Background: an optimization exercise with open tools, aiming at small area, a short achievable clock period and few clock cycles per item. Do not read the settings as production practice. In this exercise RTL edits were held to simulation tests only and were not proved equivalent to the original. Some runs may be left out. An edit can pass the tests and still lose a function that they never use.

run_1/cell_density.png
Bar = 100 µm. The die is cut into 22 by 22 equal tiles; dark purple is low, yellow is high, 0 to 100% covered.
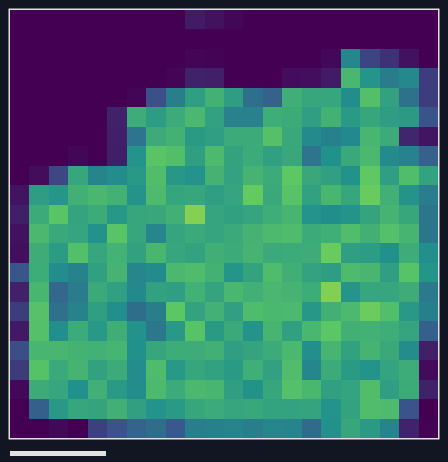
run_1/flops_by_reg.png
Bar = 100 µm. Other sequential cells in the stronger grey, the rest of the logic in the fainter grey.
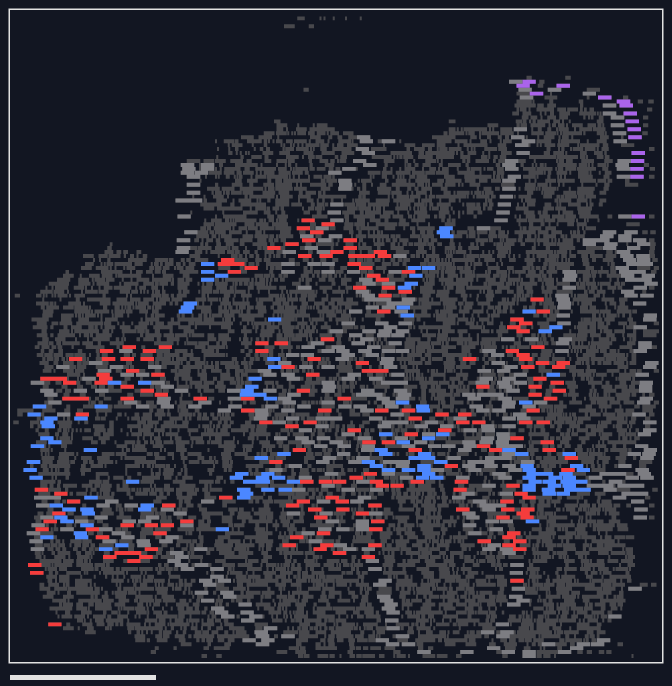
run_1/worst_path.png
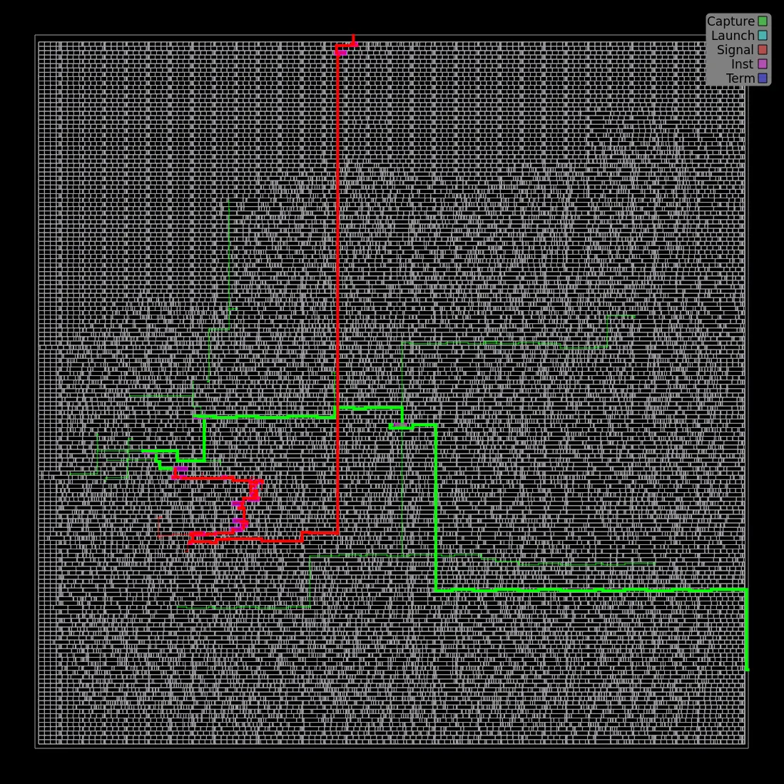
==> flow/design.v <==
module PE #(
    parameter DATA_WIDTH = 16,
    parameter OUT_WIDTH = 16
)(
    input  wire                  clk,
    input  wire                  aresetn,
    input  wire                  load,        
    input  wire [DATA_WIDTH-1:0] matrix_in,   
    input  wire [DATA_WIDTH-1:0] top_in, 
    input  wire [OUT_WIDTH-1:0]  left_in,
    output reg  [DATA_WIDTH-1:0] down_out,  
    output reg  [OUT_WIDTH-1:0]  partial_out  
);
    reg [DATA_WIDTH-1:0] matrix_val;
    always @(posedge clk or negedge aresetn) begin
        if (!aresetn) begin
            partial_out <= 0;
            down_out    <= 0;
        end
        else begin
          partial_out <= left_in + (matrix_val * top_in);
          down_out    <= top_in;   
        end
    end
    always @(posedge clk or negedge aresetn) begin
        if (!aresetn) begin
            matrix_val  <= 0;
        end
        else begin
            if (load)
                matrix_val <= matrix_in;
        end
    end
endmodule
module SystolicArray #(
    parameter DATA_WIDTH = 16,
    parameter OUT_WIDTH  = 16
)(
    input  wire                  clk,
    input  wire                  aresetn,
    input  wire                  load_matrix,
    input  wire [DATA_WIDTH-1:0] a00, a01, a02, a03,
    input  wire [DATA_WIDTH-1:0] a10, a11, a12, a13,
    input  wire [DATA_WIDTH-1:0] a20, a21, a22, a23,
    input  wire [DATA_WIDTH-1:0] vec_in0,   
    input  wire [DATA_WIDTH-1:0] vec_in1,   
    input  wire [DATA_WIDTH-1:0] vec_in2,   
    input  wire [DATA_WIDTH-1:0] vec_in3,   
    output wire [OUT_WIDTH-1:0]  result0, result1, result2
);
    wire [DATA_WIDTH-1:0] mat_val [0:2][0:3];
    assign mat_val[0][0]=a00; assign mat_val[0][1]=a01; assign mat_val[0][2]=a02; assign mat_val[0][3]=a03;
    assign mat_val[1][0]=a10; assign mat_val[1][1]=a11; assign mat_val[1][2]=a12; assign mat_val[1][3]=a13;
    assign mat_val[2][0]=a20; assign mat_val[2][1]=a21; assign mat_val[2][2]=a22; assign mat_val[2][3]=a23;
    wire [OUT_WIDTH-1:0]  partial  [0:2][0:3];
    wire [DATA_WIDTH-1:0] down_val [0:2][0:3];
    wire [DATA_WIDTH-1:0] top_in_sig  [0:2][0:3];
    wire [OUT_WIDTH-1:0]  left_in_sig [0:2][0:3];
    genvar i, j;
    generate
        assign top_in_sig[0][0] = vec_in0;
        assign top_in_sig[0][1] = vec_in1;
        assign top_in_sig[0][2] = vec_in2;
        assign top_in_sig[0][3] = vec_in3;
        for (i = 1; i < 3; i = i + 1) begin : DOWN_FEED
            for (j = 0; j < 4; j = j + 1) begin : DOWN_FEED_COL
                assign top_in_sig[i][j] = down_val[i-1][j];
            end
        end
        for (i = 0; i < 3; i = i + 1) begin : LEFT_BOUNDARY
            assign left_in_sig[i][0] = {OUT_WIDTH{1'b0}};
        end
        for (i = 0; i < 3; i = i + 1) begin : RIGHT_FEED_ROW
            for (j = 1; j < 4; j = j + 1) begin : RIGHT_FEED
                assign left_in_sig[i][j] = partial[i][j-1];
            end
        end
        for (i = 0; i < 3; i = i + 1) begin : ROW
            for (j = 0; j < 4; j = j + 1) begin : COL
                PE #(.DATA_WIDTH(DATA_WIDTH), .OUT_WIDTH(OUT_WIDTH)) pe_inst (
                    .clk        (clk),
                    .aresetn    (aresetn),
                    .load       (load_matrix),
                    .matrix_in  (mat_val[i][j]),
                    .top_in     (top_in_sig[i][j]),
                    .left_in    (left_in_sig[i][j]),
                    .down_out   (down_val[i][j]),
                    .partial_out(partial[i][j])
                );
            end
        end
    endgenerate
    assign result0 = partial[0][3];
    assign result1 = partial[1][3];
    assign result2 = partial[2][3];
endmodule
module SRT #(
    parameter DATA_WIDTH = 16,
    parameter OUT_WIDTH  = 16
)(
    input  wire                  aclk,
    input  wire                  aresetn,
    input  wire                  load_matrix,
    input  wire [DATA_WIDTH-1:0] a00, a01, a02, a03,
    input  wire [DATA_WIDTH-1:0] a10, a11, a12, a13,
    input  wire [DATA_WIDTH-1:0] a20, a21, a22, a23,
    input  wire [4*DATA_WIDTH-1:0] vector,
    output wire [OUT_WIDTH-1:0]  result0, result1, result2
);
    wire [DATA_WIDTH-1:0] vec_in0 = vector[DATA_WIDTH*1-1:DATA_WIDTH*0];
    wire [DATA_WIDTH-1:0] vec_in1 = vector[DATA_WIDTH*2-1:DATA_WIDTH*1];
    wire [DATA_WIDTH-1:0] vec_in2 = vector[DATA_WIDTH*3-1:DATA_WIDTH*2];
    wire [DATA_WIDTH-1:0] vec_in3 = vector[DATA_WIDTH*4-1:DATA_WIDTH*3];
    reg [DATA_WIDTH-1:0] in_01, in_02, in_03, in_12, in_13, in_23;
    reg [OUT_WIDTH-1:0] out_00, out_01, out_10;
    wire [OUT_WIDTH-1:0] temp0, temp1;
    always @(posedge aclk or negedge aresetn) begin
      if(!aresetn) begin
        in_01<=0; in_02<=0; in_03<=0; in_12<=0; in_13<=0; in_23<=0;
      end
      else begin
        in_01 <= vec_in1;
        in_12 <= vec_in2;
        in_02 <= in_12;
        in_23 <= vec_in3;
        in_13 <= in_23;
        in_03 <= in_13;
      end
    end
    always @(posedge aclk or negedge aresetn) begin
      if(!aresetn) begin
        out_00<=0; out_01<=0; out_10<=0;
      end
      else begin
        out_00 <= temp0;
        out_01 <= out_00; 
        out_10 <= temp1;
      end
    end
    assign result0 = out_01;
    assign result1 = out_10;
    SystolicArray #(.DATA_WIDTH(DATA_WIDTH), .OUT_WIDTH(OUT_WIDTH)) sa3x4 (
        .clk        (aclk),
        .aresetn      (aresetn),
        .load_matrix(load_matrix),
        .a00(a00), .a01(a01), .a02(a02), .a03(a03),
        .a10(a10), .a11(a11), .a12(a12), .a13(a13),
        .a20(a20), .a21(a21), .a22(a22), .a23(a23),
        .vec_in0(vec_in0), .vec_in1(in_01), .vec_in2(in_02), .vec_in3(in_03),
        .result0(temp0), .result1(temp1), .result2(result2)
    );
endmodule
module process #(
    parameter integer DATA_WIDTH = 16,
    parameter integer OUT_WIDTH  = 16,
    parameter integer LANES      = 4,
    parameter integer PIPE_LAT   = 6
)(
    input  wire                          aclk,
    input  wire                          aresetn,
    input  wire [LANES*DATA_WIDTH-1:0]   s_tdata,
    input  wire                          s_tvalid,
    output wire                          s_tready,
    input  wire                          s_tlast,
    output wire [LANES*OUT_WIDTH-1:0]    m_tdata,
    output wire                          m_tvalid,
    output wire                          m_tlast
);
    wire [DATA_WIDTH-1:0] lane0 = s_tdata[DATA_WIDTH*1-1:DATA_WIDTH*0];
    wire [DATA_WIDTH-1:0] lane1 = s_tdata[DATA_WIDTH*2-1:DATA_WIDTH*1];
    wire [DATA_WIDTH-1:0] lane2 = s_tdata[DATA_WIDTH*3-1:DATA_WIDTH*2];
    wire [DATA_WIDTH-1:0] lane3 = s_tdata[DATA_WIDTH*4-1:DATA_WIDTH*3];
    assign s_tready = 1'b1;
    wire   s_hand        = s_tvalid & s_tready;
    localparam [1:0] ST_IDLE   = 2'b00;
    localparam [1:0] ST_LOAD   = 2'b01;
    localparam [1:0] ST_STREAM = 2'b10;
    reg [1:0] state, next_state;
    reg [DATA_WIDTH-1:0] mat [0:11];
    reg [3:0]            mat_idx, next_mat_idx;
    reg                  ip_load_matrix;
    reg [PIPE_LAT-1:0] vld_sr;
    reg [PIPE_LAT-1:0] lst_sr;
    always @* begin
        next_state = state;
        case (state)
            ST_IDLE: begin
                if (s_hand) next_state = ST_LOAD;
            end
            ST_LOAD: begin
                if ((mat_idx == 4'd8) && s_hand)
                    next_state = ST_STREAM;
                else
                    next_state = ST_LOAD;
            end
            ST_STREAM: begin
                if (m_tlast)
                    next_state = ST_IDLE;
            end
            default: next_state = ST_IDLE;
        endcase
    end
    always @* begin
        next_mat_idx = mat_idx;
        if (next_state == ST_IDLE)
            next_mat_idx = 4'd0;
        else if (next_state == ST_LOAD && s_hand) begin
            if (mat_idx <= 4'd12)
                next_mat_idx = mat_idx + 4'd4;
        end
    end
    integer i;
    always @(posedge aclk or negedge aresetn) begin
        if (!aresetn) begin
            state     <= ST_IDLE;
            mat_idx   <= 4'd0;
            vld_sr    <= {PIPE_LAT{1'b0}};
            lst_sr    <= {PIPE_LAT{1'b0}};
        end else begin
            state   <= next_state;
            mat_idx <= next_mat_idx;
            if (state == ST_STREAM) begin
                vld_sr <= {vld_sr[PIPE_LAT-2:0], s_hand};
                lst_sr <= {lst_sr[PIPE_LAT-2:0], (s_hand & s_tlast)};
            end else begin
                vld_sr <= {PIPE_LAT{1'b0}};
                lst_sr <= {PIPE_LAT{1'b0}};
            end
        end
    end
    always @(negedge aclk or negedge aresetn) begin
        if (!aresetn)
            for (i=0; i<12; i=i+1) mat[i] <= {DATA_WIDTH{1'b0}};
        else begin
            if (ip_load_matrix) begin
                if (mat_idx <= 4'd8) begin
                    mat[mat_idx+0] <= lane0;
                    mat[mat_idx+1] <= lane1;
                    mat[mat_idx+2] <= lane2;
                    mat[mat_idx+3] <= lane3;
                end
            end
        end
    end
    wire [DATA_WIDTH-1:0]  a00,a01,a02,a03,
                           a10,a11,a12,a13,
                           a20,a21,a22,a23;
    assign a00 = mat[ 0]; assign a01 = mat[ 1]; assign a02 = mat[ 2]; assign a03 = mat[ 3];
    assign a10 = mat[ 4]; assign a11 = mat[ 5]; assign a12 = mat[ 6]; assign a13 = mat[ 7];
    assign a20 = mat[ 8]; assign a21 = mat[ 9]; assign a22 = mat[10]; assign a23 = mat[11];
    wire [LANES*DATA_WIDTH-1:0] ip_vector =
        (state == ST_STREAM) ? s_tdata : {LANES*DATA_WIDTH{1'b0}};
    always @(*) begin
      if (!aresetn)
        ip_load_matrix = 0;
      else begin
        if (state == ST_STREAM)
          ip_load_matrix = 0;
        else if (s_hand)
          ip_load_matrix = 1;
        else
          ip_load_matrix = 0;
      end    
    end
    wire [OUT_WIDTH-1:0] result0, result1, result2;
    SRT #(
        .DATA_WIDTH (DATA_WIDTH),
        .OUT_WIDTH  (OUT_WIDTH)
    ) srt (
        .aclk        (aclk),
        .aresetn     (aresetn),
        .load_matrix (ip_load_matrix),
        .a00(a00), .a01(a01), .a02(a02), .a03(a03),
        .a10(a10), .a11(a11), .a12(a12), .a13(a13),
        .a20(a20), .a21(a21), .a22(a22), .a23(a23),
        .vector      (ip_vector),
        .result0     (result0),
        .result1     (result1),
        .result2     (result2)
    );
    assign m_tdata  = {result2, result1, result0};
    assign m_tvalid = vld_sr[PIPE_LAT-1];
    assign m_tlast  = lst_sr[PIPE_LAT-1];
endmodule
module top #(
    parameter integer C_S00_AXIS_TDATA_WIDTH = 64,
    parameter integer C_M00_AXIS_TDATA_WIDTH = 64
)(
    input  wire                                 s00_axis_aclk,     
    input  wire                                 s00_axis_aresetn,  
    output wire                                 s00_axis_tready,
    input  wire [C_S00_AXIS_TDATA_WIDTH-1:0]    s00_axis_tdata,
    input  wire                                 s00_axis_tlast,
    input  wire                                 s00_axis_tvalid,
    output wire                                 m00_axis_tvalid,
    output wire [C_M00_AXIS_TDATA_WIDTH-1:0]    m00_axis_tdata,
    output wire                                 m00_axis_tlast
);
    wire aclk    = s00_axis_aclk;
    wire aresetn = s00_axis_aresetn;
    process proc (
        .aclk     (aclk),
        .aresetn  (aresetn),
        .s_tdata  (s00_axis_tdata),
        .s_tlast  (s00_axis_tlast),
        .s_tvalid (s00_axis_tvalid),
        .s_tready (s00_axis_tready),
        .m_tdata  (m00_axis_tdata),
        .m_tlast  (m00_axis_tlast),
        .m_tvalid (m00_axis_tvalid)
    );
endmodule
==> flow/run.sh <==
#!/bin/bash
# synth_recipe.tcl (not shown) runs the flow's synth.tcl, then flattens the netlist and writes it again
# the make line also repeats each setting of config.mk as NAME=value (left out here)
make -C /OpenROAD-flow-scripts/flow DESIGN_CONFIG=/design/flow/config.mk WORK_HOME=/design/flow/orfs CLKGATE_MAP_FILE= SYNTH_SCRIPT=/design/flow/synth_recipe.tcl finish
==> flow/config.mk <==
export PLATFORM = sky130hd
export DESIGN_NAME = top
export DESIGN_NICKNAME = top
export VERILOG_FILES = /design/flow/design.v
export SDC_FILE = /design/flow/constraint.sdc
export NUM_CORES = 4
export LEC_CHECK = 0
export CAP_MARGIN = 20
export CORE_MARGIN = 2
export CORE_UTILIZATION = 40
export SLEW_MARGIN = 20
==> flow/constraint.sdc <==
create_clock -name core_clock -period 6.0 [get_ports {s00_axis_aclk}]
set_input_delay 1.2000 -clock core_clock [delete_from_list [all_inputs] [get_ports {s00_axis_aclk}]]
set_output_delay 1.2000 -clock core_clock [all_outputs]
set_load 0.01 [all_outputs]
==> results.json, run 1 <==
{
  "outcome": "complete, no violations",
  "cp.buffers_inverters": 6,
  "num_antenna_cells": 4,
  "critical_path.startpoint": "s00_axis_tdata[6]",
  "worst_pin_slew_ns": 0.971,
  "cap_violations": 0,
  "design.seq.count": 864,
  "grt_pass1_vias": 56600,
  "fillCellCount": 18700,
  "multi_input_area_share": 0.566,
  "met3_usage": 0.0333,
  "worstPathCellList": "clkdlybuf4s50_1, buf_12, and2_1, nand2_1, fa_1, inv_1, fa_1, ha_1, fa_1, inv_1, fa_1, fa_1, inv_1, ha_1, o21ai_1, inv_1, o31ai_1, nand2b_1, a31o_2, o41a_1, xnor2_1",
  "synth-simple-area-share": 0.125,
  "vias": 52400,
  "fin_crit_sh": 0.963,
  "r2r_slack_ns": 0.31,
  "wl_met3_um": 10100,
  "mostFrequentLayoutCells": "inv_1, nand2_1, fa_1",
  "top_layer": "met5",
  "std_cell_rows": 162,
  "inv_count": 1698,
  "postCtsSetupBuffers": 0,
  "cts_resized": 0,
  "area_growth_syn_to_layout_pct": 11.2,
  "reg_top3": "proc.mat: 192 flops, proc.srt.sa3x4.ROW.COL.pe_inst.matrix_val: 192 flops, proc.srt.sa3x4.ROW.COL.pe_inst.partial_out: 192 flops",
  "grtUsageMet1": 0.273,
  "synth-compound-area-share": 0.0413,
  "cp.arrival_ns": 6.38,
  "rsz0062_at_grt": "no",
  "fin_skew_ns": 0.0889,
  "ys_async_sr_fraction": 1.00,
  "hold_viol_final": 0,
  "clk_share": 0.0381,
  "fin_nets": 9889,
  "slew_viol_final": 0,
  "wl_per_cell_um": 19.2,
  "synth_edf_count": 0,
  "gp_congestion": 0.915,
  "critical_path_depth": 21,
  "r2r-start": "proc.state[0]",
  "post-route-cell-area_mm2": 0.0876,
  "num-multi-input-gates": 5080,
  "hold_end": "proc.srt.in_02[8]",
  "cp_slowest_stage_delay_ns": 0.52,
  "netlist_area_mm2": 0.0788,
  "final_common_cell": "inv_1",
  "drt_iter0_markers": 3220,
  "max_slew_margin": 0.353,
  "worstHoldPathType": "reg -> reg",
  "wl_met2_um": 102000,
  "synth_flop_cell": "dfrtp_1",
  "synth_top_area_frac": 0.276,
  "holdPathStages": 0
}
Testbench counts for the RTL of run 1, summed over its fixed seeds: cycles 9,480, items 7,752.
Back to the opening pictures, cell_density.png:
fullest tile: 81%
tiles over 75% full: 1.2%
mean over tiles: 42%
emptiest ninth of the die: top left
nearly empty tiles: 21%
effective utilization at floorplan: 0.403
fin util: 0.448
Core Area: 0.195 mm²

Back to the opening pictures, flops_by_reg.png:
| colour | netlist name | flops |
|---|---|---|
| blue | proc.srt.sa3x4.ROW.COL.pe_inst.down_out | 128 |
| red | proc.srt.sa3x4.ROW.COL.pe_inst.matrix_val | 192 |
| purple | proc.srt.out_10 | 16 |
not coloured: 528
Reg area: 0.0216 mm²
fraction of area in registers: 0.247

Back to the opening pictures, worst_path.png:
worst setup margin: 0.223 ns
setup_tns: 0 ns
Finished Layout Cells: 10800
Tmin final: 5.78 ns

run_1/wires.png
Bar = 100 µm.
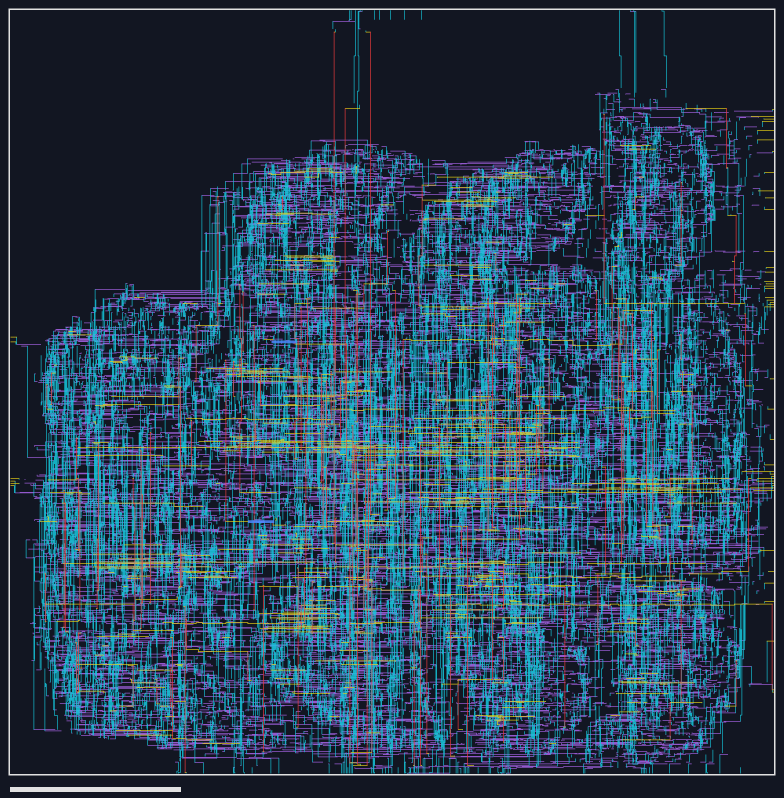

## Run 2: large edit since run 1, in outline
flow/design.v: 312 -> 4750 lines; modules unchanged: 0
  fa: new, 4 lines
  top: edited, 28 -> 4746 lines
  removed: PE, SystolicArray, SRT, process
==> module fa as of run 2 <==
module fa (input wire a, input wire b, input wire c, output wire s, output wire co);
    assign s  = a ^ b ^ c;
    assign co = (a & b) | (c & (a ^ b));
endmodule
--- a/flow/config.mk
+++ b/flow/config.mk
@@ -6,6 +6,8 @@
 export NUM_CORES = 4
 export LEC_CHECK = 0
+export ABC_CLOCK_PERIOD_IN_PS = 3000
 export CAP_MARGIN = 20
 export CORE_MARGIN = 2
 export CORE_UTILIZATION = 40
+export SETUP_SLACK_MARGIN = 2.5
 export SLEW_MARGIN = 20
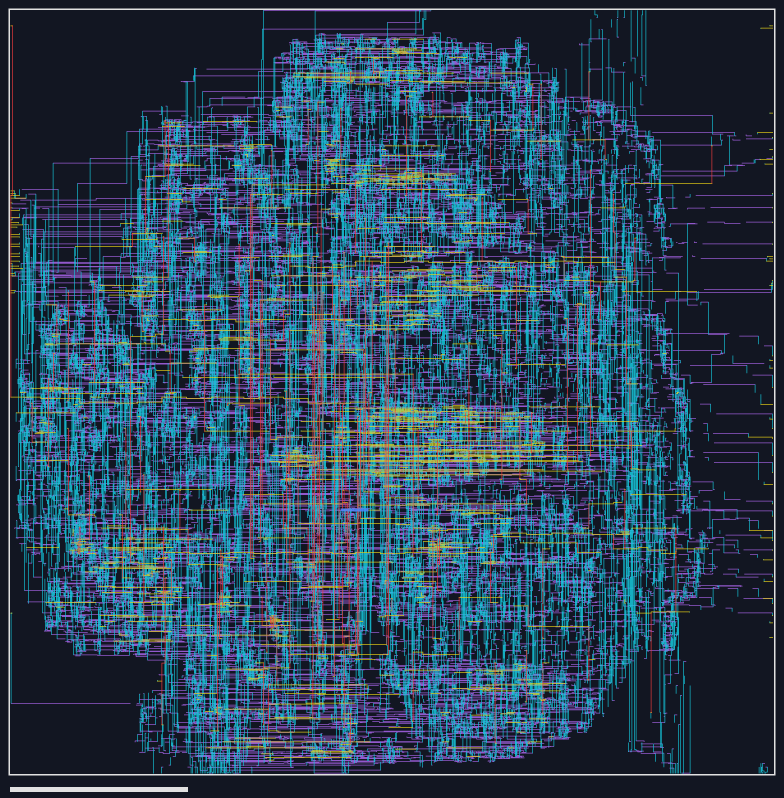
run_2/wires.png
Bar = 100 µm.
| colour | layer | wire length |
|---|---|---|
| cyan | metal 2 | 101 mm |
| red | metal 4 | 8440 µm |
| blue | metal 5 | 13.8 µm |
| yellow | metal 3 | 12500 µm |
| purple | metal 1 | 89.1 mm |
DR WL/cell: 20.6 µm
final WL: 211000 µm
via count: 54800

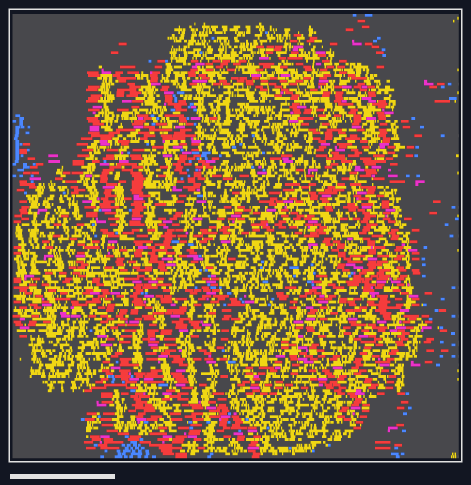
run_2/placement_by_type.png
Bar = 100 µm. Fill, decap, tap and diode cells in grey.
| colour | class | cells |
|---|---|---|
| red | sequential cells | 1139 |
| blue | remaining buffers and delay cells | 225 |
| yellow | combinational and other logic | 6262 |
| magenta | clock drivers and dummy loads | 247 |
fraction of area in registers: 0.319
fin util: 0.446

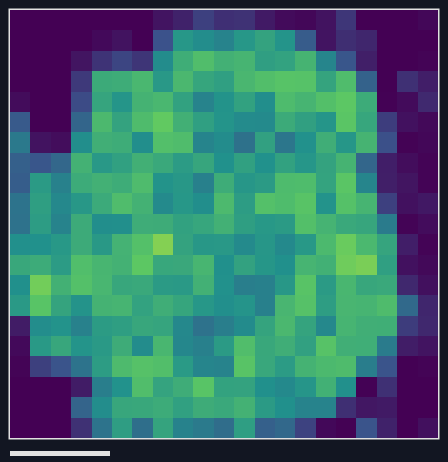
run_2/cell_density.png
Bar = 100 µm. The die is cut into 21 by 21 equal tiles; dark purple is low, yellow is high, 0 to 100% covered.
tiles over 75% full: 1.4%
fullest tile: 81%
nearly empty tiles: 14%
Core Area: 0.179 mm²
effective utilization at floorplan: 0.403

==> results.json, run 2 <==
{
  "cap_violations": 0,
  "ys_async_sr_fraction": 0.0184,
  "design.seq.count": 1139,
  "area_growth_syn_to_layout_pct": 10.8,
  "cts_hold_buf": 0,
  "synth_edf_count": 240,
  "clk_share": 0.0562,
  "rsz0062_at_grt": "yes",
  "critical_path_depth": 13,
  "synth_common_cells": "inv_1, dfxtp_1, nand2_1",
  "r2r_slack_ns": 2.61,
  "mostFrequentLayoutCells": "inv_1, dfxtp_1, nand2_1",
  "outcome": "complete, no violations",
  "hold_end": "vsr[1]",
  "seqCellArea_mm2": 0.0254,
  "inv_count": 900,
  "synth_area_leaders": "dfxtp_1, fa_1, edfxtp_1",
  "critical_path.startpoint": "vq[3]",
  "wl_met3_um": 12500,
  "worst_pin_slew_ns": 1.14,
  "synth_flop_cell": "dfxtp_1",
  "drt_iter0_markers": 4768,
  "grt_pass1_vias": 52200,
  "postCtsSetupBuffers": 2,
  "fin_nets": 8676,
  "synth-compound-area-share": 0.155,
  "wl_met2_um": 101000,
  "top_layer": "met5",
  "max_slew_margin": 0.237,
  "cp.arrival_ns": 4.09,
  "synth_top_area_frac": 0.244,
  "fillCellCount": 16900,
  "netlist_area_mm2": 0.0719,
  "hold_viol_final": 0,
  "fin_skew_ns": 0.0398,
  "fin_crit_sh": 0.566,
  "final_common_cell": "inv_1",
  "slew_viol_final": 0,
  "cp.buffers_inverters": 1,
  "fin_setup_tns_ns": 0,
  "cts_resized": 25,
  "startpoint_type": "register",
  "worstHoldPathType": "reg -> reg",
  "num_antenna_cells": 6,
  "holdPathStages": 0,
  "cp_slowest_stage_delay_ns": 0.49,
  "layout_setup_ws_ns": 2.61,
  "std_cell_rows": 155,
  "r2r-start": "vq[3]",
  "gp_congestion": 0.922
}
Testbench counts for the RTL of run 2, summed over its fixed seeds: cycles 9,288, items 7,752.
run_2/detail.png
Bar = 10 µm. Window x 199 to 229, y 113 to 143 µm. Cells in grey, sequential cells in the stronger grey; small squares are vias.
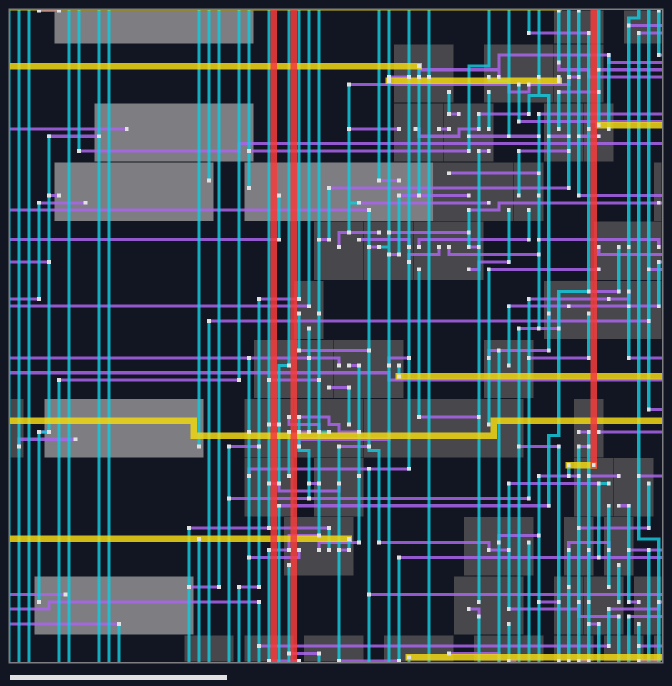

==> run 2 -> run 3 <==
--- a/flow/config.mk
+++ b/flow/config.mk
@@ -6,8 +6,6 @@
 export NUM_CORES = 4
 export LEC_CHECK = 0
-export ABC_CLOCK_PERIOD_IN_PS = 3000
 export CAP_MARGIN = 20
 export CORE_MARGIN = 2
 export CORE_UTILIZATION = 40
-export SETUP_SLACK_MARGIN = 2.5
 export SLEW_MARGIN = 20
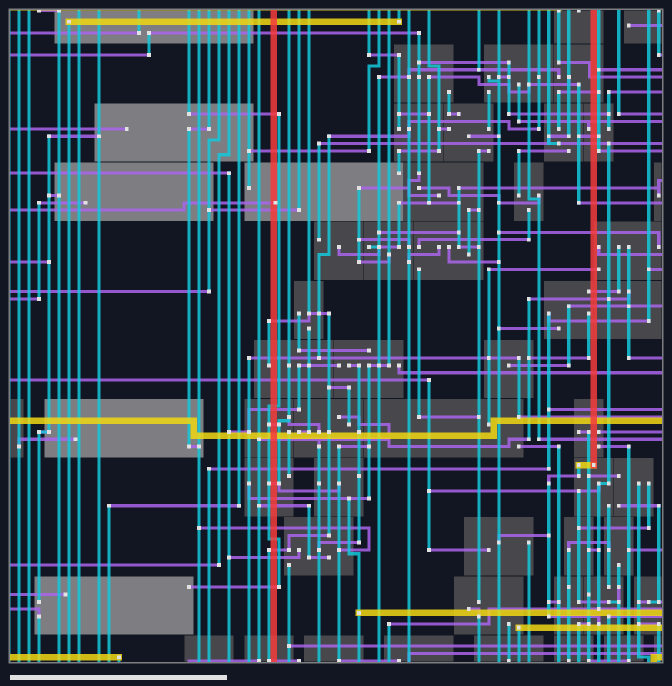
run_3/detail.png
Bar = 10 µm. Window x 199 to 229, y 113 to 143 µm. Cells in grey, sequential cells in the stronger grey; small squares are vias.
| colour | layer |
|---|---|
| cyan | metal 2 |
| purple | metal 1 |
| red | metal 4 |
| yellow | metal 3 |
most frequent: nand2_1 (7), nor2b_1 (5), dfxtp_1 (5)
sequential cells in the window: 6
cells with their middle in the window: 43
netlist names of flops here include: pq20 (4)

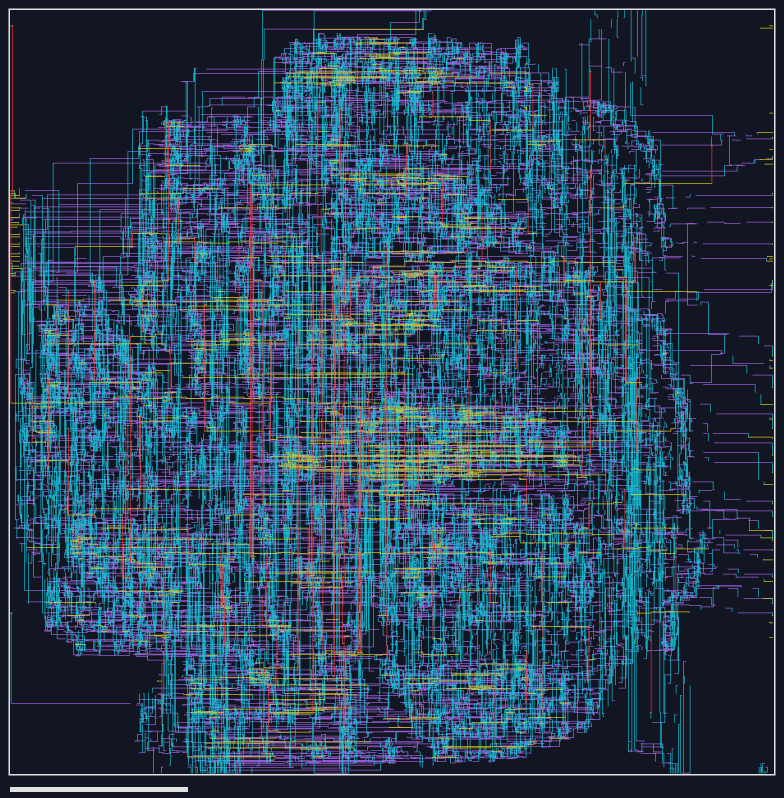
run_3/wires.png
Bar = 100 µm.
| colour | layer | wire length |
|---|---|---|
| purple | metal 1 | 89.2 mm |
| blue | metal 5 | 10.1 µm |
| red | metal 4 | 7690 µm |
| yellow | metal 3 | 12300 µm |
| cyan | metal 2 | 101 mm |
final WL: 210000 µm
via count: 54700

==> results.json, run 3 <==
{
  "outcome": "complete, no violations",
  "hold_end": "vsr[1]",
  "rsz0062_at_grt": "no",
  "r2r_slack_ns": 2.05,
  "num_antenna_cells": 4,
  "ys_async_sr_fraction": 0.0184,
  "cts_resized": 0,
  "initial_core_util": 0.403,
  "fin_setup_tns_ns": 0,
  "synth_area_leaders": "dfxtp_1, fa_1, edfxtp_1",
  "fillCellCount": 16900,
  "worstHoldPathType": "reg -> reg",
  "netlist_area_mm2": 0.0719,
  "cts_hold_buf": 0,
  "seqCellArea_mm2": 0.0253,
  "postCtsSetupBuffers": 0,
  "slew_viol_final": 0,
  "std_cell_rows": 155,
  "hold_viol_final": 0,
  "r2r-start": "r2089",
  "synth_flop_cell": "dfxtp_1",
  "cp.buffers_inverters": 2,
  "mostFrequentLayoutCells": "inv_1, dfxtp_1, nand2_1"
}
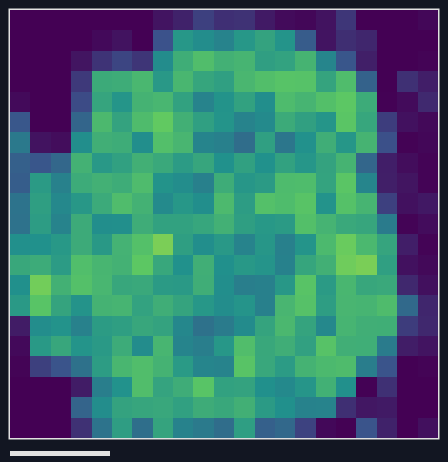
run_3/cell_density.png
Bar = 100 µm. The die is cut into 21 by 21 equal tiles; dark purple is low, yellow is high, 0 to 100% covered.
emptiest ninth of the die: top left
tiles over 75% full: 1.4%
nearly empty tiles: 14%
mean over tiles: 42%
fullest tile: 80%
fin util: 0.444

run_3/worst_path.png
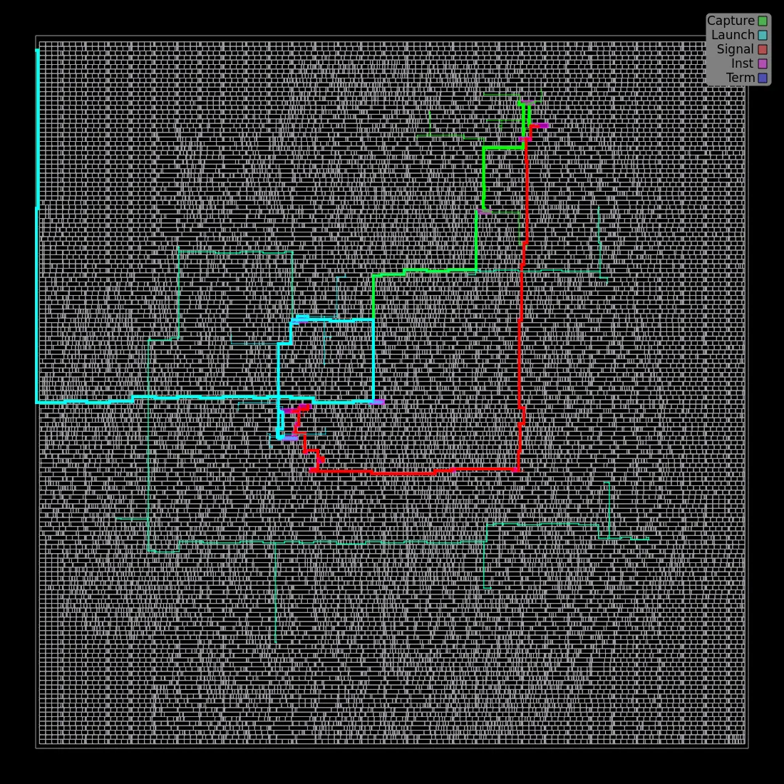

--- run 4: outline of the changes from run 3 ---
flow/design.v: 4750 -> 4734 lines; modules unchanged: 1
  top: edited, 4746 -> 4730 lines
--- a/flow/config.mk
+++ b/flow/config.mk
@@ -6,6 +6,8 @@
 export NUM_CORES = 4
 export LEC_CHECK = 0
+export ABC_CLOCK_PERIOD_IN_PS = 2500
 export CAP_MARGIN = 20
 export CORE_MARGIN = 2
 export CORE_UTILIZATION = 40
+export SETUP_SLACK_MARGIN = 3.2
 export SLEW_MARGIN = 20
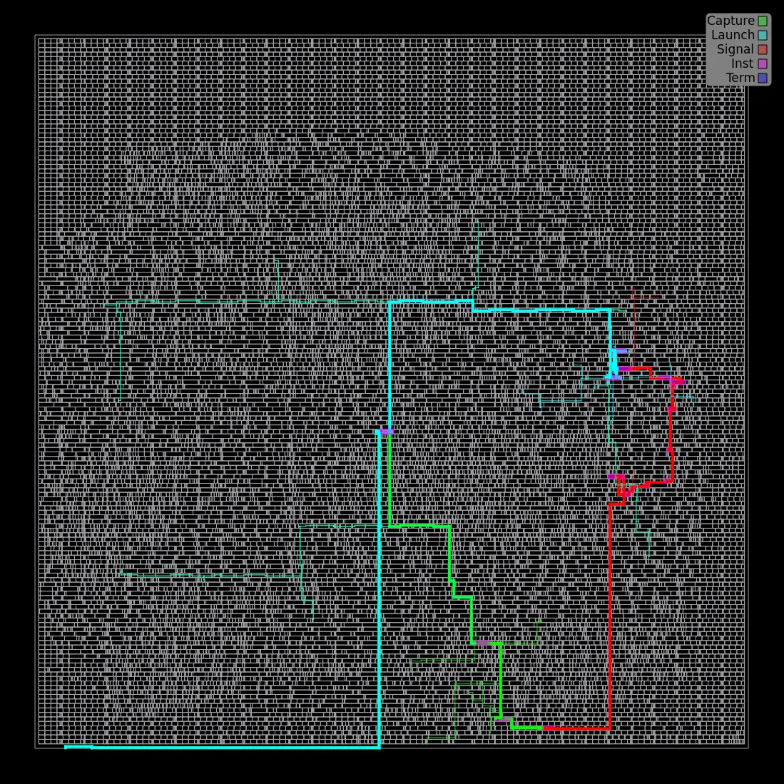
run_4/worst_path.png
worst setup margin: 3.14 ns
Finished Layout Cells: 10400
Tmin final: 2.86 ns
fin util: 0.464

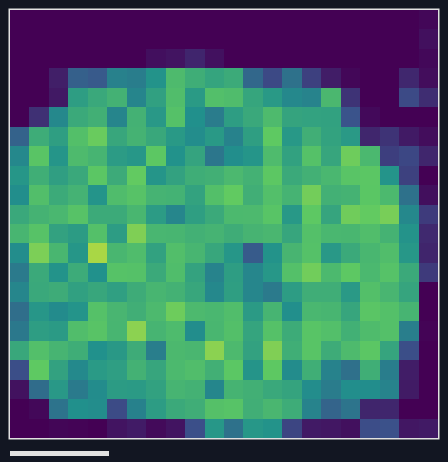
run_4/cell_density.png
Bar = 100 µm. The die is cut into 22 by 22 equal tiles; dark purple is low, yellow is high, 0 to 100% covered.
mean over tiles: 44%
fullest tile: 87%
tiles over 75% full: 3.3%
Core Area: 0.182 mm²
effective utilization at floorplan: 0.401

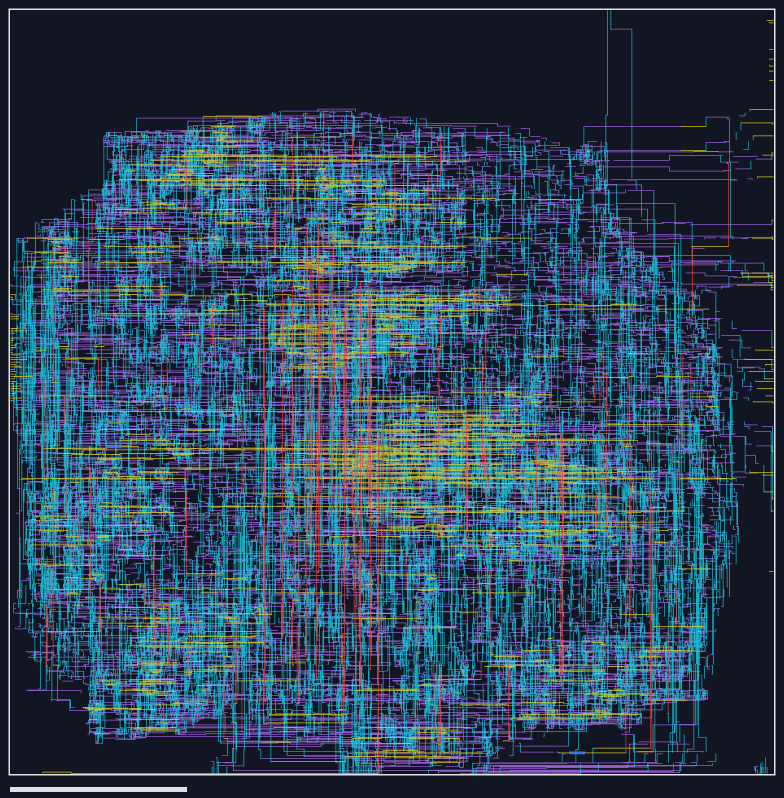
run_4/wires.png
Bar = 100 µm.
| colour | layer | wire length |
|---|---|---|
| yellow | metal 3 | 18700 µm |
| cyan | metal 2 | 100 mm |
| red | metal 4 | 9420 µm |
| blue | metal 5 | 14.7 µm |
| purple | metal 1 | 100 mm |
via count: 56900
DR WL/cell: 22.0 µm

==> results.json, run 4 <==
{
  "cts_resized": 426,
  "r2r_slack_ns": 3.14,
  "num_antenna_cells": 6,
  "std_cell_rows": 157,
  "r2r-start": "r2419",
  "fillCellCount": 17000,
  "slew_viol_final": 0,
  "netlist_area_mm2": 0.0733,
  "rsz0062_at_grt": "yes",
  "drt_wl_total_um": 229000,
  "postCtsSetupBuffers": 58,
  "cts_hold_buf": 0,
  "ys_async_sr_fraction": 0.0176,
  "worstHoldPathType": "reg -> reg",
  "outcome": "complete, no violations",
  "seqCellArea_mm2": 0.0267,
  "synth_flop_cell": "dfxtp_1",
  "taps": 2385,
  "fin_setup_tns_ns": 0,
  "hold_end": "r2416",
  "synth_area_leaders": "dfxtp_1, fa_1, edfxtp_1"
}
Testbench counts for the RTL of run 4, summed over its fixed seeds: cycles 9,288, items 7,752.
run_4/detail.png
Bar = 10 µm. Window x 201 to 231, y 115 to 145 µm. Cells in grey, sequential cells in the stronger grey; small squares are vias.
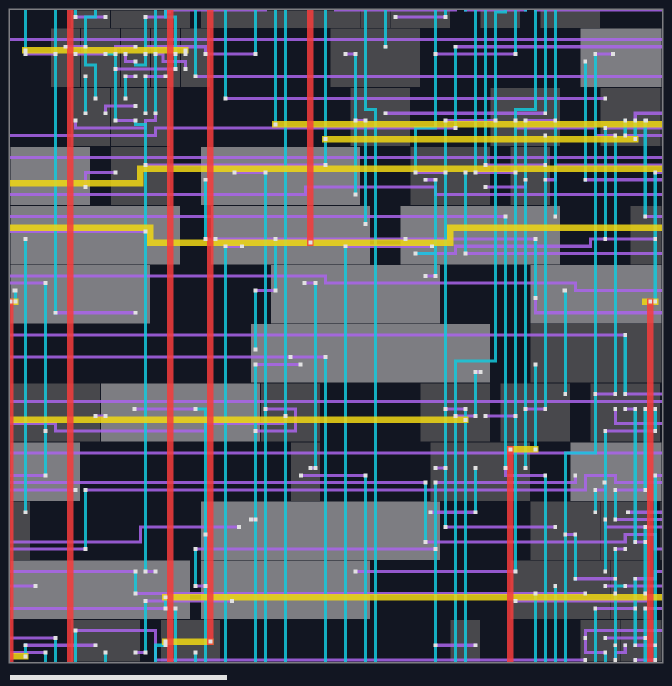

==> run 4 -> run 5 <==
--- a/flow/config.mk
+++ b/flow/config.mk
@@ -6,4 +6,5 @@
 export NUM_CORES = 4
 export LEC_CHECK = 0
+export ABC_AREA = 1
 export ABC_CLOCK_PERIOD_IN_PS = 2500
 export CAP_MARGIN = 20
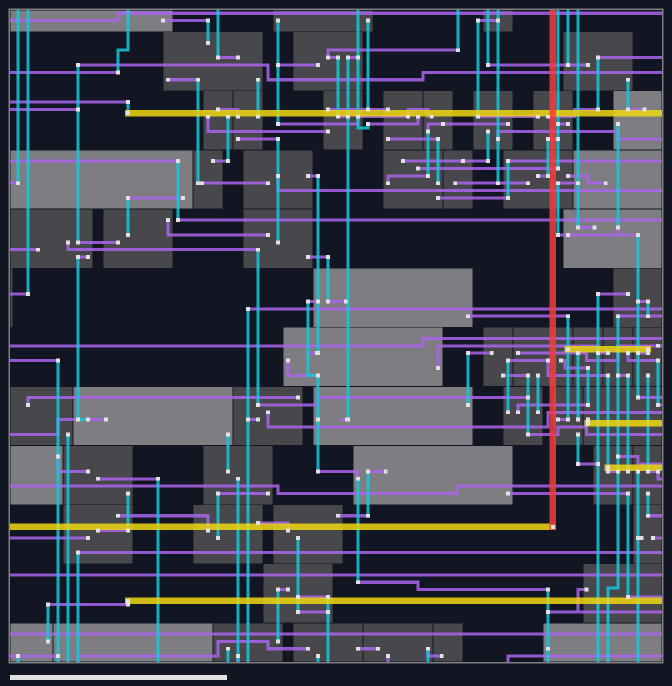
run_5/detail.png
Bar = 10 µm. Window x 188 to 218, y 107 to 137 µm. Cells in grey, sequential cells in the stronger grey; small squares are vias.
| colour | layer |
|---|---|
| red | metal 4 |
| cyan | metal 2 |
| purple | metal 1 |
| yellow | metal 3 |
sequential cells in the window: 10
most frequent: xor2_1 (12), dfxtp_1 (9), inv_1 (6)
netlist names of flops here include: pq22 (5)
cells with their middle in the window: 51

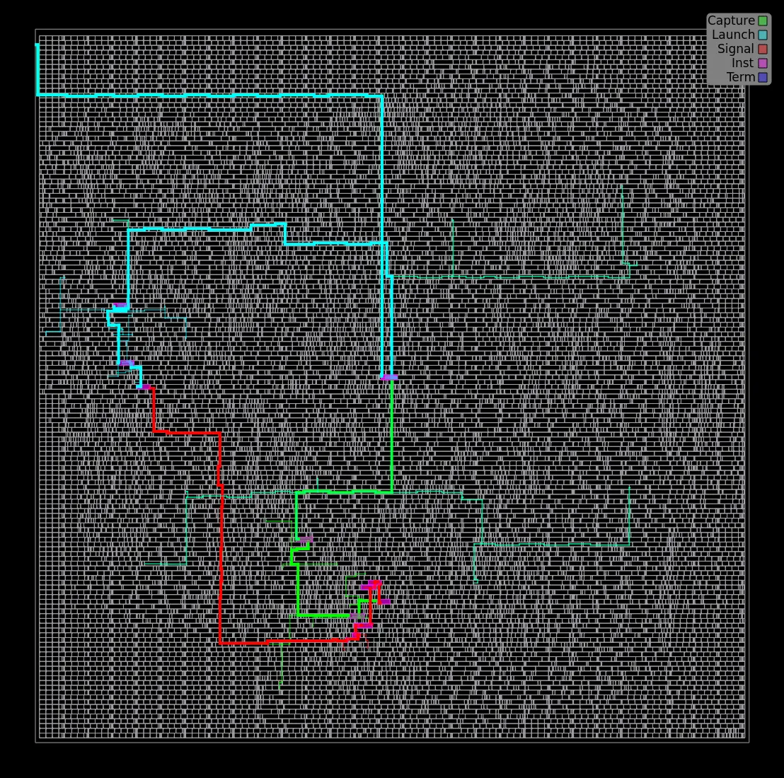
run_5/worst_path.png
worst setup margin: 3.20 ns
Tmin final: 2.80 ns
Finished Layout Cells: 9077
fin util: 0.465

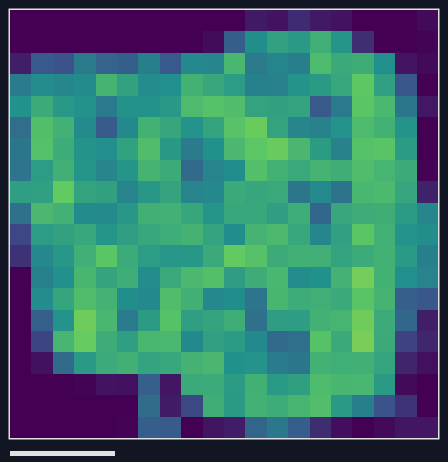
run_5/cell_density.png
Bar = 100 µm. The die is cut into 20 by 20 equal tiles; dark purple is low, yellow is high, 0 to 100% covered.
nearly empty tiles: 14%
tiles over 75% full: 2.2%
fullest tile: 79%
mean over tiles: 44%
emptiest ninth of the die: bottom left
Core Area: 0.161 mm²
effective utilization at floorplan: 0.403

==> results.json, run 5 <==
{
  "outcome": "complete, no violations",
  "final_common_cell": "inv_1",
  "std_cell_rows": 147,
  "taps": 2160,
  "root_buffer": "clkbuf_16",
  "ys_async_sr_fraction": 0.0176,
  "hold_end": "r2367",
  "area_share_nonclk_buffers": 0.0283,
  "r2r_slack_ns": 3.20,
  "synth-compound-area-share": 0.0886,
  "postCtsSetupBuffers": 61,
  "cts_resized": 261,
  "cts_buffers": 136,
  "seqCellArea_mm2": 0.0266,
  "groute.usage.overall": 0.236,
  "multi_input_area_share": 0.449,
  "drtAntennaViolNets": 0,
  "die_h_um": 406,
  "slew_viol_final": 0,
  "cp-endpoint": "r1556",
  "synthCells": 6552,
  "worst_pin_slew_ns": 1.04,
  "cp.arrival_ns": 3.45,
  "synth_area_leaders": "dfxtp_1, fa_1, edfxtp_1",
  "wl_per_cell_um": 21.5,
  "fillCellCount": 14900,
  "critical_path.startpoint": "pq20[11]",
  "synth-xor-area-share": 0.112,
  "fin_setup_tns_ns": 0,
  "r2r-start": "pq20[11]",
  "post_drt_via_cell_ratio": 5.01,
  "clk_latency_ns": 0.79,
  "netlist_area_mm2": 0.0647,
  "fin_nets": 7699,
  "worstHoldPathType": "reg -> reg",
  "synth_flop_cell": "dfxtp_1",
  "num_antenna_cells": 15,
  "vias": 45500,
  "regMostFlops": "vq",
  "rsz0062_at_grt": "yes",
  "ys_seq_area_frac": 0.408,
  "cts_hold_buf": 0
}
run_5/wires.png
Bar = 100 µm.
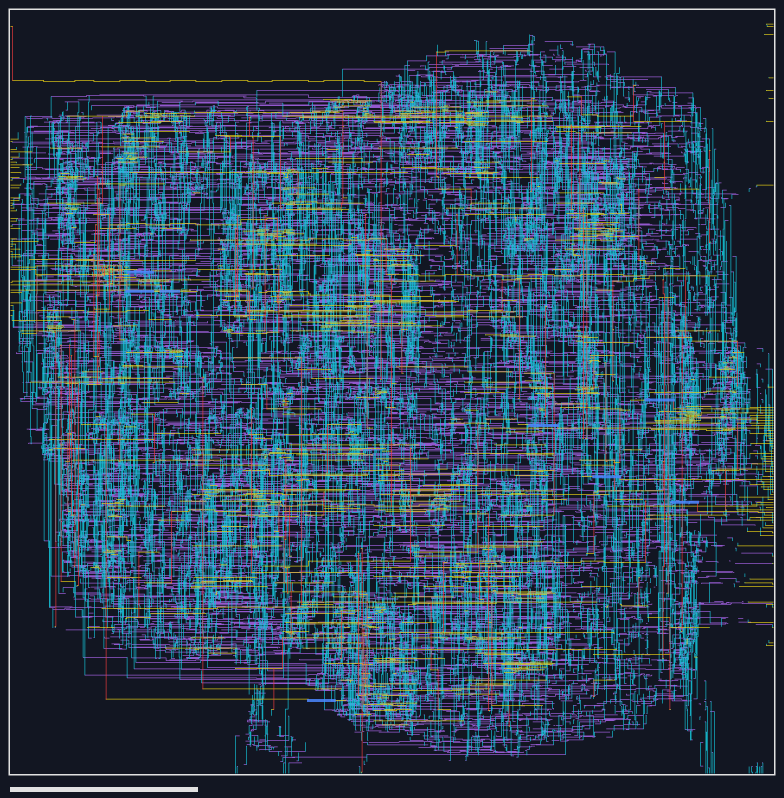

==> run 5 -> run 6 <==
--- a/flow/config.mk
+++ b/flow/config.mk
@@ -7,5 +7,4 @@
 export LEC_CHECK = 0
 export ABC_AREA = 1
-export ABC_CLOCK_PERIOD_IN_PS = 2500
 export CAP_MARGIN = 20
 export CORE_MARGIN = 2
@@ -13,2 +12,4 @@
 export SETUP_SLACK_MARGIN = 3.2
 export SLEW_MARGIN = 20
+export SYNTH_HIERARCHICAL = 1
+export SYNTH_MINIMUM_KEEP_SIZE = 0
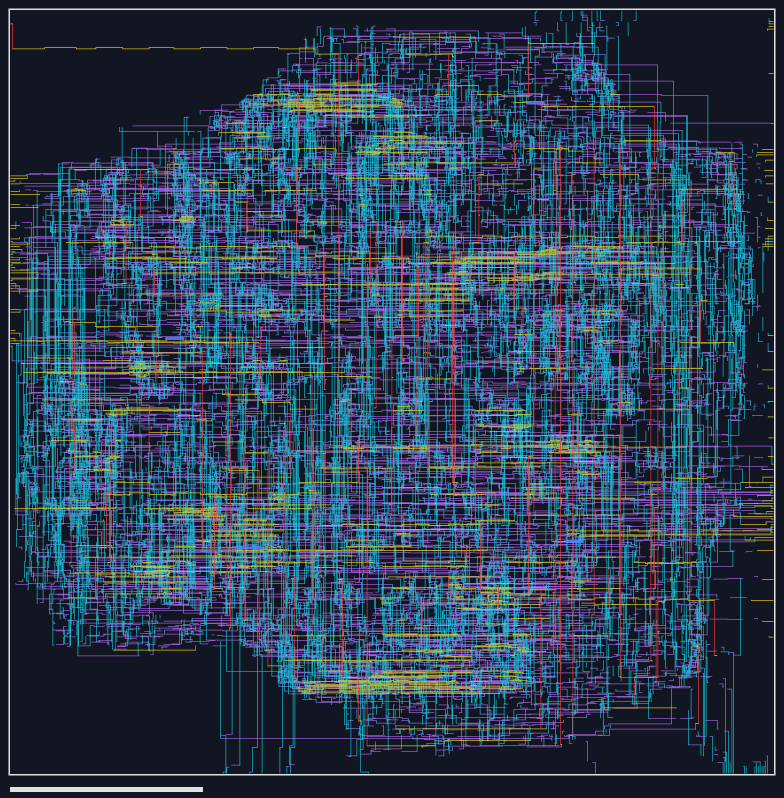
run_6/wires.png
Bar = 100 µm.
| colour | layer | wire length |
|---|---|---|
| purple | metal 1 | 81.0 mm |
| blue | metal 5 | 36.8 µm |
| yellow | metal 3 | 13500 µm |
| cyan | metal 2 | 79.5 mm |
| red | metal 4 | 7890 µm |
DR WL/cell: 22.3 µm
Total GRT Usage: 0.231
via count: 42200
final WL: 182000 µm

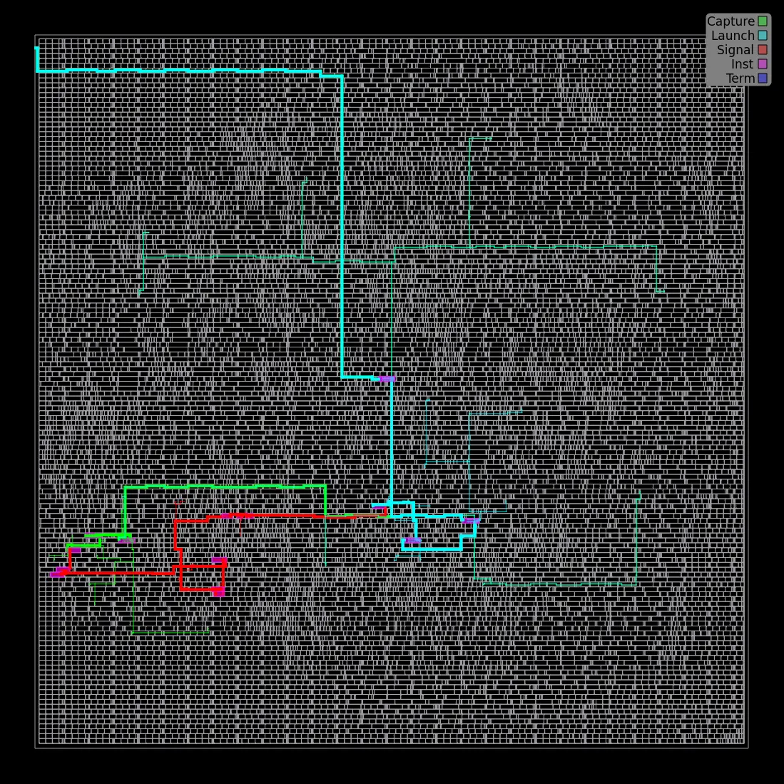
run_6/worst_path.png
Tmin final: 2.83 ns
Finished Layout Cells: 8173
fin util: 0.463
worst setup margin: 3.17 ns

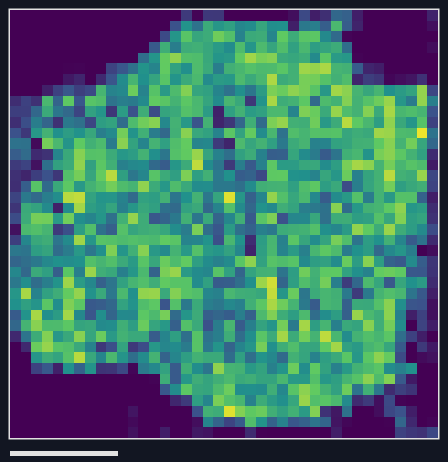
run_6/cell_density.png
Bar = 100 µm. The die is cut into 40 by 40 equal tiles; dark purple is low, yellow is high, 0 to 100% covered.
fullest tile: 97%
nearly empty tiles: 17%
tiles over 75% full: 10%
mean over tiles: 44%
emptiest ninth of the die: top left
Core Area: 0.154 mm²
effective utilization at floorplan: 0.401

==> results.json, run 6 <==
{
  "root_buffer": "clkbuf_16",
  "multi_input_area_share": 0.465,
  "area_share_nonclk_buffers": 0.0273,
  "ys_async_sr_fraction": 0.0176,
  "seqCellArea_mm2": 0.0266,
  "num_antenna_cells": 14,
  "cts_buffers": 137,
  "critical_path.startpoint": "vq[4]",
  "cp.arrival_ns": 3.47,
  "fin_nets": 6911,
  "regMostFlops": "vq",
  "postCtsSetupBuffers": 50,
  "slew_viol_final": 0,
  "rsz0062_at_grt": "yes",
  "die_h_um": 397,
  "fillCellCount": 14100,
  "synth_area_leaders": "dfxtp_1, fa_1, edfxtp_1",
  "post_drt_via_cell_ratio": 5.16,
  "taps": 2044,
  "ys_seq_area_frac": 0.429,
  "netlist_area_mm2": 0.0616,
  "cp-endpoint": "r1271",
  "fin_setup_tns_ns": 0,
  "outcome": "complete, no violations",
  "std_cell_rows": 144,
  "r2r_slack_ns": 3.17,
  "final_common_cell": "dfxtp_1",
  "synth-compound-area-share": 0.0910,
  "worst_pin_slew_ns": 1.06,
  "drtAntennaViolNets": 0
}
run_6/detail.png
Bar = 10 µm. Window x 183 to 213, y 104 to 134 µm. Cells in grey, sequential cells in the stronger grey; small squares are vias.
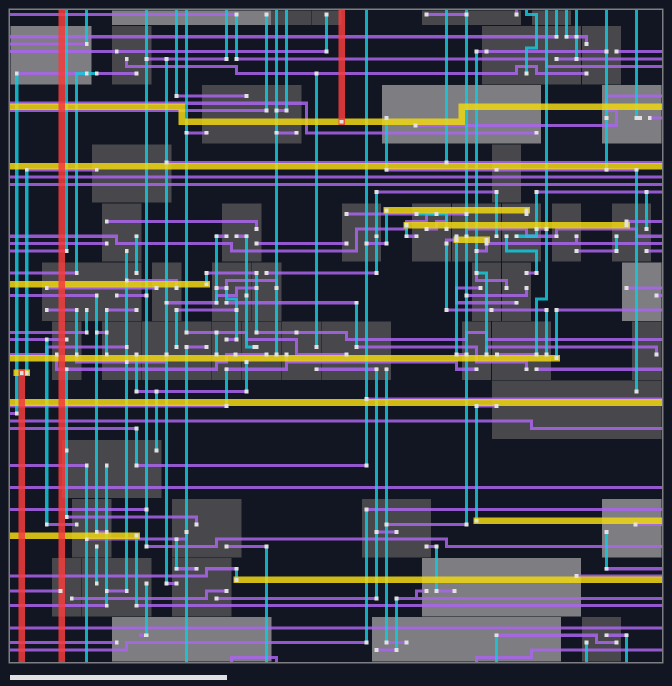

==> run 6 -> run 7 <==
--- a/flow/config.mk
+++ b/flow/config.mk
@@ -10,4 +10,6 @@
 export CORE_MARGIN = 2
 export CORE_UTILIZATION = 40
+export CTS_CLUSTER_DIAMETER = 120
+export CTS_CLUSTER_SIZE = 30
 export SETUP_SLACK_MARGIN = 3.2
 export SLEW_MARGIN = 20
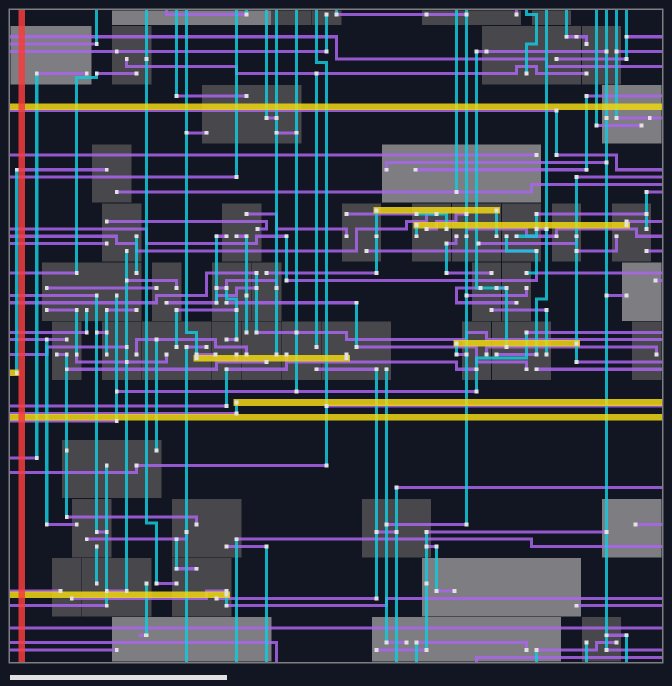
run_7/detail.png
Bar = 10 µm. Window x 183 to 213, y 104 to 134 µm. Cells in grey, sequential cells in the stronger grey; small squares are vias.
| colour | layer |
|---|---|
| red | metal 4 |
| cyan | metal 2 |
| purple | metal 1 |
| yellow | metal 3 |
cells with their middle in the window: 41
sequential cells in the window: 5
netlist names of flops here include: pq11 (3), vq (2)
most frequent: nand2_1 (6), a21oi_1 (5), o21ai_1 (5)

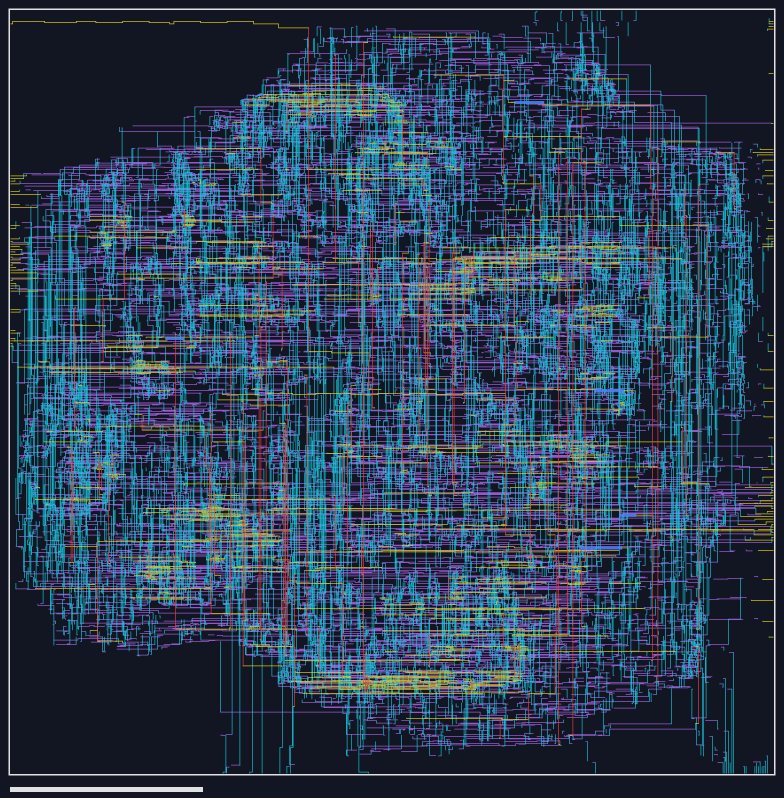
run_7/wires.png
Bar = 100 µm.
| colour | layer | wire length |
|---|---|---|
| red | metal 4 | 7500 µm |
| yellow | metal 3 | 11900 µm |
| blue | metal 5 | 63.5 µm |
| purple | metal 1 | 81.0 mm |
| cyan | metal 2 | 78.9 mm |
final WL: 179000 µm
Total GRT Usage: 0.226
DR WL/cell: 22.4 µm
via count: 41500

==> results.json, run 7 <==
{
  "fin_setup_tns_ns": 0,
  "cts_buffers": 49,
  "worst_pin_slew_ns": 1.03,
  "ys_seq_area_frac": 0.429,
  "drtAntennaViolNets": 0,
  "area_share_nonclk_buffers": 0.0281,
  "critical_path.startpoint": "vq[3]",
  "rsz0062_at_grt": "yes",
  "core_area_mm2": 0.154,
  "ys_async_sr_fraction": 0.0176,
  "root_buffer": "clkbuf_16",
  "post_drt_via_cell_ratio": 5.19,
  "synth_area_leaders": "dfxtp_1, fa_1, edfxtp_1",
  "netlist_area_mm2": 0.0616,
  "synth-compound-area-share": 0.0910,
  "final_common_cell": "dfxtp_1",
  "multi_input_area_share": 0.488,
  "outcome": "complete, no violations",
  "num_antenna_cells": 9,
  "initial_core_util": 0.401,
  "slew_viol_final": 0,
  "seqCellArea_mm2": 0.0266
}
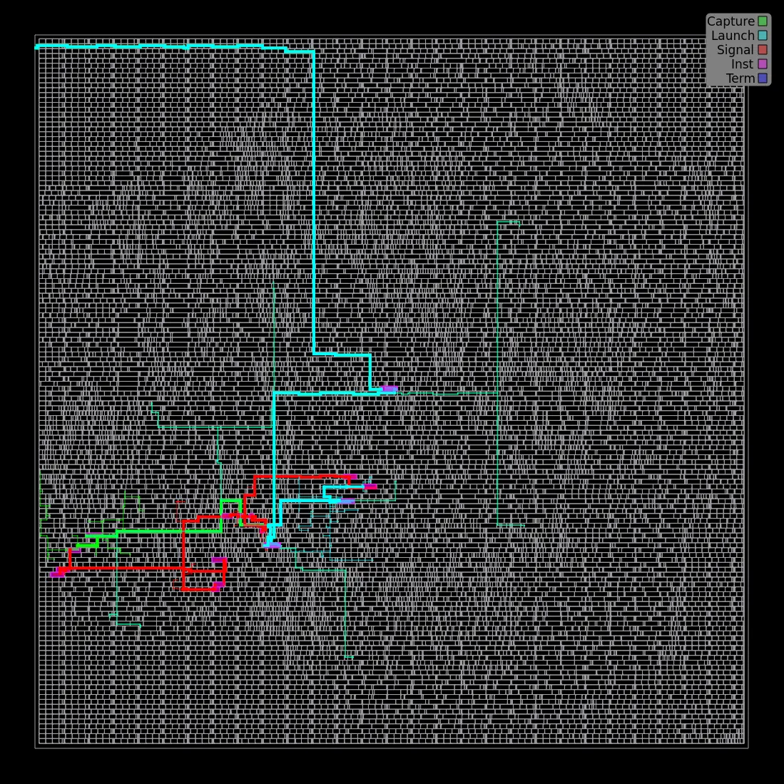
run_7/worst_path.png
worst setup margin: 3.21 ns
Tmin final: 2.79 ns
Finished Layout Cells: 8000
fin util: 0.442

run_7/placement_by_type.png
Bar = 100 µm. Fill, decap, tap and diode cells in grey.
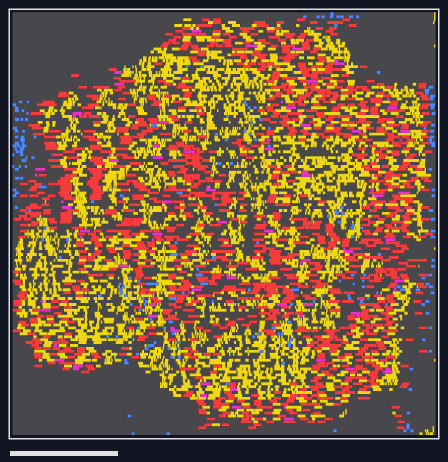

==> run 7 -> run 8 <==
--- a/flow/config.mk
+++ b/flow/config.mk
@@ -11,5 +11,5 @@
 export CORE_UTILIZATION = 40
 export CTS_CLUSTER_DIAMETER = 120
-export CTS_CLUSTER_SIZE = 30
+export CTS_CLUSTER_SIZE = 24
 export SETUP_SLACK_MARGIN = 3.2
 export SLEW_MARGIN = 20
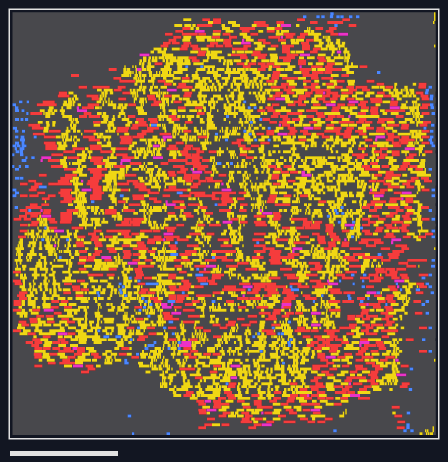
run_8/placement_by_type.png
Bar = 100 µm. Fill, decap, tap and diode cells in grey.
| colour | class | cells |
|---|---|---|
| yellow | combinational and other logic | 4447 |
| magenta | clock drivers and dummy loads | 105 |
| blue | remaining buffers and delay cells | 215 |
| red | sequential cells | 1195 |
fin util: 0.443
final instance area: 0.0680 mm²
fraction of area in registers: 0.391

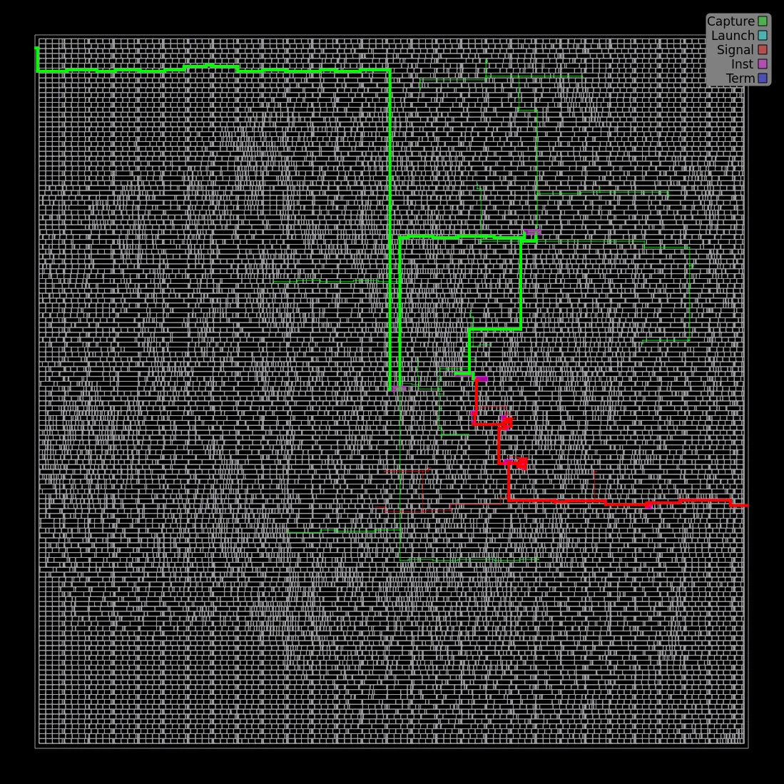
run_8/worst_path.png
worst setup margin: 3.20 ns
Tmin final: 2.80 ns
Finished Layout Cells: 8013

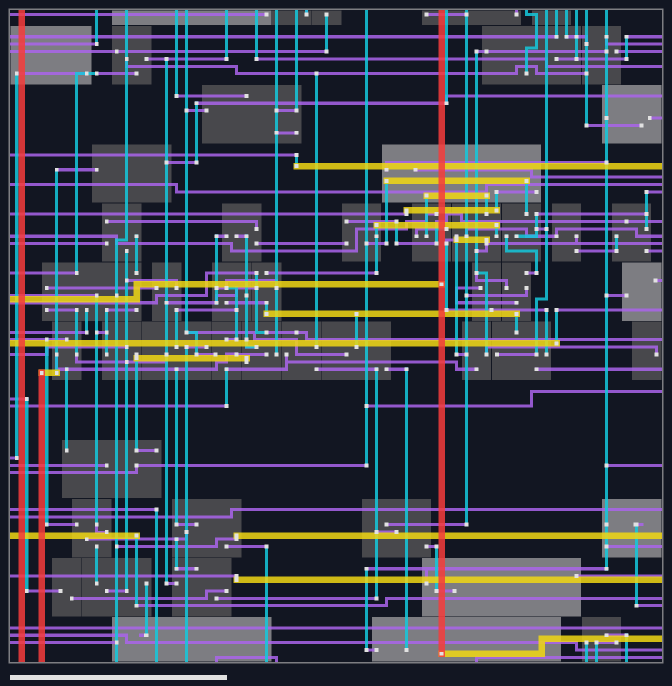
run_8/detail.png
Bar = 10 µm. Window x 183 to 213, y 104 to 134 µm. Cells in grey, sequential cells in the stronger grey; small squares are vias.
| colour | layer |
|---|---|
| cyan | metal 2 |
| red | metal 4 |
| purple | metal 1 |
| yellow | metal 3 |
most frequent: nand2_1 (6), a21oi_1 (5), o21ai_1 (5)
sequential cells in the window: 5
netlist names of flops here include: pq11 (3), vq (2)
cells with their middle in the window: 41

==> results.json, run 8 <==
{
  "outcome": "complete, no violations",
  "synth-xor-area-share": 0.119,
  "wl_met3_um": 11600,
  "multi_input_area_share": 0.487,
  "crit_family": "compound AO/OA/AOI/OAI gates",
  "hold_end": "mw2[2]",
  "synth_area_leader_cell": "dfxtp_1",
  "slowest_stage": "dlygate4sd2_1",
  "worst_pin_slew_ns": 1.03,
  "vias": 41500,
  "critical_path.startpoint": "s00_axis_tdata[4]",
  "core_area_mm2": 0.154,
  "final_common_cell": "dfxtp_1",
  "drtAntennaViolNets": 0,
  "seqCellArea_mm2": 0.0266,
  "post_drt_via_cell_ratio": 5.18,
  "cts_buffers": 58,
  "fin_setup_tns_ns": 0,
  "initial_core_util": 0.401,
  "ys_seq_area_frac": 0.429,
  "root_buffer": "clkbuf_16",
  "num_antenna_cells": 7,
  "die_h_um": 397,
  "nNonClkBuffers": 215,
  "groute.usage.overall": 0.226,
  "met2_usage": 0.349,
  "synth_area_leaders": "dfxtp_1, fa_1, edfxtp_1",
  "wl_met2_um": 78900,
  "drt_wl_total_um": 179000,
  "ys_async_sr_fraction": 0.0176,
  "place_inst": 7830,
  "slew_viol_final": 0,
  "drtPass1Iterations": 6,
  "area_share_nonclk_buffers": 0.0274,
  "largestClassByArea": "multi-input gates",
  "synth_flop_cell": "dfxtp_1",
  "synth_seq_cells": 1195,
  "netlist_area_mm2": 0.0616,
  "rsz0062_at_grt": "yes",
  "wl_per_cell_um": 22.4,
  "muxShareOfSynthArea": 0
}
run_8/cell_density.png
Bar = 100 µm. The die is cut into 40 by 40 equal tiles; dark purple is low, yellow is high, 0 to 100% covered.
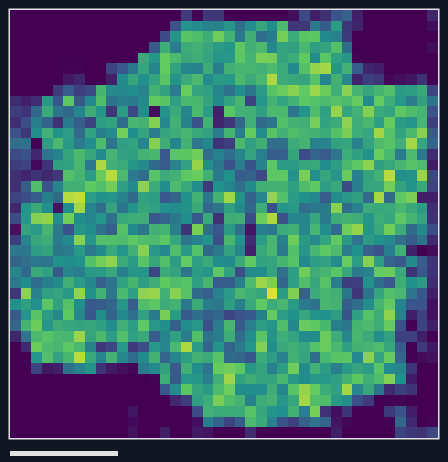

--- run 9: outline of the changes from run 8 ---
flow/design.v: 4734 -> 4650 lines; modules unchanged: 1
  top: edited, 4730 -> 4646 lines
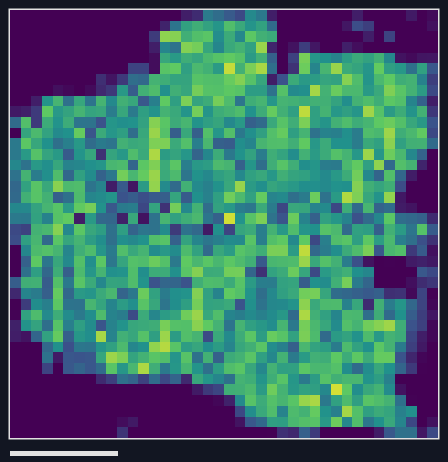
run_9/cell_density.png
Bar = 100 µm. The die is cut into 40 by 40 equal tiles; dark purple is low, yellow is high, 0 to 100% covered.
tiles over 75% full: 7.2%
emptiest ninth of the die: top left
nearly empty tiles: 20%
Core Area: 0.154 mm²
fin util: 0.442
effective utilization at floorplan: 0.402

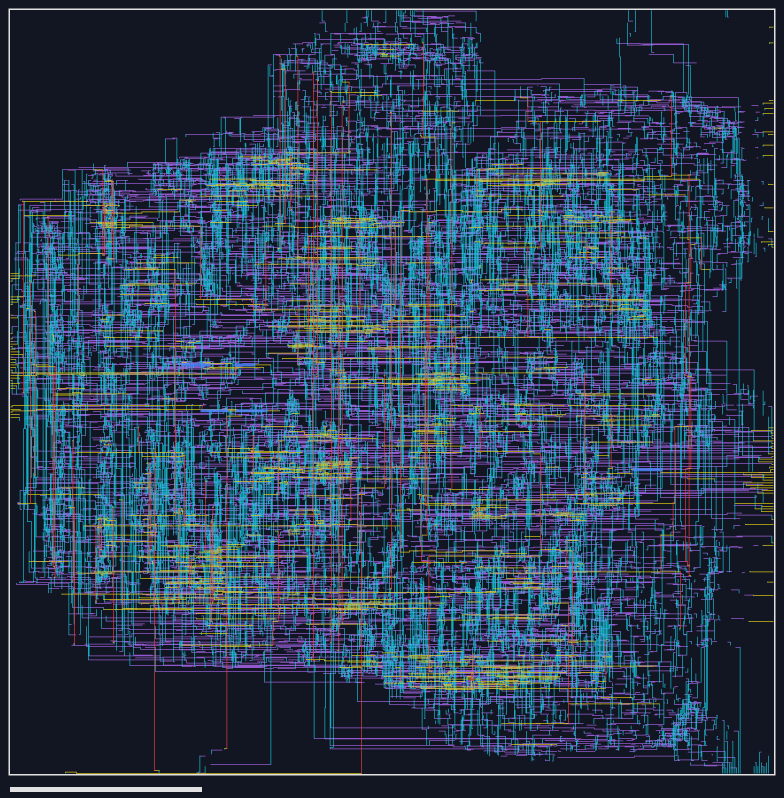
run_9/wires.png
Bar = 100 µm.
| colour | layer | wire length |
|---|---|---|
| red | metal 4 | 6380 µm |
| cyan | metal 2 | 74.5 mm |
| purple | metal 1 | 80.8 mm |
| yellow | metal 3 | 12000 µm |
| blue | metal 5 | 64.4 µm |
Total GRT Usage: 0.220
final WL: 174000 µm
via count: 41800
DR WL/cell: 21.6 µm

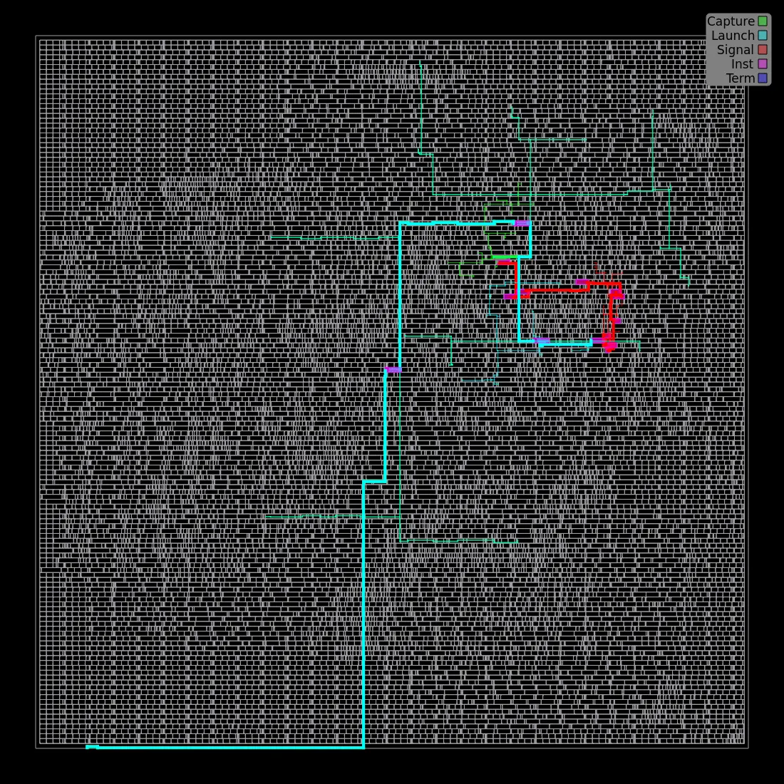
run_9/worst_path.png
Tmin final: 2.83 ns
Finished Layout Cells: 8055
worst setup margin: 3.17 ns

==> results.json, run 9 <==
{
  "outcome": "complete, no violations",
  "cts_buffers": 56,
  "post_drt_via_cell_ratio": 5.19,
  "wl_met2_um": 74500,
  "met2_usage": 0.332,
  "synth_area_leader_cell": "dfxtp_1",
  "synth_area_leaders": "dfxtp_1, fa_1, edfxtp_1",
  "seq_share": 0.387,
  "worst_pin_slew_ns": 1.03,
  "place_inst": 7877,
  "wl_met3_um": 12000,
  "drtPass1Iterations": 7,
  "crit_family": "adder cells",
  "muxShareOfSynthArea": 0,
  "synth_seq_cells": 1181,
  "rsz0062_at_grt": "yes",
  "hold_end": "lsr[1]",
  "netlist_area_mm2": 0.0617,
  "area_share_nonclk_buffers": 0.0276,
  "fin_setup_tns_ns": 0,
  "seqCellArea_mm2": 0.0263,
  "slowest_stage": "fa_1",
  "drtAntennaViolNets": 0,
  "final_common_cell": "dfxtp_1",
  "num_antenna_cells": 8,
  "critical_path.startpoint": "pq01[1]",
  "synth-xor-area-share": 0.117
}
Testbench counts for the RTL of run 9, summed over its fixed seeds: cycles 9,288, items 7,752.
run_9/detail.png
Bar = 10 µm. Window x 183 to 213, y 104 to 134 µm. Cells in grey, sequential cells in the stronger grey; small squares are vias.
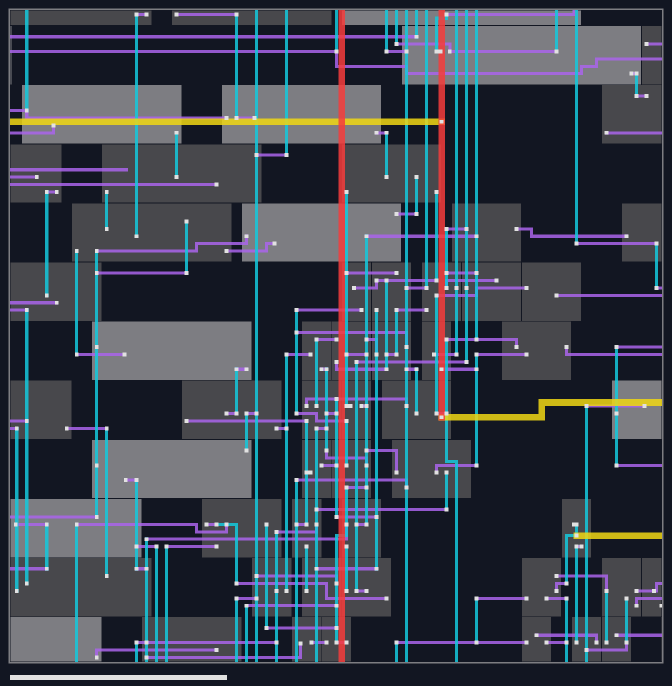

==> run 9 -> run 10 <==
--- a/flow/config.mk
+++ b/flow/config.mk
@@ -12,5 +12,5 @@
 export CTS_CLUSTER_DIAMETER = 120
 export CTS_CLUSTER_SIZE = 24
-export SETUP_SLACK_MARGIN = 3.2
+export SETUP_SLACK_MARGIN = 3.3
 export SLEW_MARGIN = 20
 export SYNTH_HIERARCHICAL = 1
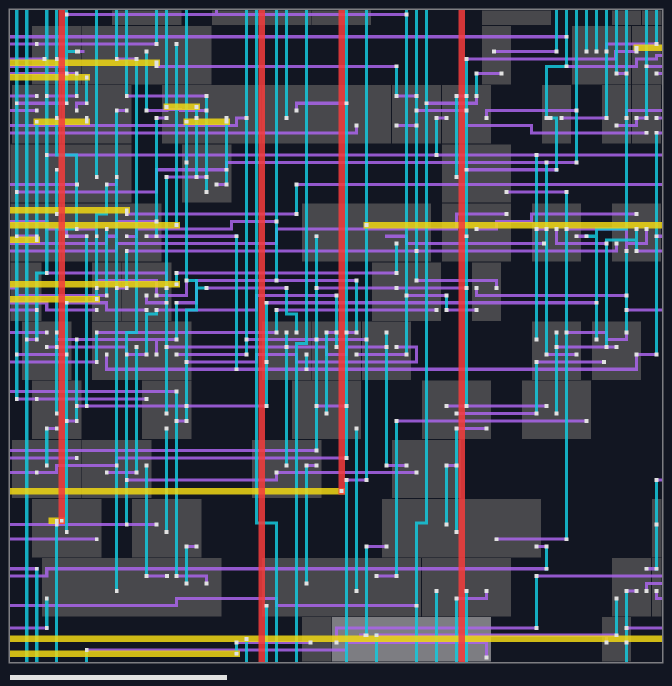
run_10/detail.png
Bar = 10 µm. Window x 183 to 213, y 104 to 134 µm. Cells in grey, sequential cells in the stronger grey; small squares are vias.
| colour | layer |
|---|---|
| red | metal 4 |
| cyan | metal 2 |
| purple | metal 1 |
| yellow | metal 3 |
cells with their middle in the window: 53
most frequent: o22ai_1 (16), xor2_1 (14)
netlist names of flops here include: r1279 (1)
sequential cells in the window: 1

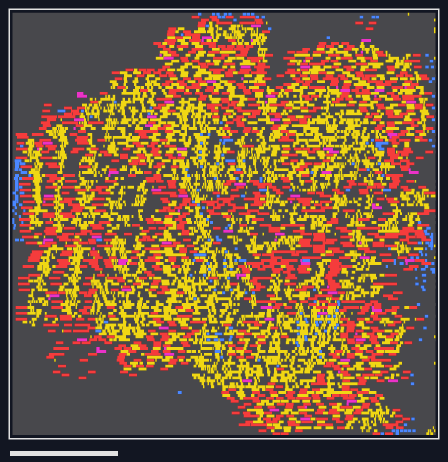
run_10/placement_by_type.png
Bar = 100 µm. Fill, decap, tap and diode cells in grey.
| colour | class | cells |
|---|---|---|
| blue | remaining buffers and delay cells | 250 |
| magenta | clock drivers and dummy loads | 98 |
| yellow | combinational and other logic | 4504 |
| red | sequential cells | 1181 |
FP Rows: 144
fin util: 0.445
fraction of area in registers: 0.384

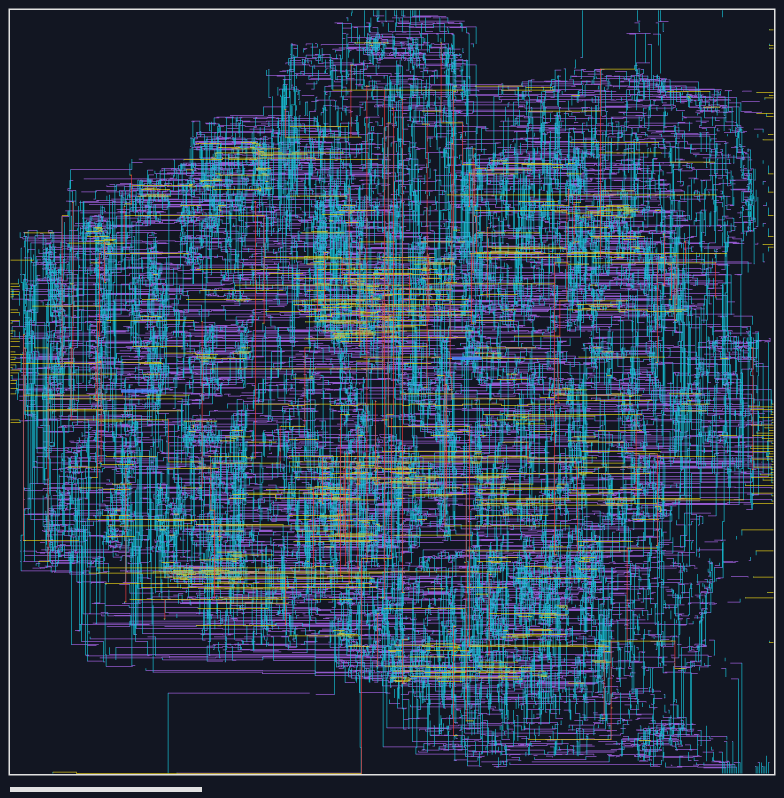
run_10/wires.png
Bar = 100 µm.
| colour | layer | wire length |
|---|---|---|
| yellow | metal 3 | 12400 µm |
| blue | metal 5 | 31.3 µm |
| cyan | metal 2 | 75.9 mm |
| red | metal 4 | 5310 µm |
| purple | metal 1 | 82.8 mm |
final WL: 176000 µm
DR WL/cell: 21.8 µm

==> results.json, run 10 <==
{
  "num_antenna_cells": 2,
  "final_common_cell": "dfxtp_1",
  "cp.buffers_inverters": 3,
  "fin_crit_ns": 2.88,
  "core_area_mm2": 0.154,
  "synth_seq_cells": 1181,
  "worst_pin_slew_ns": 1.16,
  "wl_met2_um": 75900,
  "synth_area_leaders": "dfxtp_1, fa_1, edfxtp_1",
  "met2_usage": 0.334,
  "area_share_nonclk_buffers": 0.0317,
  "wl_met3_um": 12400,
  "groute.usage.overall": 0.222,
  "synth-xor-area-share": 0.117,
  "largest_reg_flops": 64,
  "post_drt_via_cell_ratio": 5.21,
  "outcome": "complete, no violations",
  "place_inst": 7878,
  "nNonClkBuffers": 250,
  "rsz0062_at_grt": "yes",
  "crit_family": "adder cells",
  "hold_end": "mw1[2]",
  "vias": 42100,
  "finalNonFillerCells": 8079,
  "muxShareOfSynthArea": 0,
  "drtPass1Iterations": 6,
  "netlist_area_mm2": 0.0617,
  "synthCells": 5840,
  "critical_path.startpoint": "vq[5]",
  "slowest_stage": "fa_1",
  "startpoint_type": "register",
  "taps": 2044,
  "synth_area_leader_cell": "dfxtp_1",
  "cts_buffers": 56,
  "seqCellArea_mm2": 0.0263,
  "layout_setup_ws_ns": 3.12
}
run_10/worst_path.png
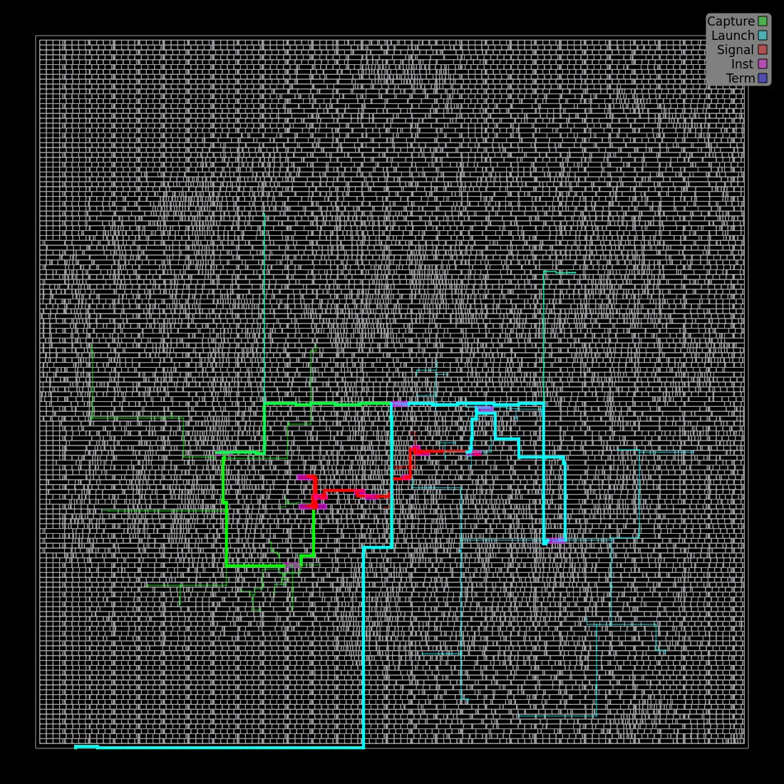

==> run 10 -> run 11 <==
--- a/flow/config.mk
+++ b/flow/config.mk
@@ -7,11 +7,11 @@
 export LEC_CHECK = 0
 export ABC_AREA = 1
-export CAP_MARGIN = 20
+export CAP_MARGIN = 5
 export CORE_MARGIN = 2
 export CORE_UTILIZATION = 40
 export CTS_CLUSTER_DIAMETER = 120
 export CTS_CLUSTER_SIZE = 24
-export SETUP_SLACK_MARGIN = 3.3
-export SLEW_MARGIN = 20
+export SETUP_SLACK_MARGIN = 3.2
+export SLEW_MARGIN = 5
 export SYNTH_HIERARCHICAL = 1
 export SYNTH_MINIMUM_KEEP_SIZE = 0
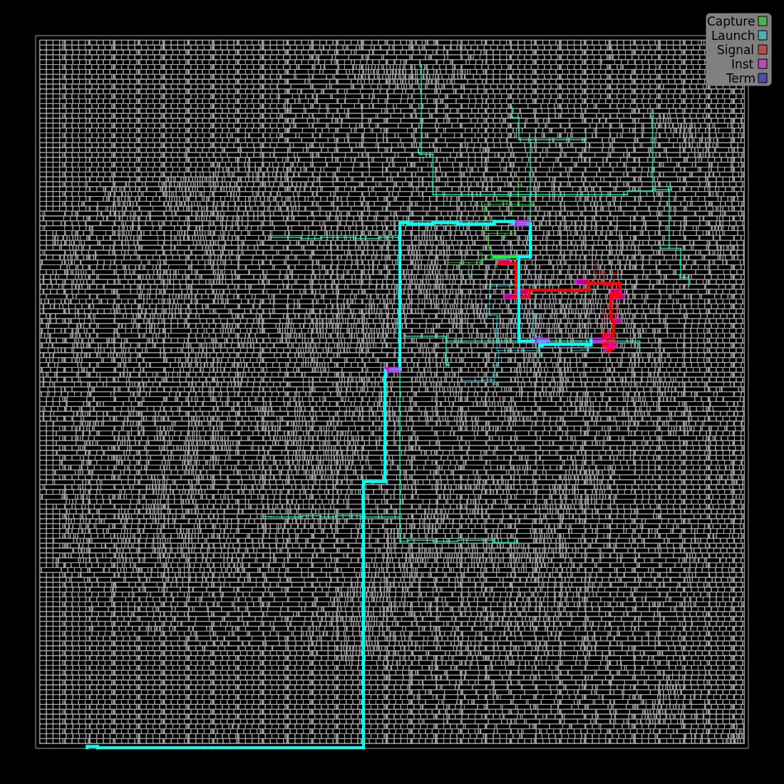
run_11/worst_path.png
Finished Layout Cells: 8054
fin util: 0.442
worst setup margin: 3.18 ns
Tmin final: 2.82 ns

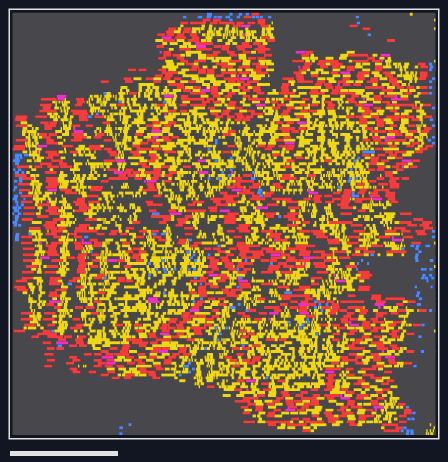
run_11/placement_by_type.png
Bar = 100 µm. Fill, decap, tap and diode cells in grey.
| colour | class | cells |
|---|---|---|
| yellow | combinational and other logic | 4503 |
| red | sequential cells | 1181 |
| blue | remaining buffers and delay cells | 215 |
| magenta | clock drivers and dummy loads | 103 |
fraction of area in registers: 0.387
final instance area: 0.0679 mm²

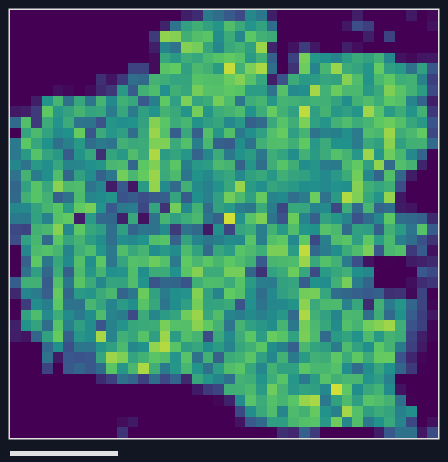
run_11/cell_density.png
Bar = 100 µm. The die is cut into 40 by 40 equal tiles; dark purple is low, yellow is high, 0 to 100% covered.
mean over tiles: 42%
nearly empty tiles: 20%
tiles over 75% full: 7.2%
emptiest ninth of the die: top left
fullest tile: 93%

==> results.json, run 11 <==
{
  "synth-xor-area-share": 0.117,
  "muxShareOfSynthArea": 0,
  "wl_met3_um": 11900,
  "wl_met2_um": 74700,
  "post_drt_via_cell_ratio": 5.18,
  "crit_family": "adder cells",
  "rsz0062_at_grt": "yes",
  "drtPass1Iterations": 6,
  "startpoint_type": "register",
  "worst_pin_slew_ns": 1.18,
  "critical_path.startpoint": "pq01[1]",
  "area_share_nonclk_buffers": 0.0274,
  "synth_seq_cells": 1181,
  "synth_area_leaders": "dfxtp_1, fa_1, edfxtp_1",
  "wl_per_cell_um": 21.6,
  "hold_end": "lsr[1]",
  "drt_wl_total_um": 174000,
  "met2_usage": 0.332,
  "nNonClkBuffers": 215,
  "synthCells": 5840,
  "groute.usage.overall": 0.220,
  "slowest_stage": "fa_1",
  "outcome": "complete, no violations",
  "num_antenna_cells": 8
}
run_11/detail.png
Bar = 10 µm. Window x 183 to 213, y 104 to 134 µm. Cells in grey, sequential cells in the stronger grey; small squares are vias.
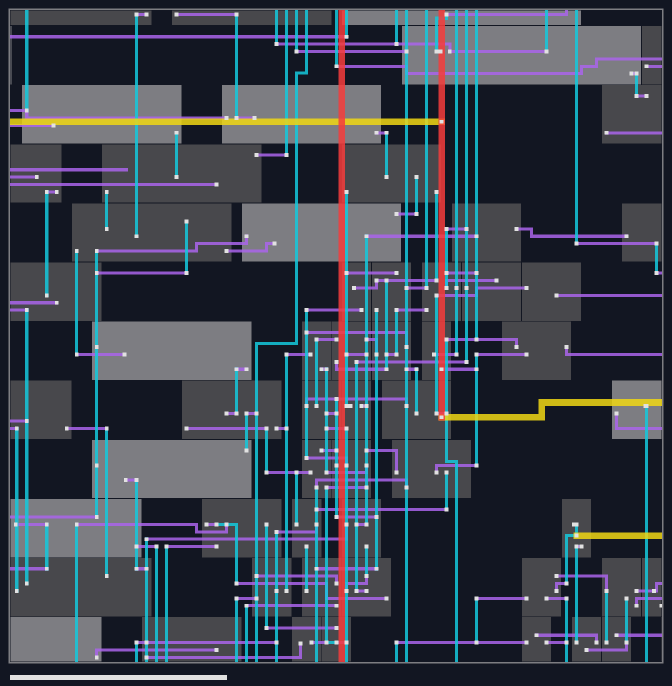

==> run 11 -> run 12 <==
--- a/flow/config.mk
+++ b/flow/config.mk
@@ -7,11 +7,11 @@
 export LEC_CHECK = 0
 export ABC_AREA = 1
-export CAP_MARGIN = 5
+export CAP_MARGIN = 20
 export CORE_MARGIN = 2
 export CORE_UTILIZATION = 40
-export CTS_CLUSTER_DIAMETER = 120
-export CTS_CLUSTER_SIZE = 24
+export CTS_CLUSTER_DIAMETER = 100
+export CTS_CLUSTER_SIZE = 28
 export SETUP_SLACK_MARGIN = 3.2
-export SLEW_MARGIN = 5
+export SLEW_MARGIN = 20
 export SYNTH_HIERARCHICAL = 1
 export SYNTH_MINIMUM_KEEP_SIZE = 0
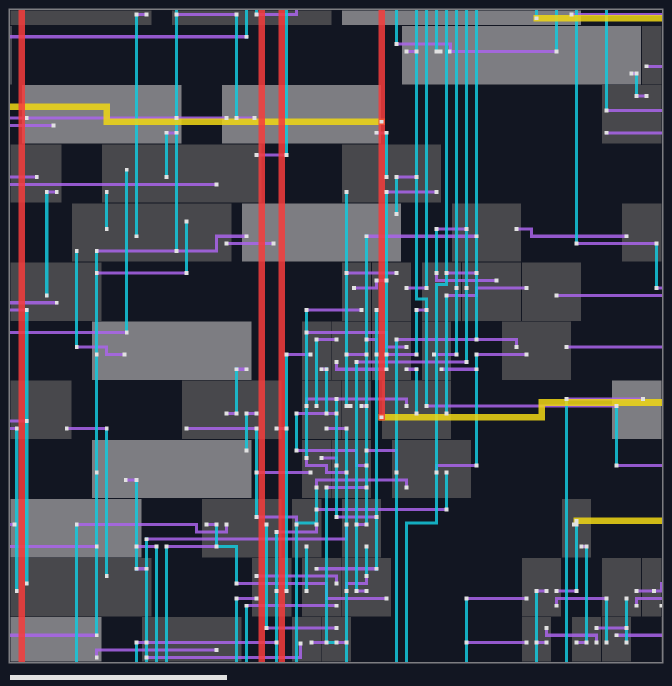
run_12/detail.png
Bar = 10 µm. Window x 183 to 213, y 104 to 134 µm. Cells in grey, sequential cells in the stronger grey; small squares are vias.
| colour | layer |
|---|---|
| cyan | metal 2 |
| red | metal 4 |
| yellow | metal 3 |
| purple | metal 1 |
most frequent: inv_1 (8), dfxtp_1 (7)
sequential cells in the window: 8
cells with their middle in the window: 50

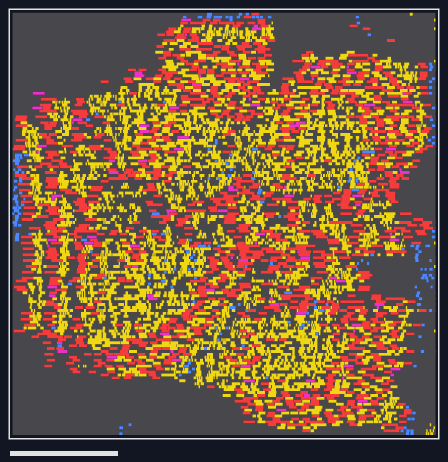
run_12/placement_by_type.png
Bar = 100 µm. Fill, decap, tap and diode cells in grey.
| colour | class | cells |
|---|---|---|
| red | sequential cells | 1181 |
| yellow | combinational and other logic | 4503 |
| blue | remaining buffers and delay cells | 212 |
| magenta | clock drivers and dummy loads | 97 |
fin util: 0.442
fraction of area in registers: 0.387
final instance area: 0.0679 mm²

==> results.json, run 12 <==
{
  "r2r_cells": 9,
  "worst_pin_slew_ns": 1.03,
  "layout_setup_ws_ns": 3.19,
  "post_drt_via_cell_ratio": 5.18,
  "htreeDepth": 2,
  "slowest_stage": "fa_1",
  "muxShareOfSynthArea": 0,
  "wl_met3_um": 12600,
  "num_antenna_cells": 2,
  "groute.usage.overall": 0.220,
  "fin_crit_ns": 2.81,
  "clk_share": 0.0260,
  "met2_usage": 0.334,
  "hold_end": "lsr[1]",
  "drt_wl_total_um": 173000,
  "drtPass1Iterations": 6,
  "dpl_cell_area_mm2": 0.0649,
  "crit_family": "adder cells",
  "synth-xor-area-share": 0.117,
  "wl_met2_um": 74500,
  "cp.buffers_inverters": 1,
  "crit_type": "reg -> reg",
  "nNonClkBuffers": 212,
  "finalNonFillerCells": 8039,
  "outcome": "complete, no violations",
  "critical_path.startpoint": "pq01[1]",
  "synthCells": 5840,
  "synth_area_leaders": "dfxtp_1, fa_1, edfxtp_1",
  "clk_pin_slew_ns": 0.11,
  "area_share_nonclk_buffers": 0.0275,
  "startpoint_type": "register",
  "synth_seq_cells": 1181,
  "wl_per_cell_um": 21.5
}
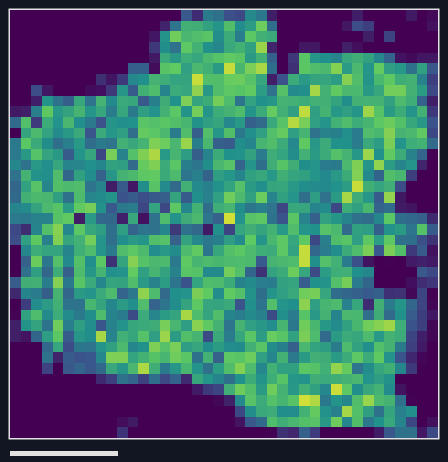
run_12/cell_density.png
Bar = 100 µm. The die is cut into 40 by 40 equal tiles; dark purple is low, yellow is high, 0 to 100% covered.
nearly empty tiles: 20%
tiles over 75% full: 7.1%
emptiest ninth of the die: top left


==> notes/layouts.md <==
Pictures saved along the way, in no particular order.

Cell classes on the final placement.
Bar = 100 µm. Fill, decap, tap and diode cells in grey.
(a)
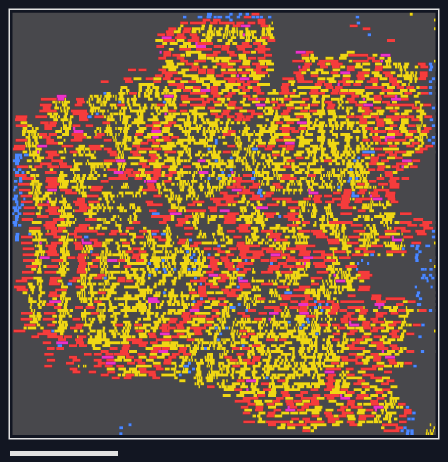
(b)
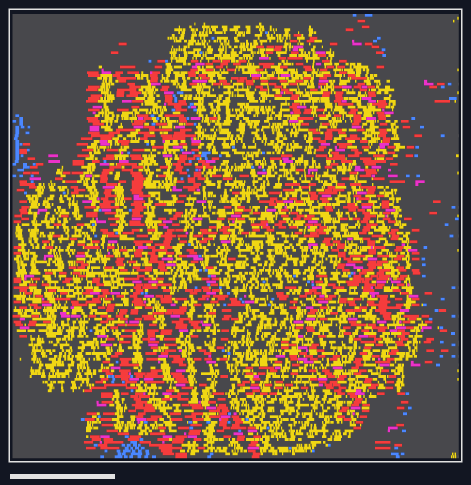
(c)
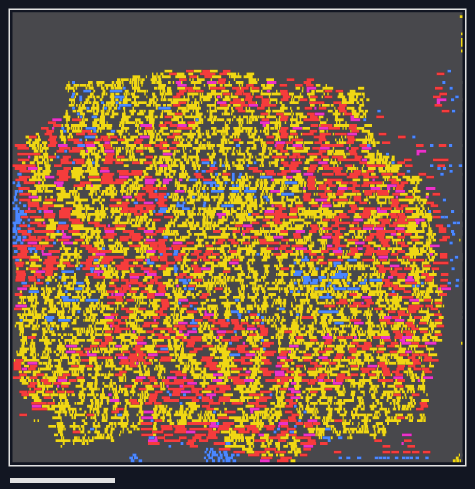
(d)
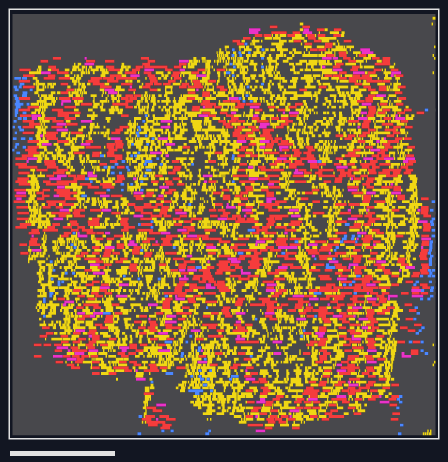
| from | picture |
|---|---|
| run 4 | (c) |
| run 9 | (a) |
| run 3 | (b) |
| run 5 | (d) |

Key to (b):
| colour | class | cells |
|---|---|---|
| yellow | combinational and other logic | 6262 |
| blue | remaining buffers and delay cells | 214 |
| magenta | clock drivers and dummy loads | 247 |
| red | sequential cells | 1139 |

-- separate check: timing with driven ports --
Ports are ideal in the flow. The routed layouts listed here were re-timed in OpenROAD. Step 1 sets driving cells, clkbuf_16 on the clock port and buf_2 on the other inputs (assumed; they add their load-dependent delay and slew). Step 2 also shifts input and output timing later by t, the mid clock arrival at the registers, as if the neighbouring blocks saw the same clock. a / b / c = ideal / step 1 / step 2; a / b = the first two.
run	t (ns)	setup slack, ns	latest minus earliest clock arrival (ns)	worst slew at a driven data input, ns	cell pins on the clock port's net
run 2	0.867	2.605 / 2.605 / 1.788	0.047 / 0.047	0.15	1
run 3	0.865	2.053 / 2.053 / 1.613	0.044 / 0.044	0.15	1
run 4	0.842	3.144 / 3.144 / 2.415	0.032 / 0.032	0.04	1
run 5	0.851	3.200 / 3.200 / 2.419	0.035 / 0.035	0.14	1
run 6	0.859	3.171 / 3.171 / 2.443	0.048 / 0.047	0.13	1
run 7	0.774	3.208 / 3.181 / 2.512	0.040 / 0.040	0.14	1
run 8	0.785	3.199 / 3.202 / 2.425	0.039 / 0.038	0.12	1
run 9	0.778	3.170 / 3.170 / 2.501	0.048 / 0.047	0.16	1
run 10	0.789	3.115 / 3.115 / 2.622	0.047 / 0.047	0.13	1
run 11	0.778	3.176 / 3.176 / 2.508	0.048 / 0.048	0.16	1
run 12	0.764	3.190 / 3.181 / 2.465	0.046 / 0.045	0.16	1
After both steps every run listed still meets setup and hold. The setup slack of run 2, which loses most, moves by 0.000 ns with the drivers and by -0.817 ns with both steps.
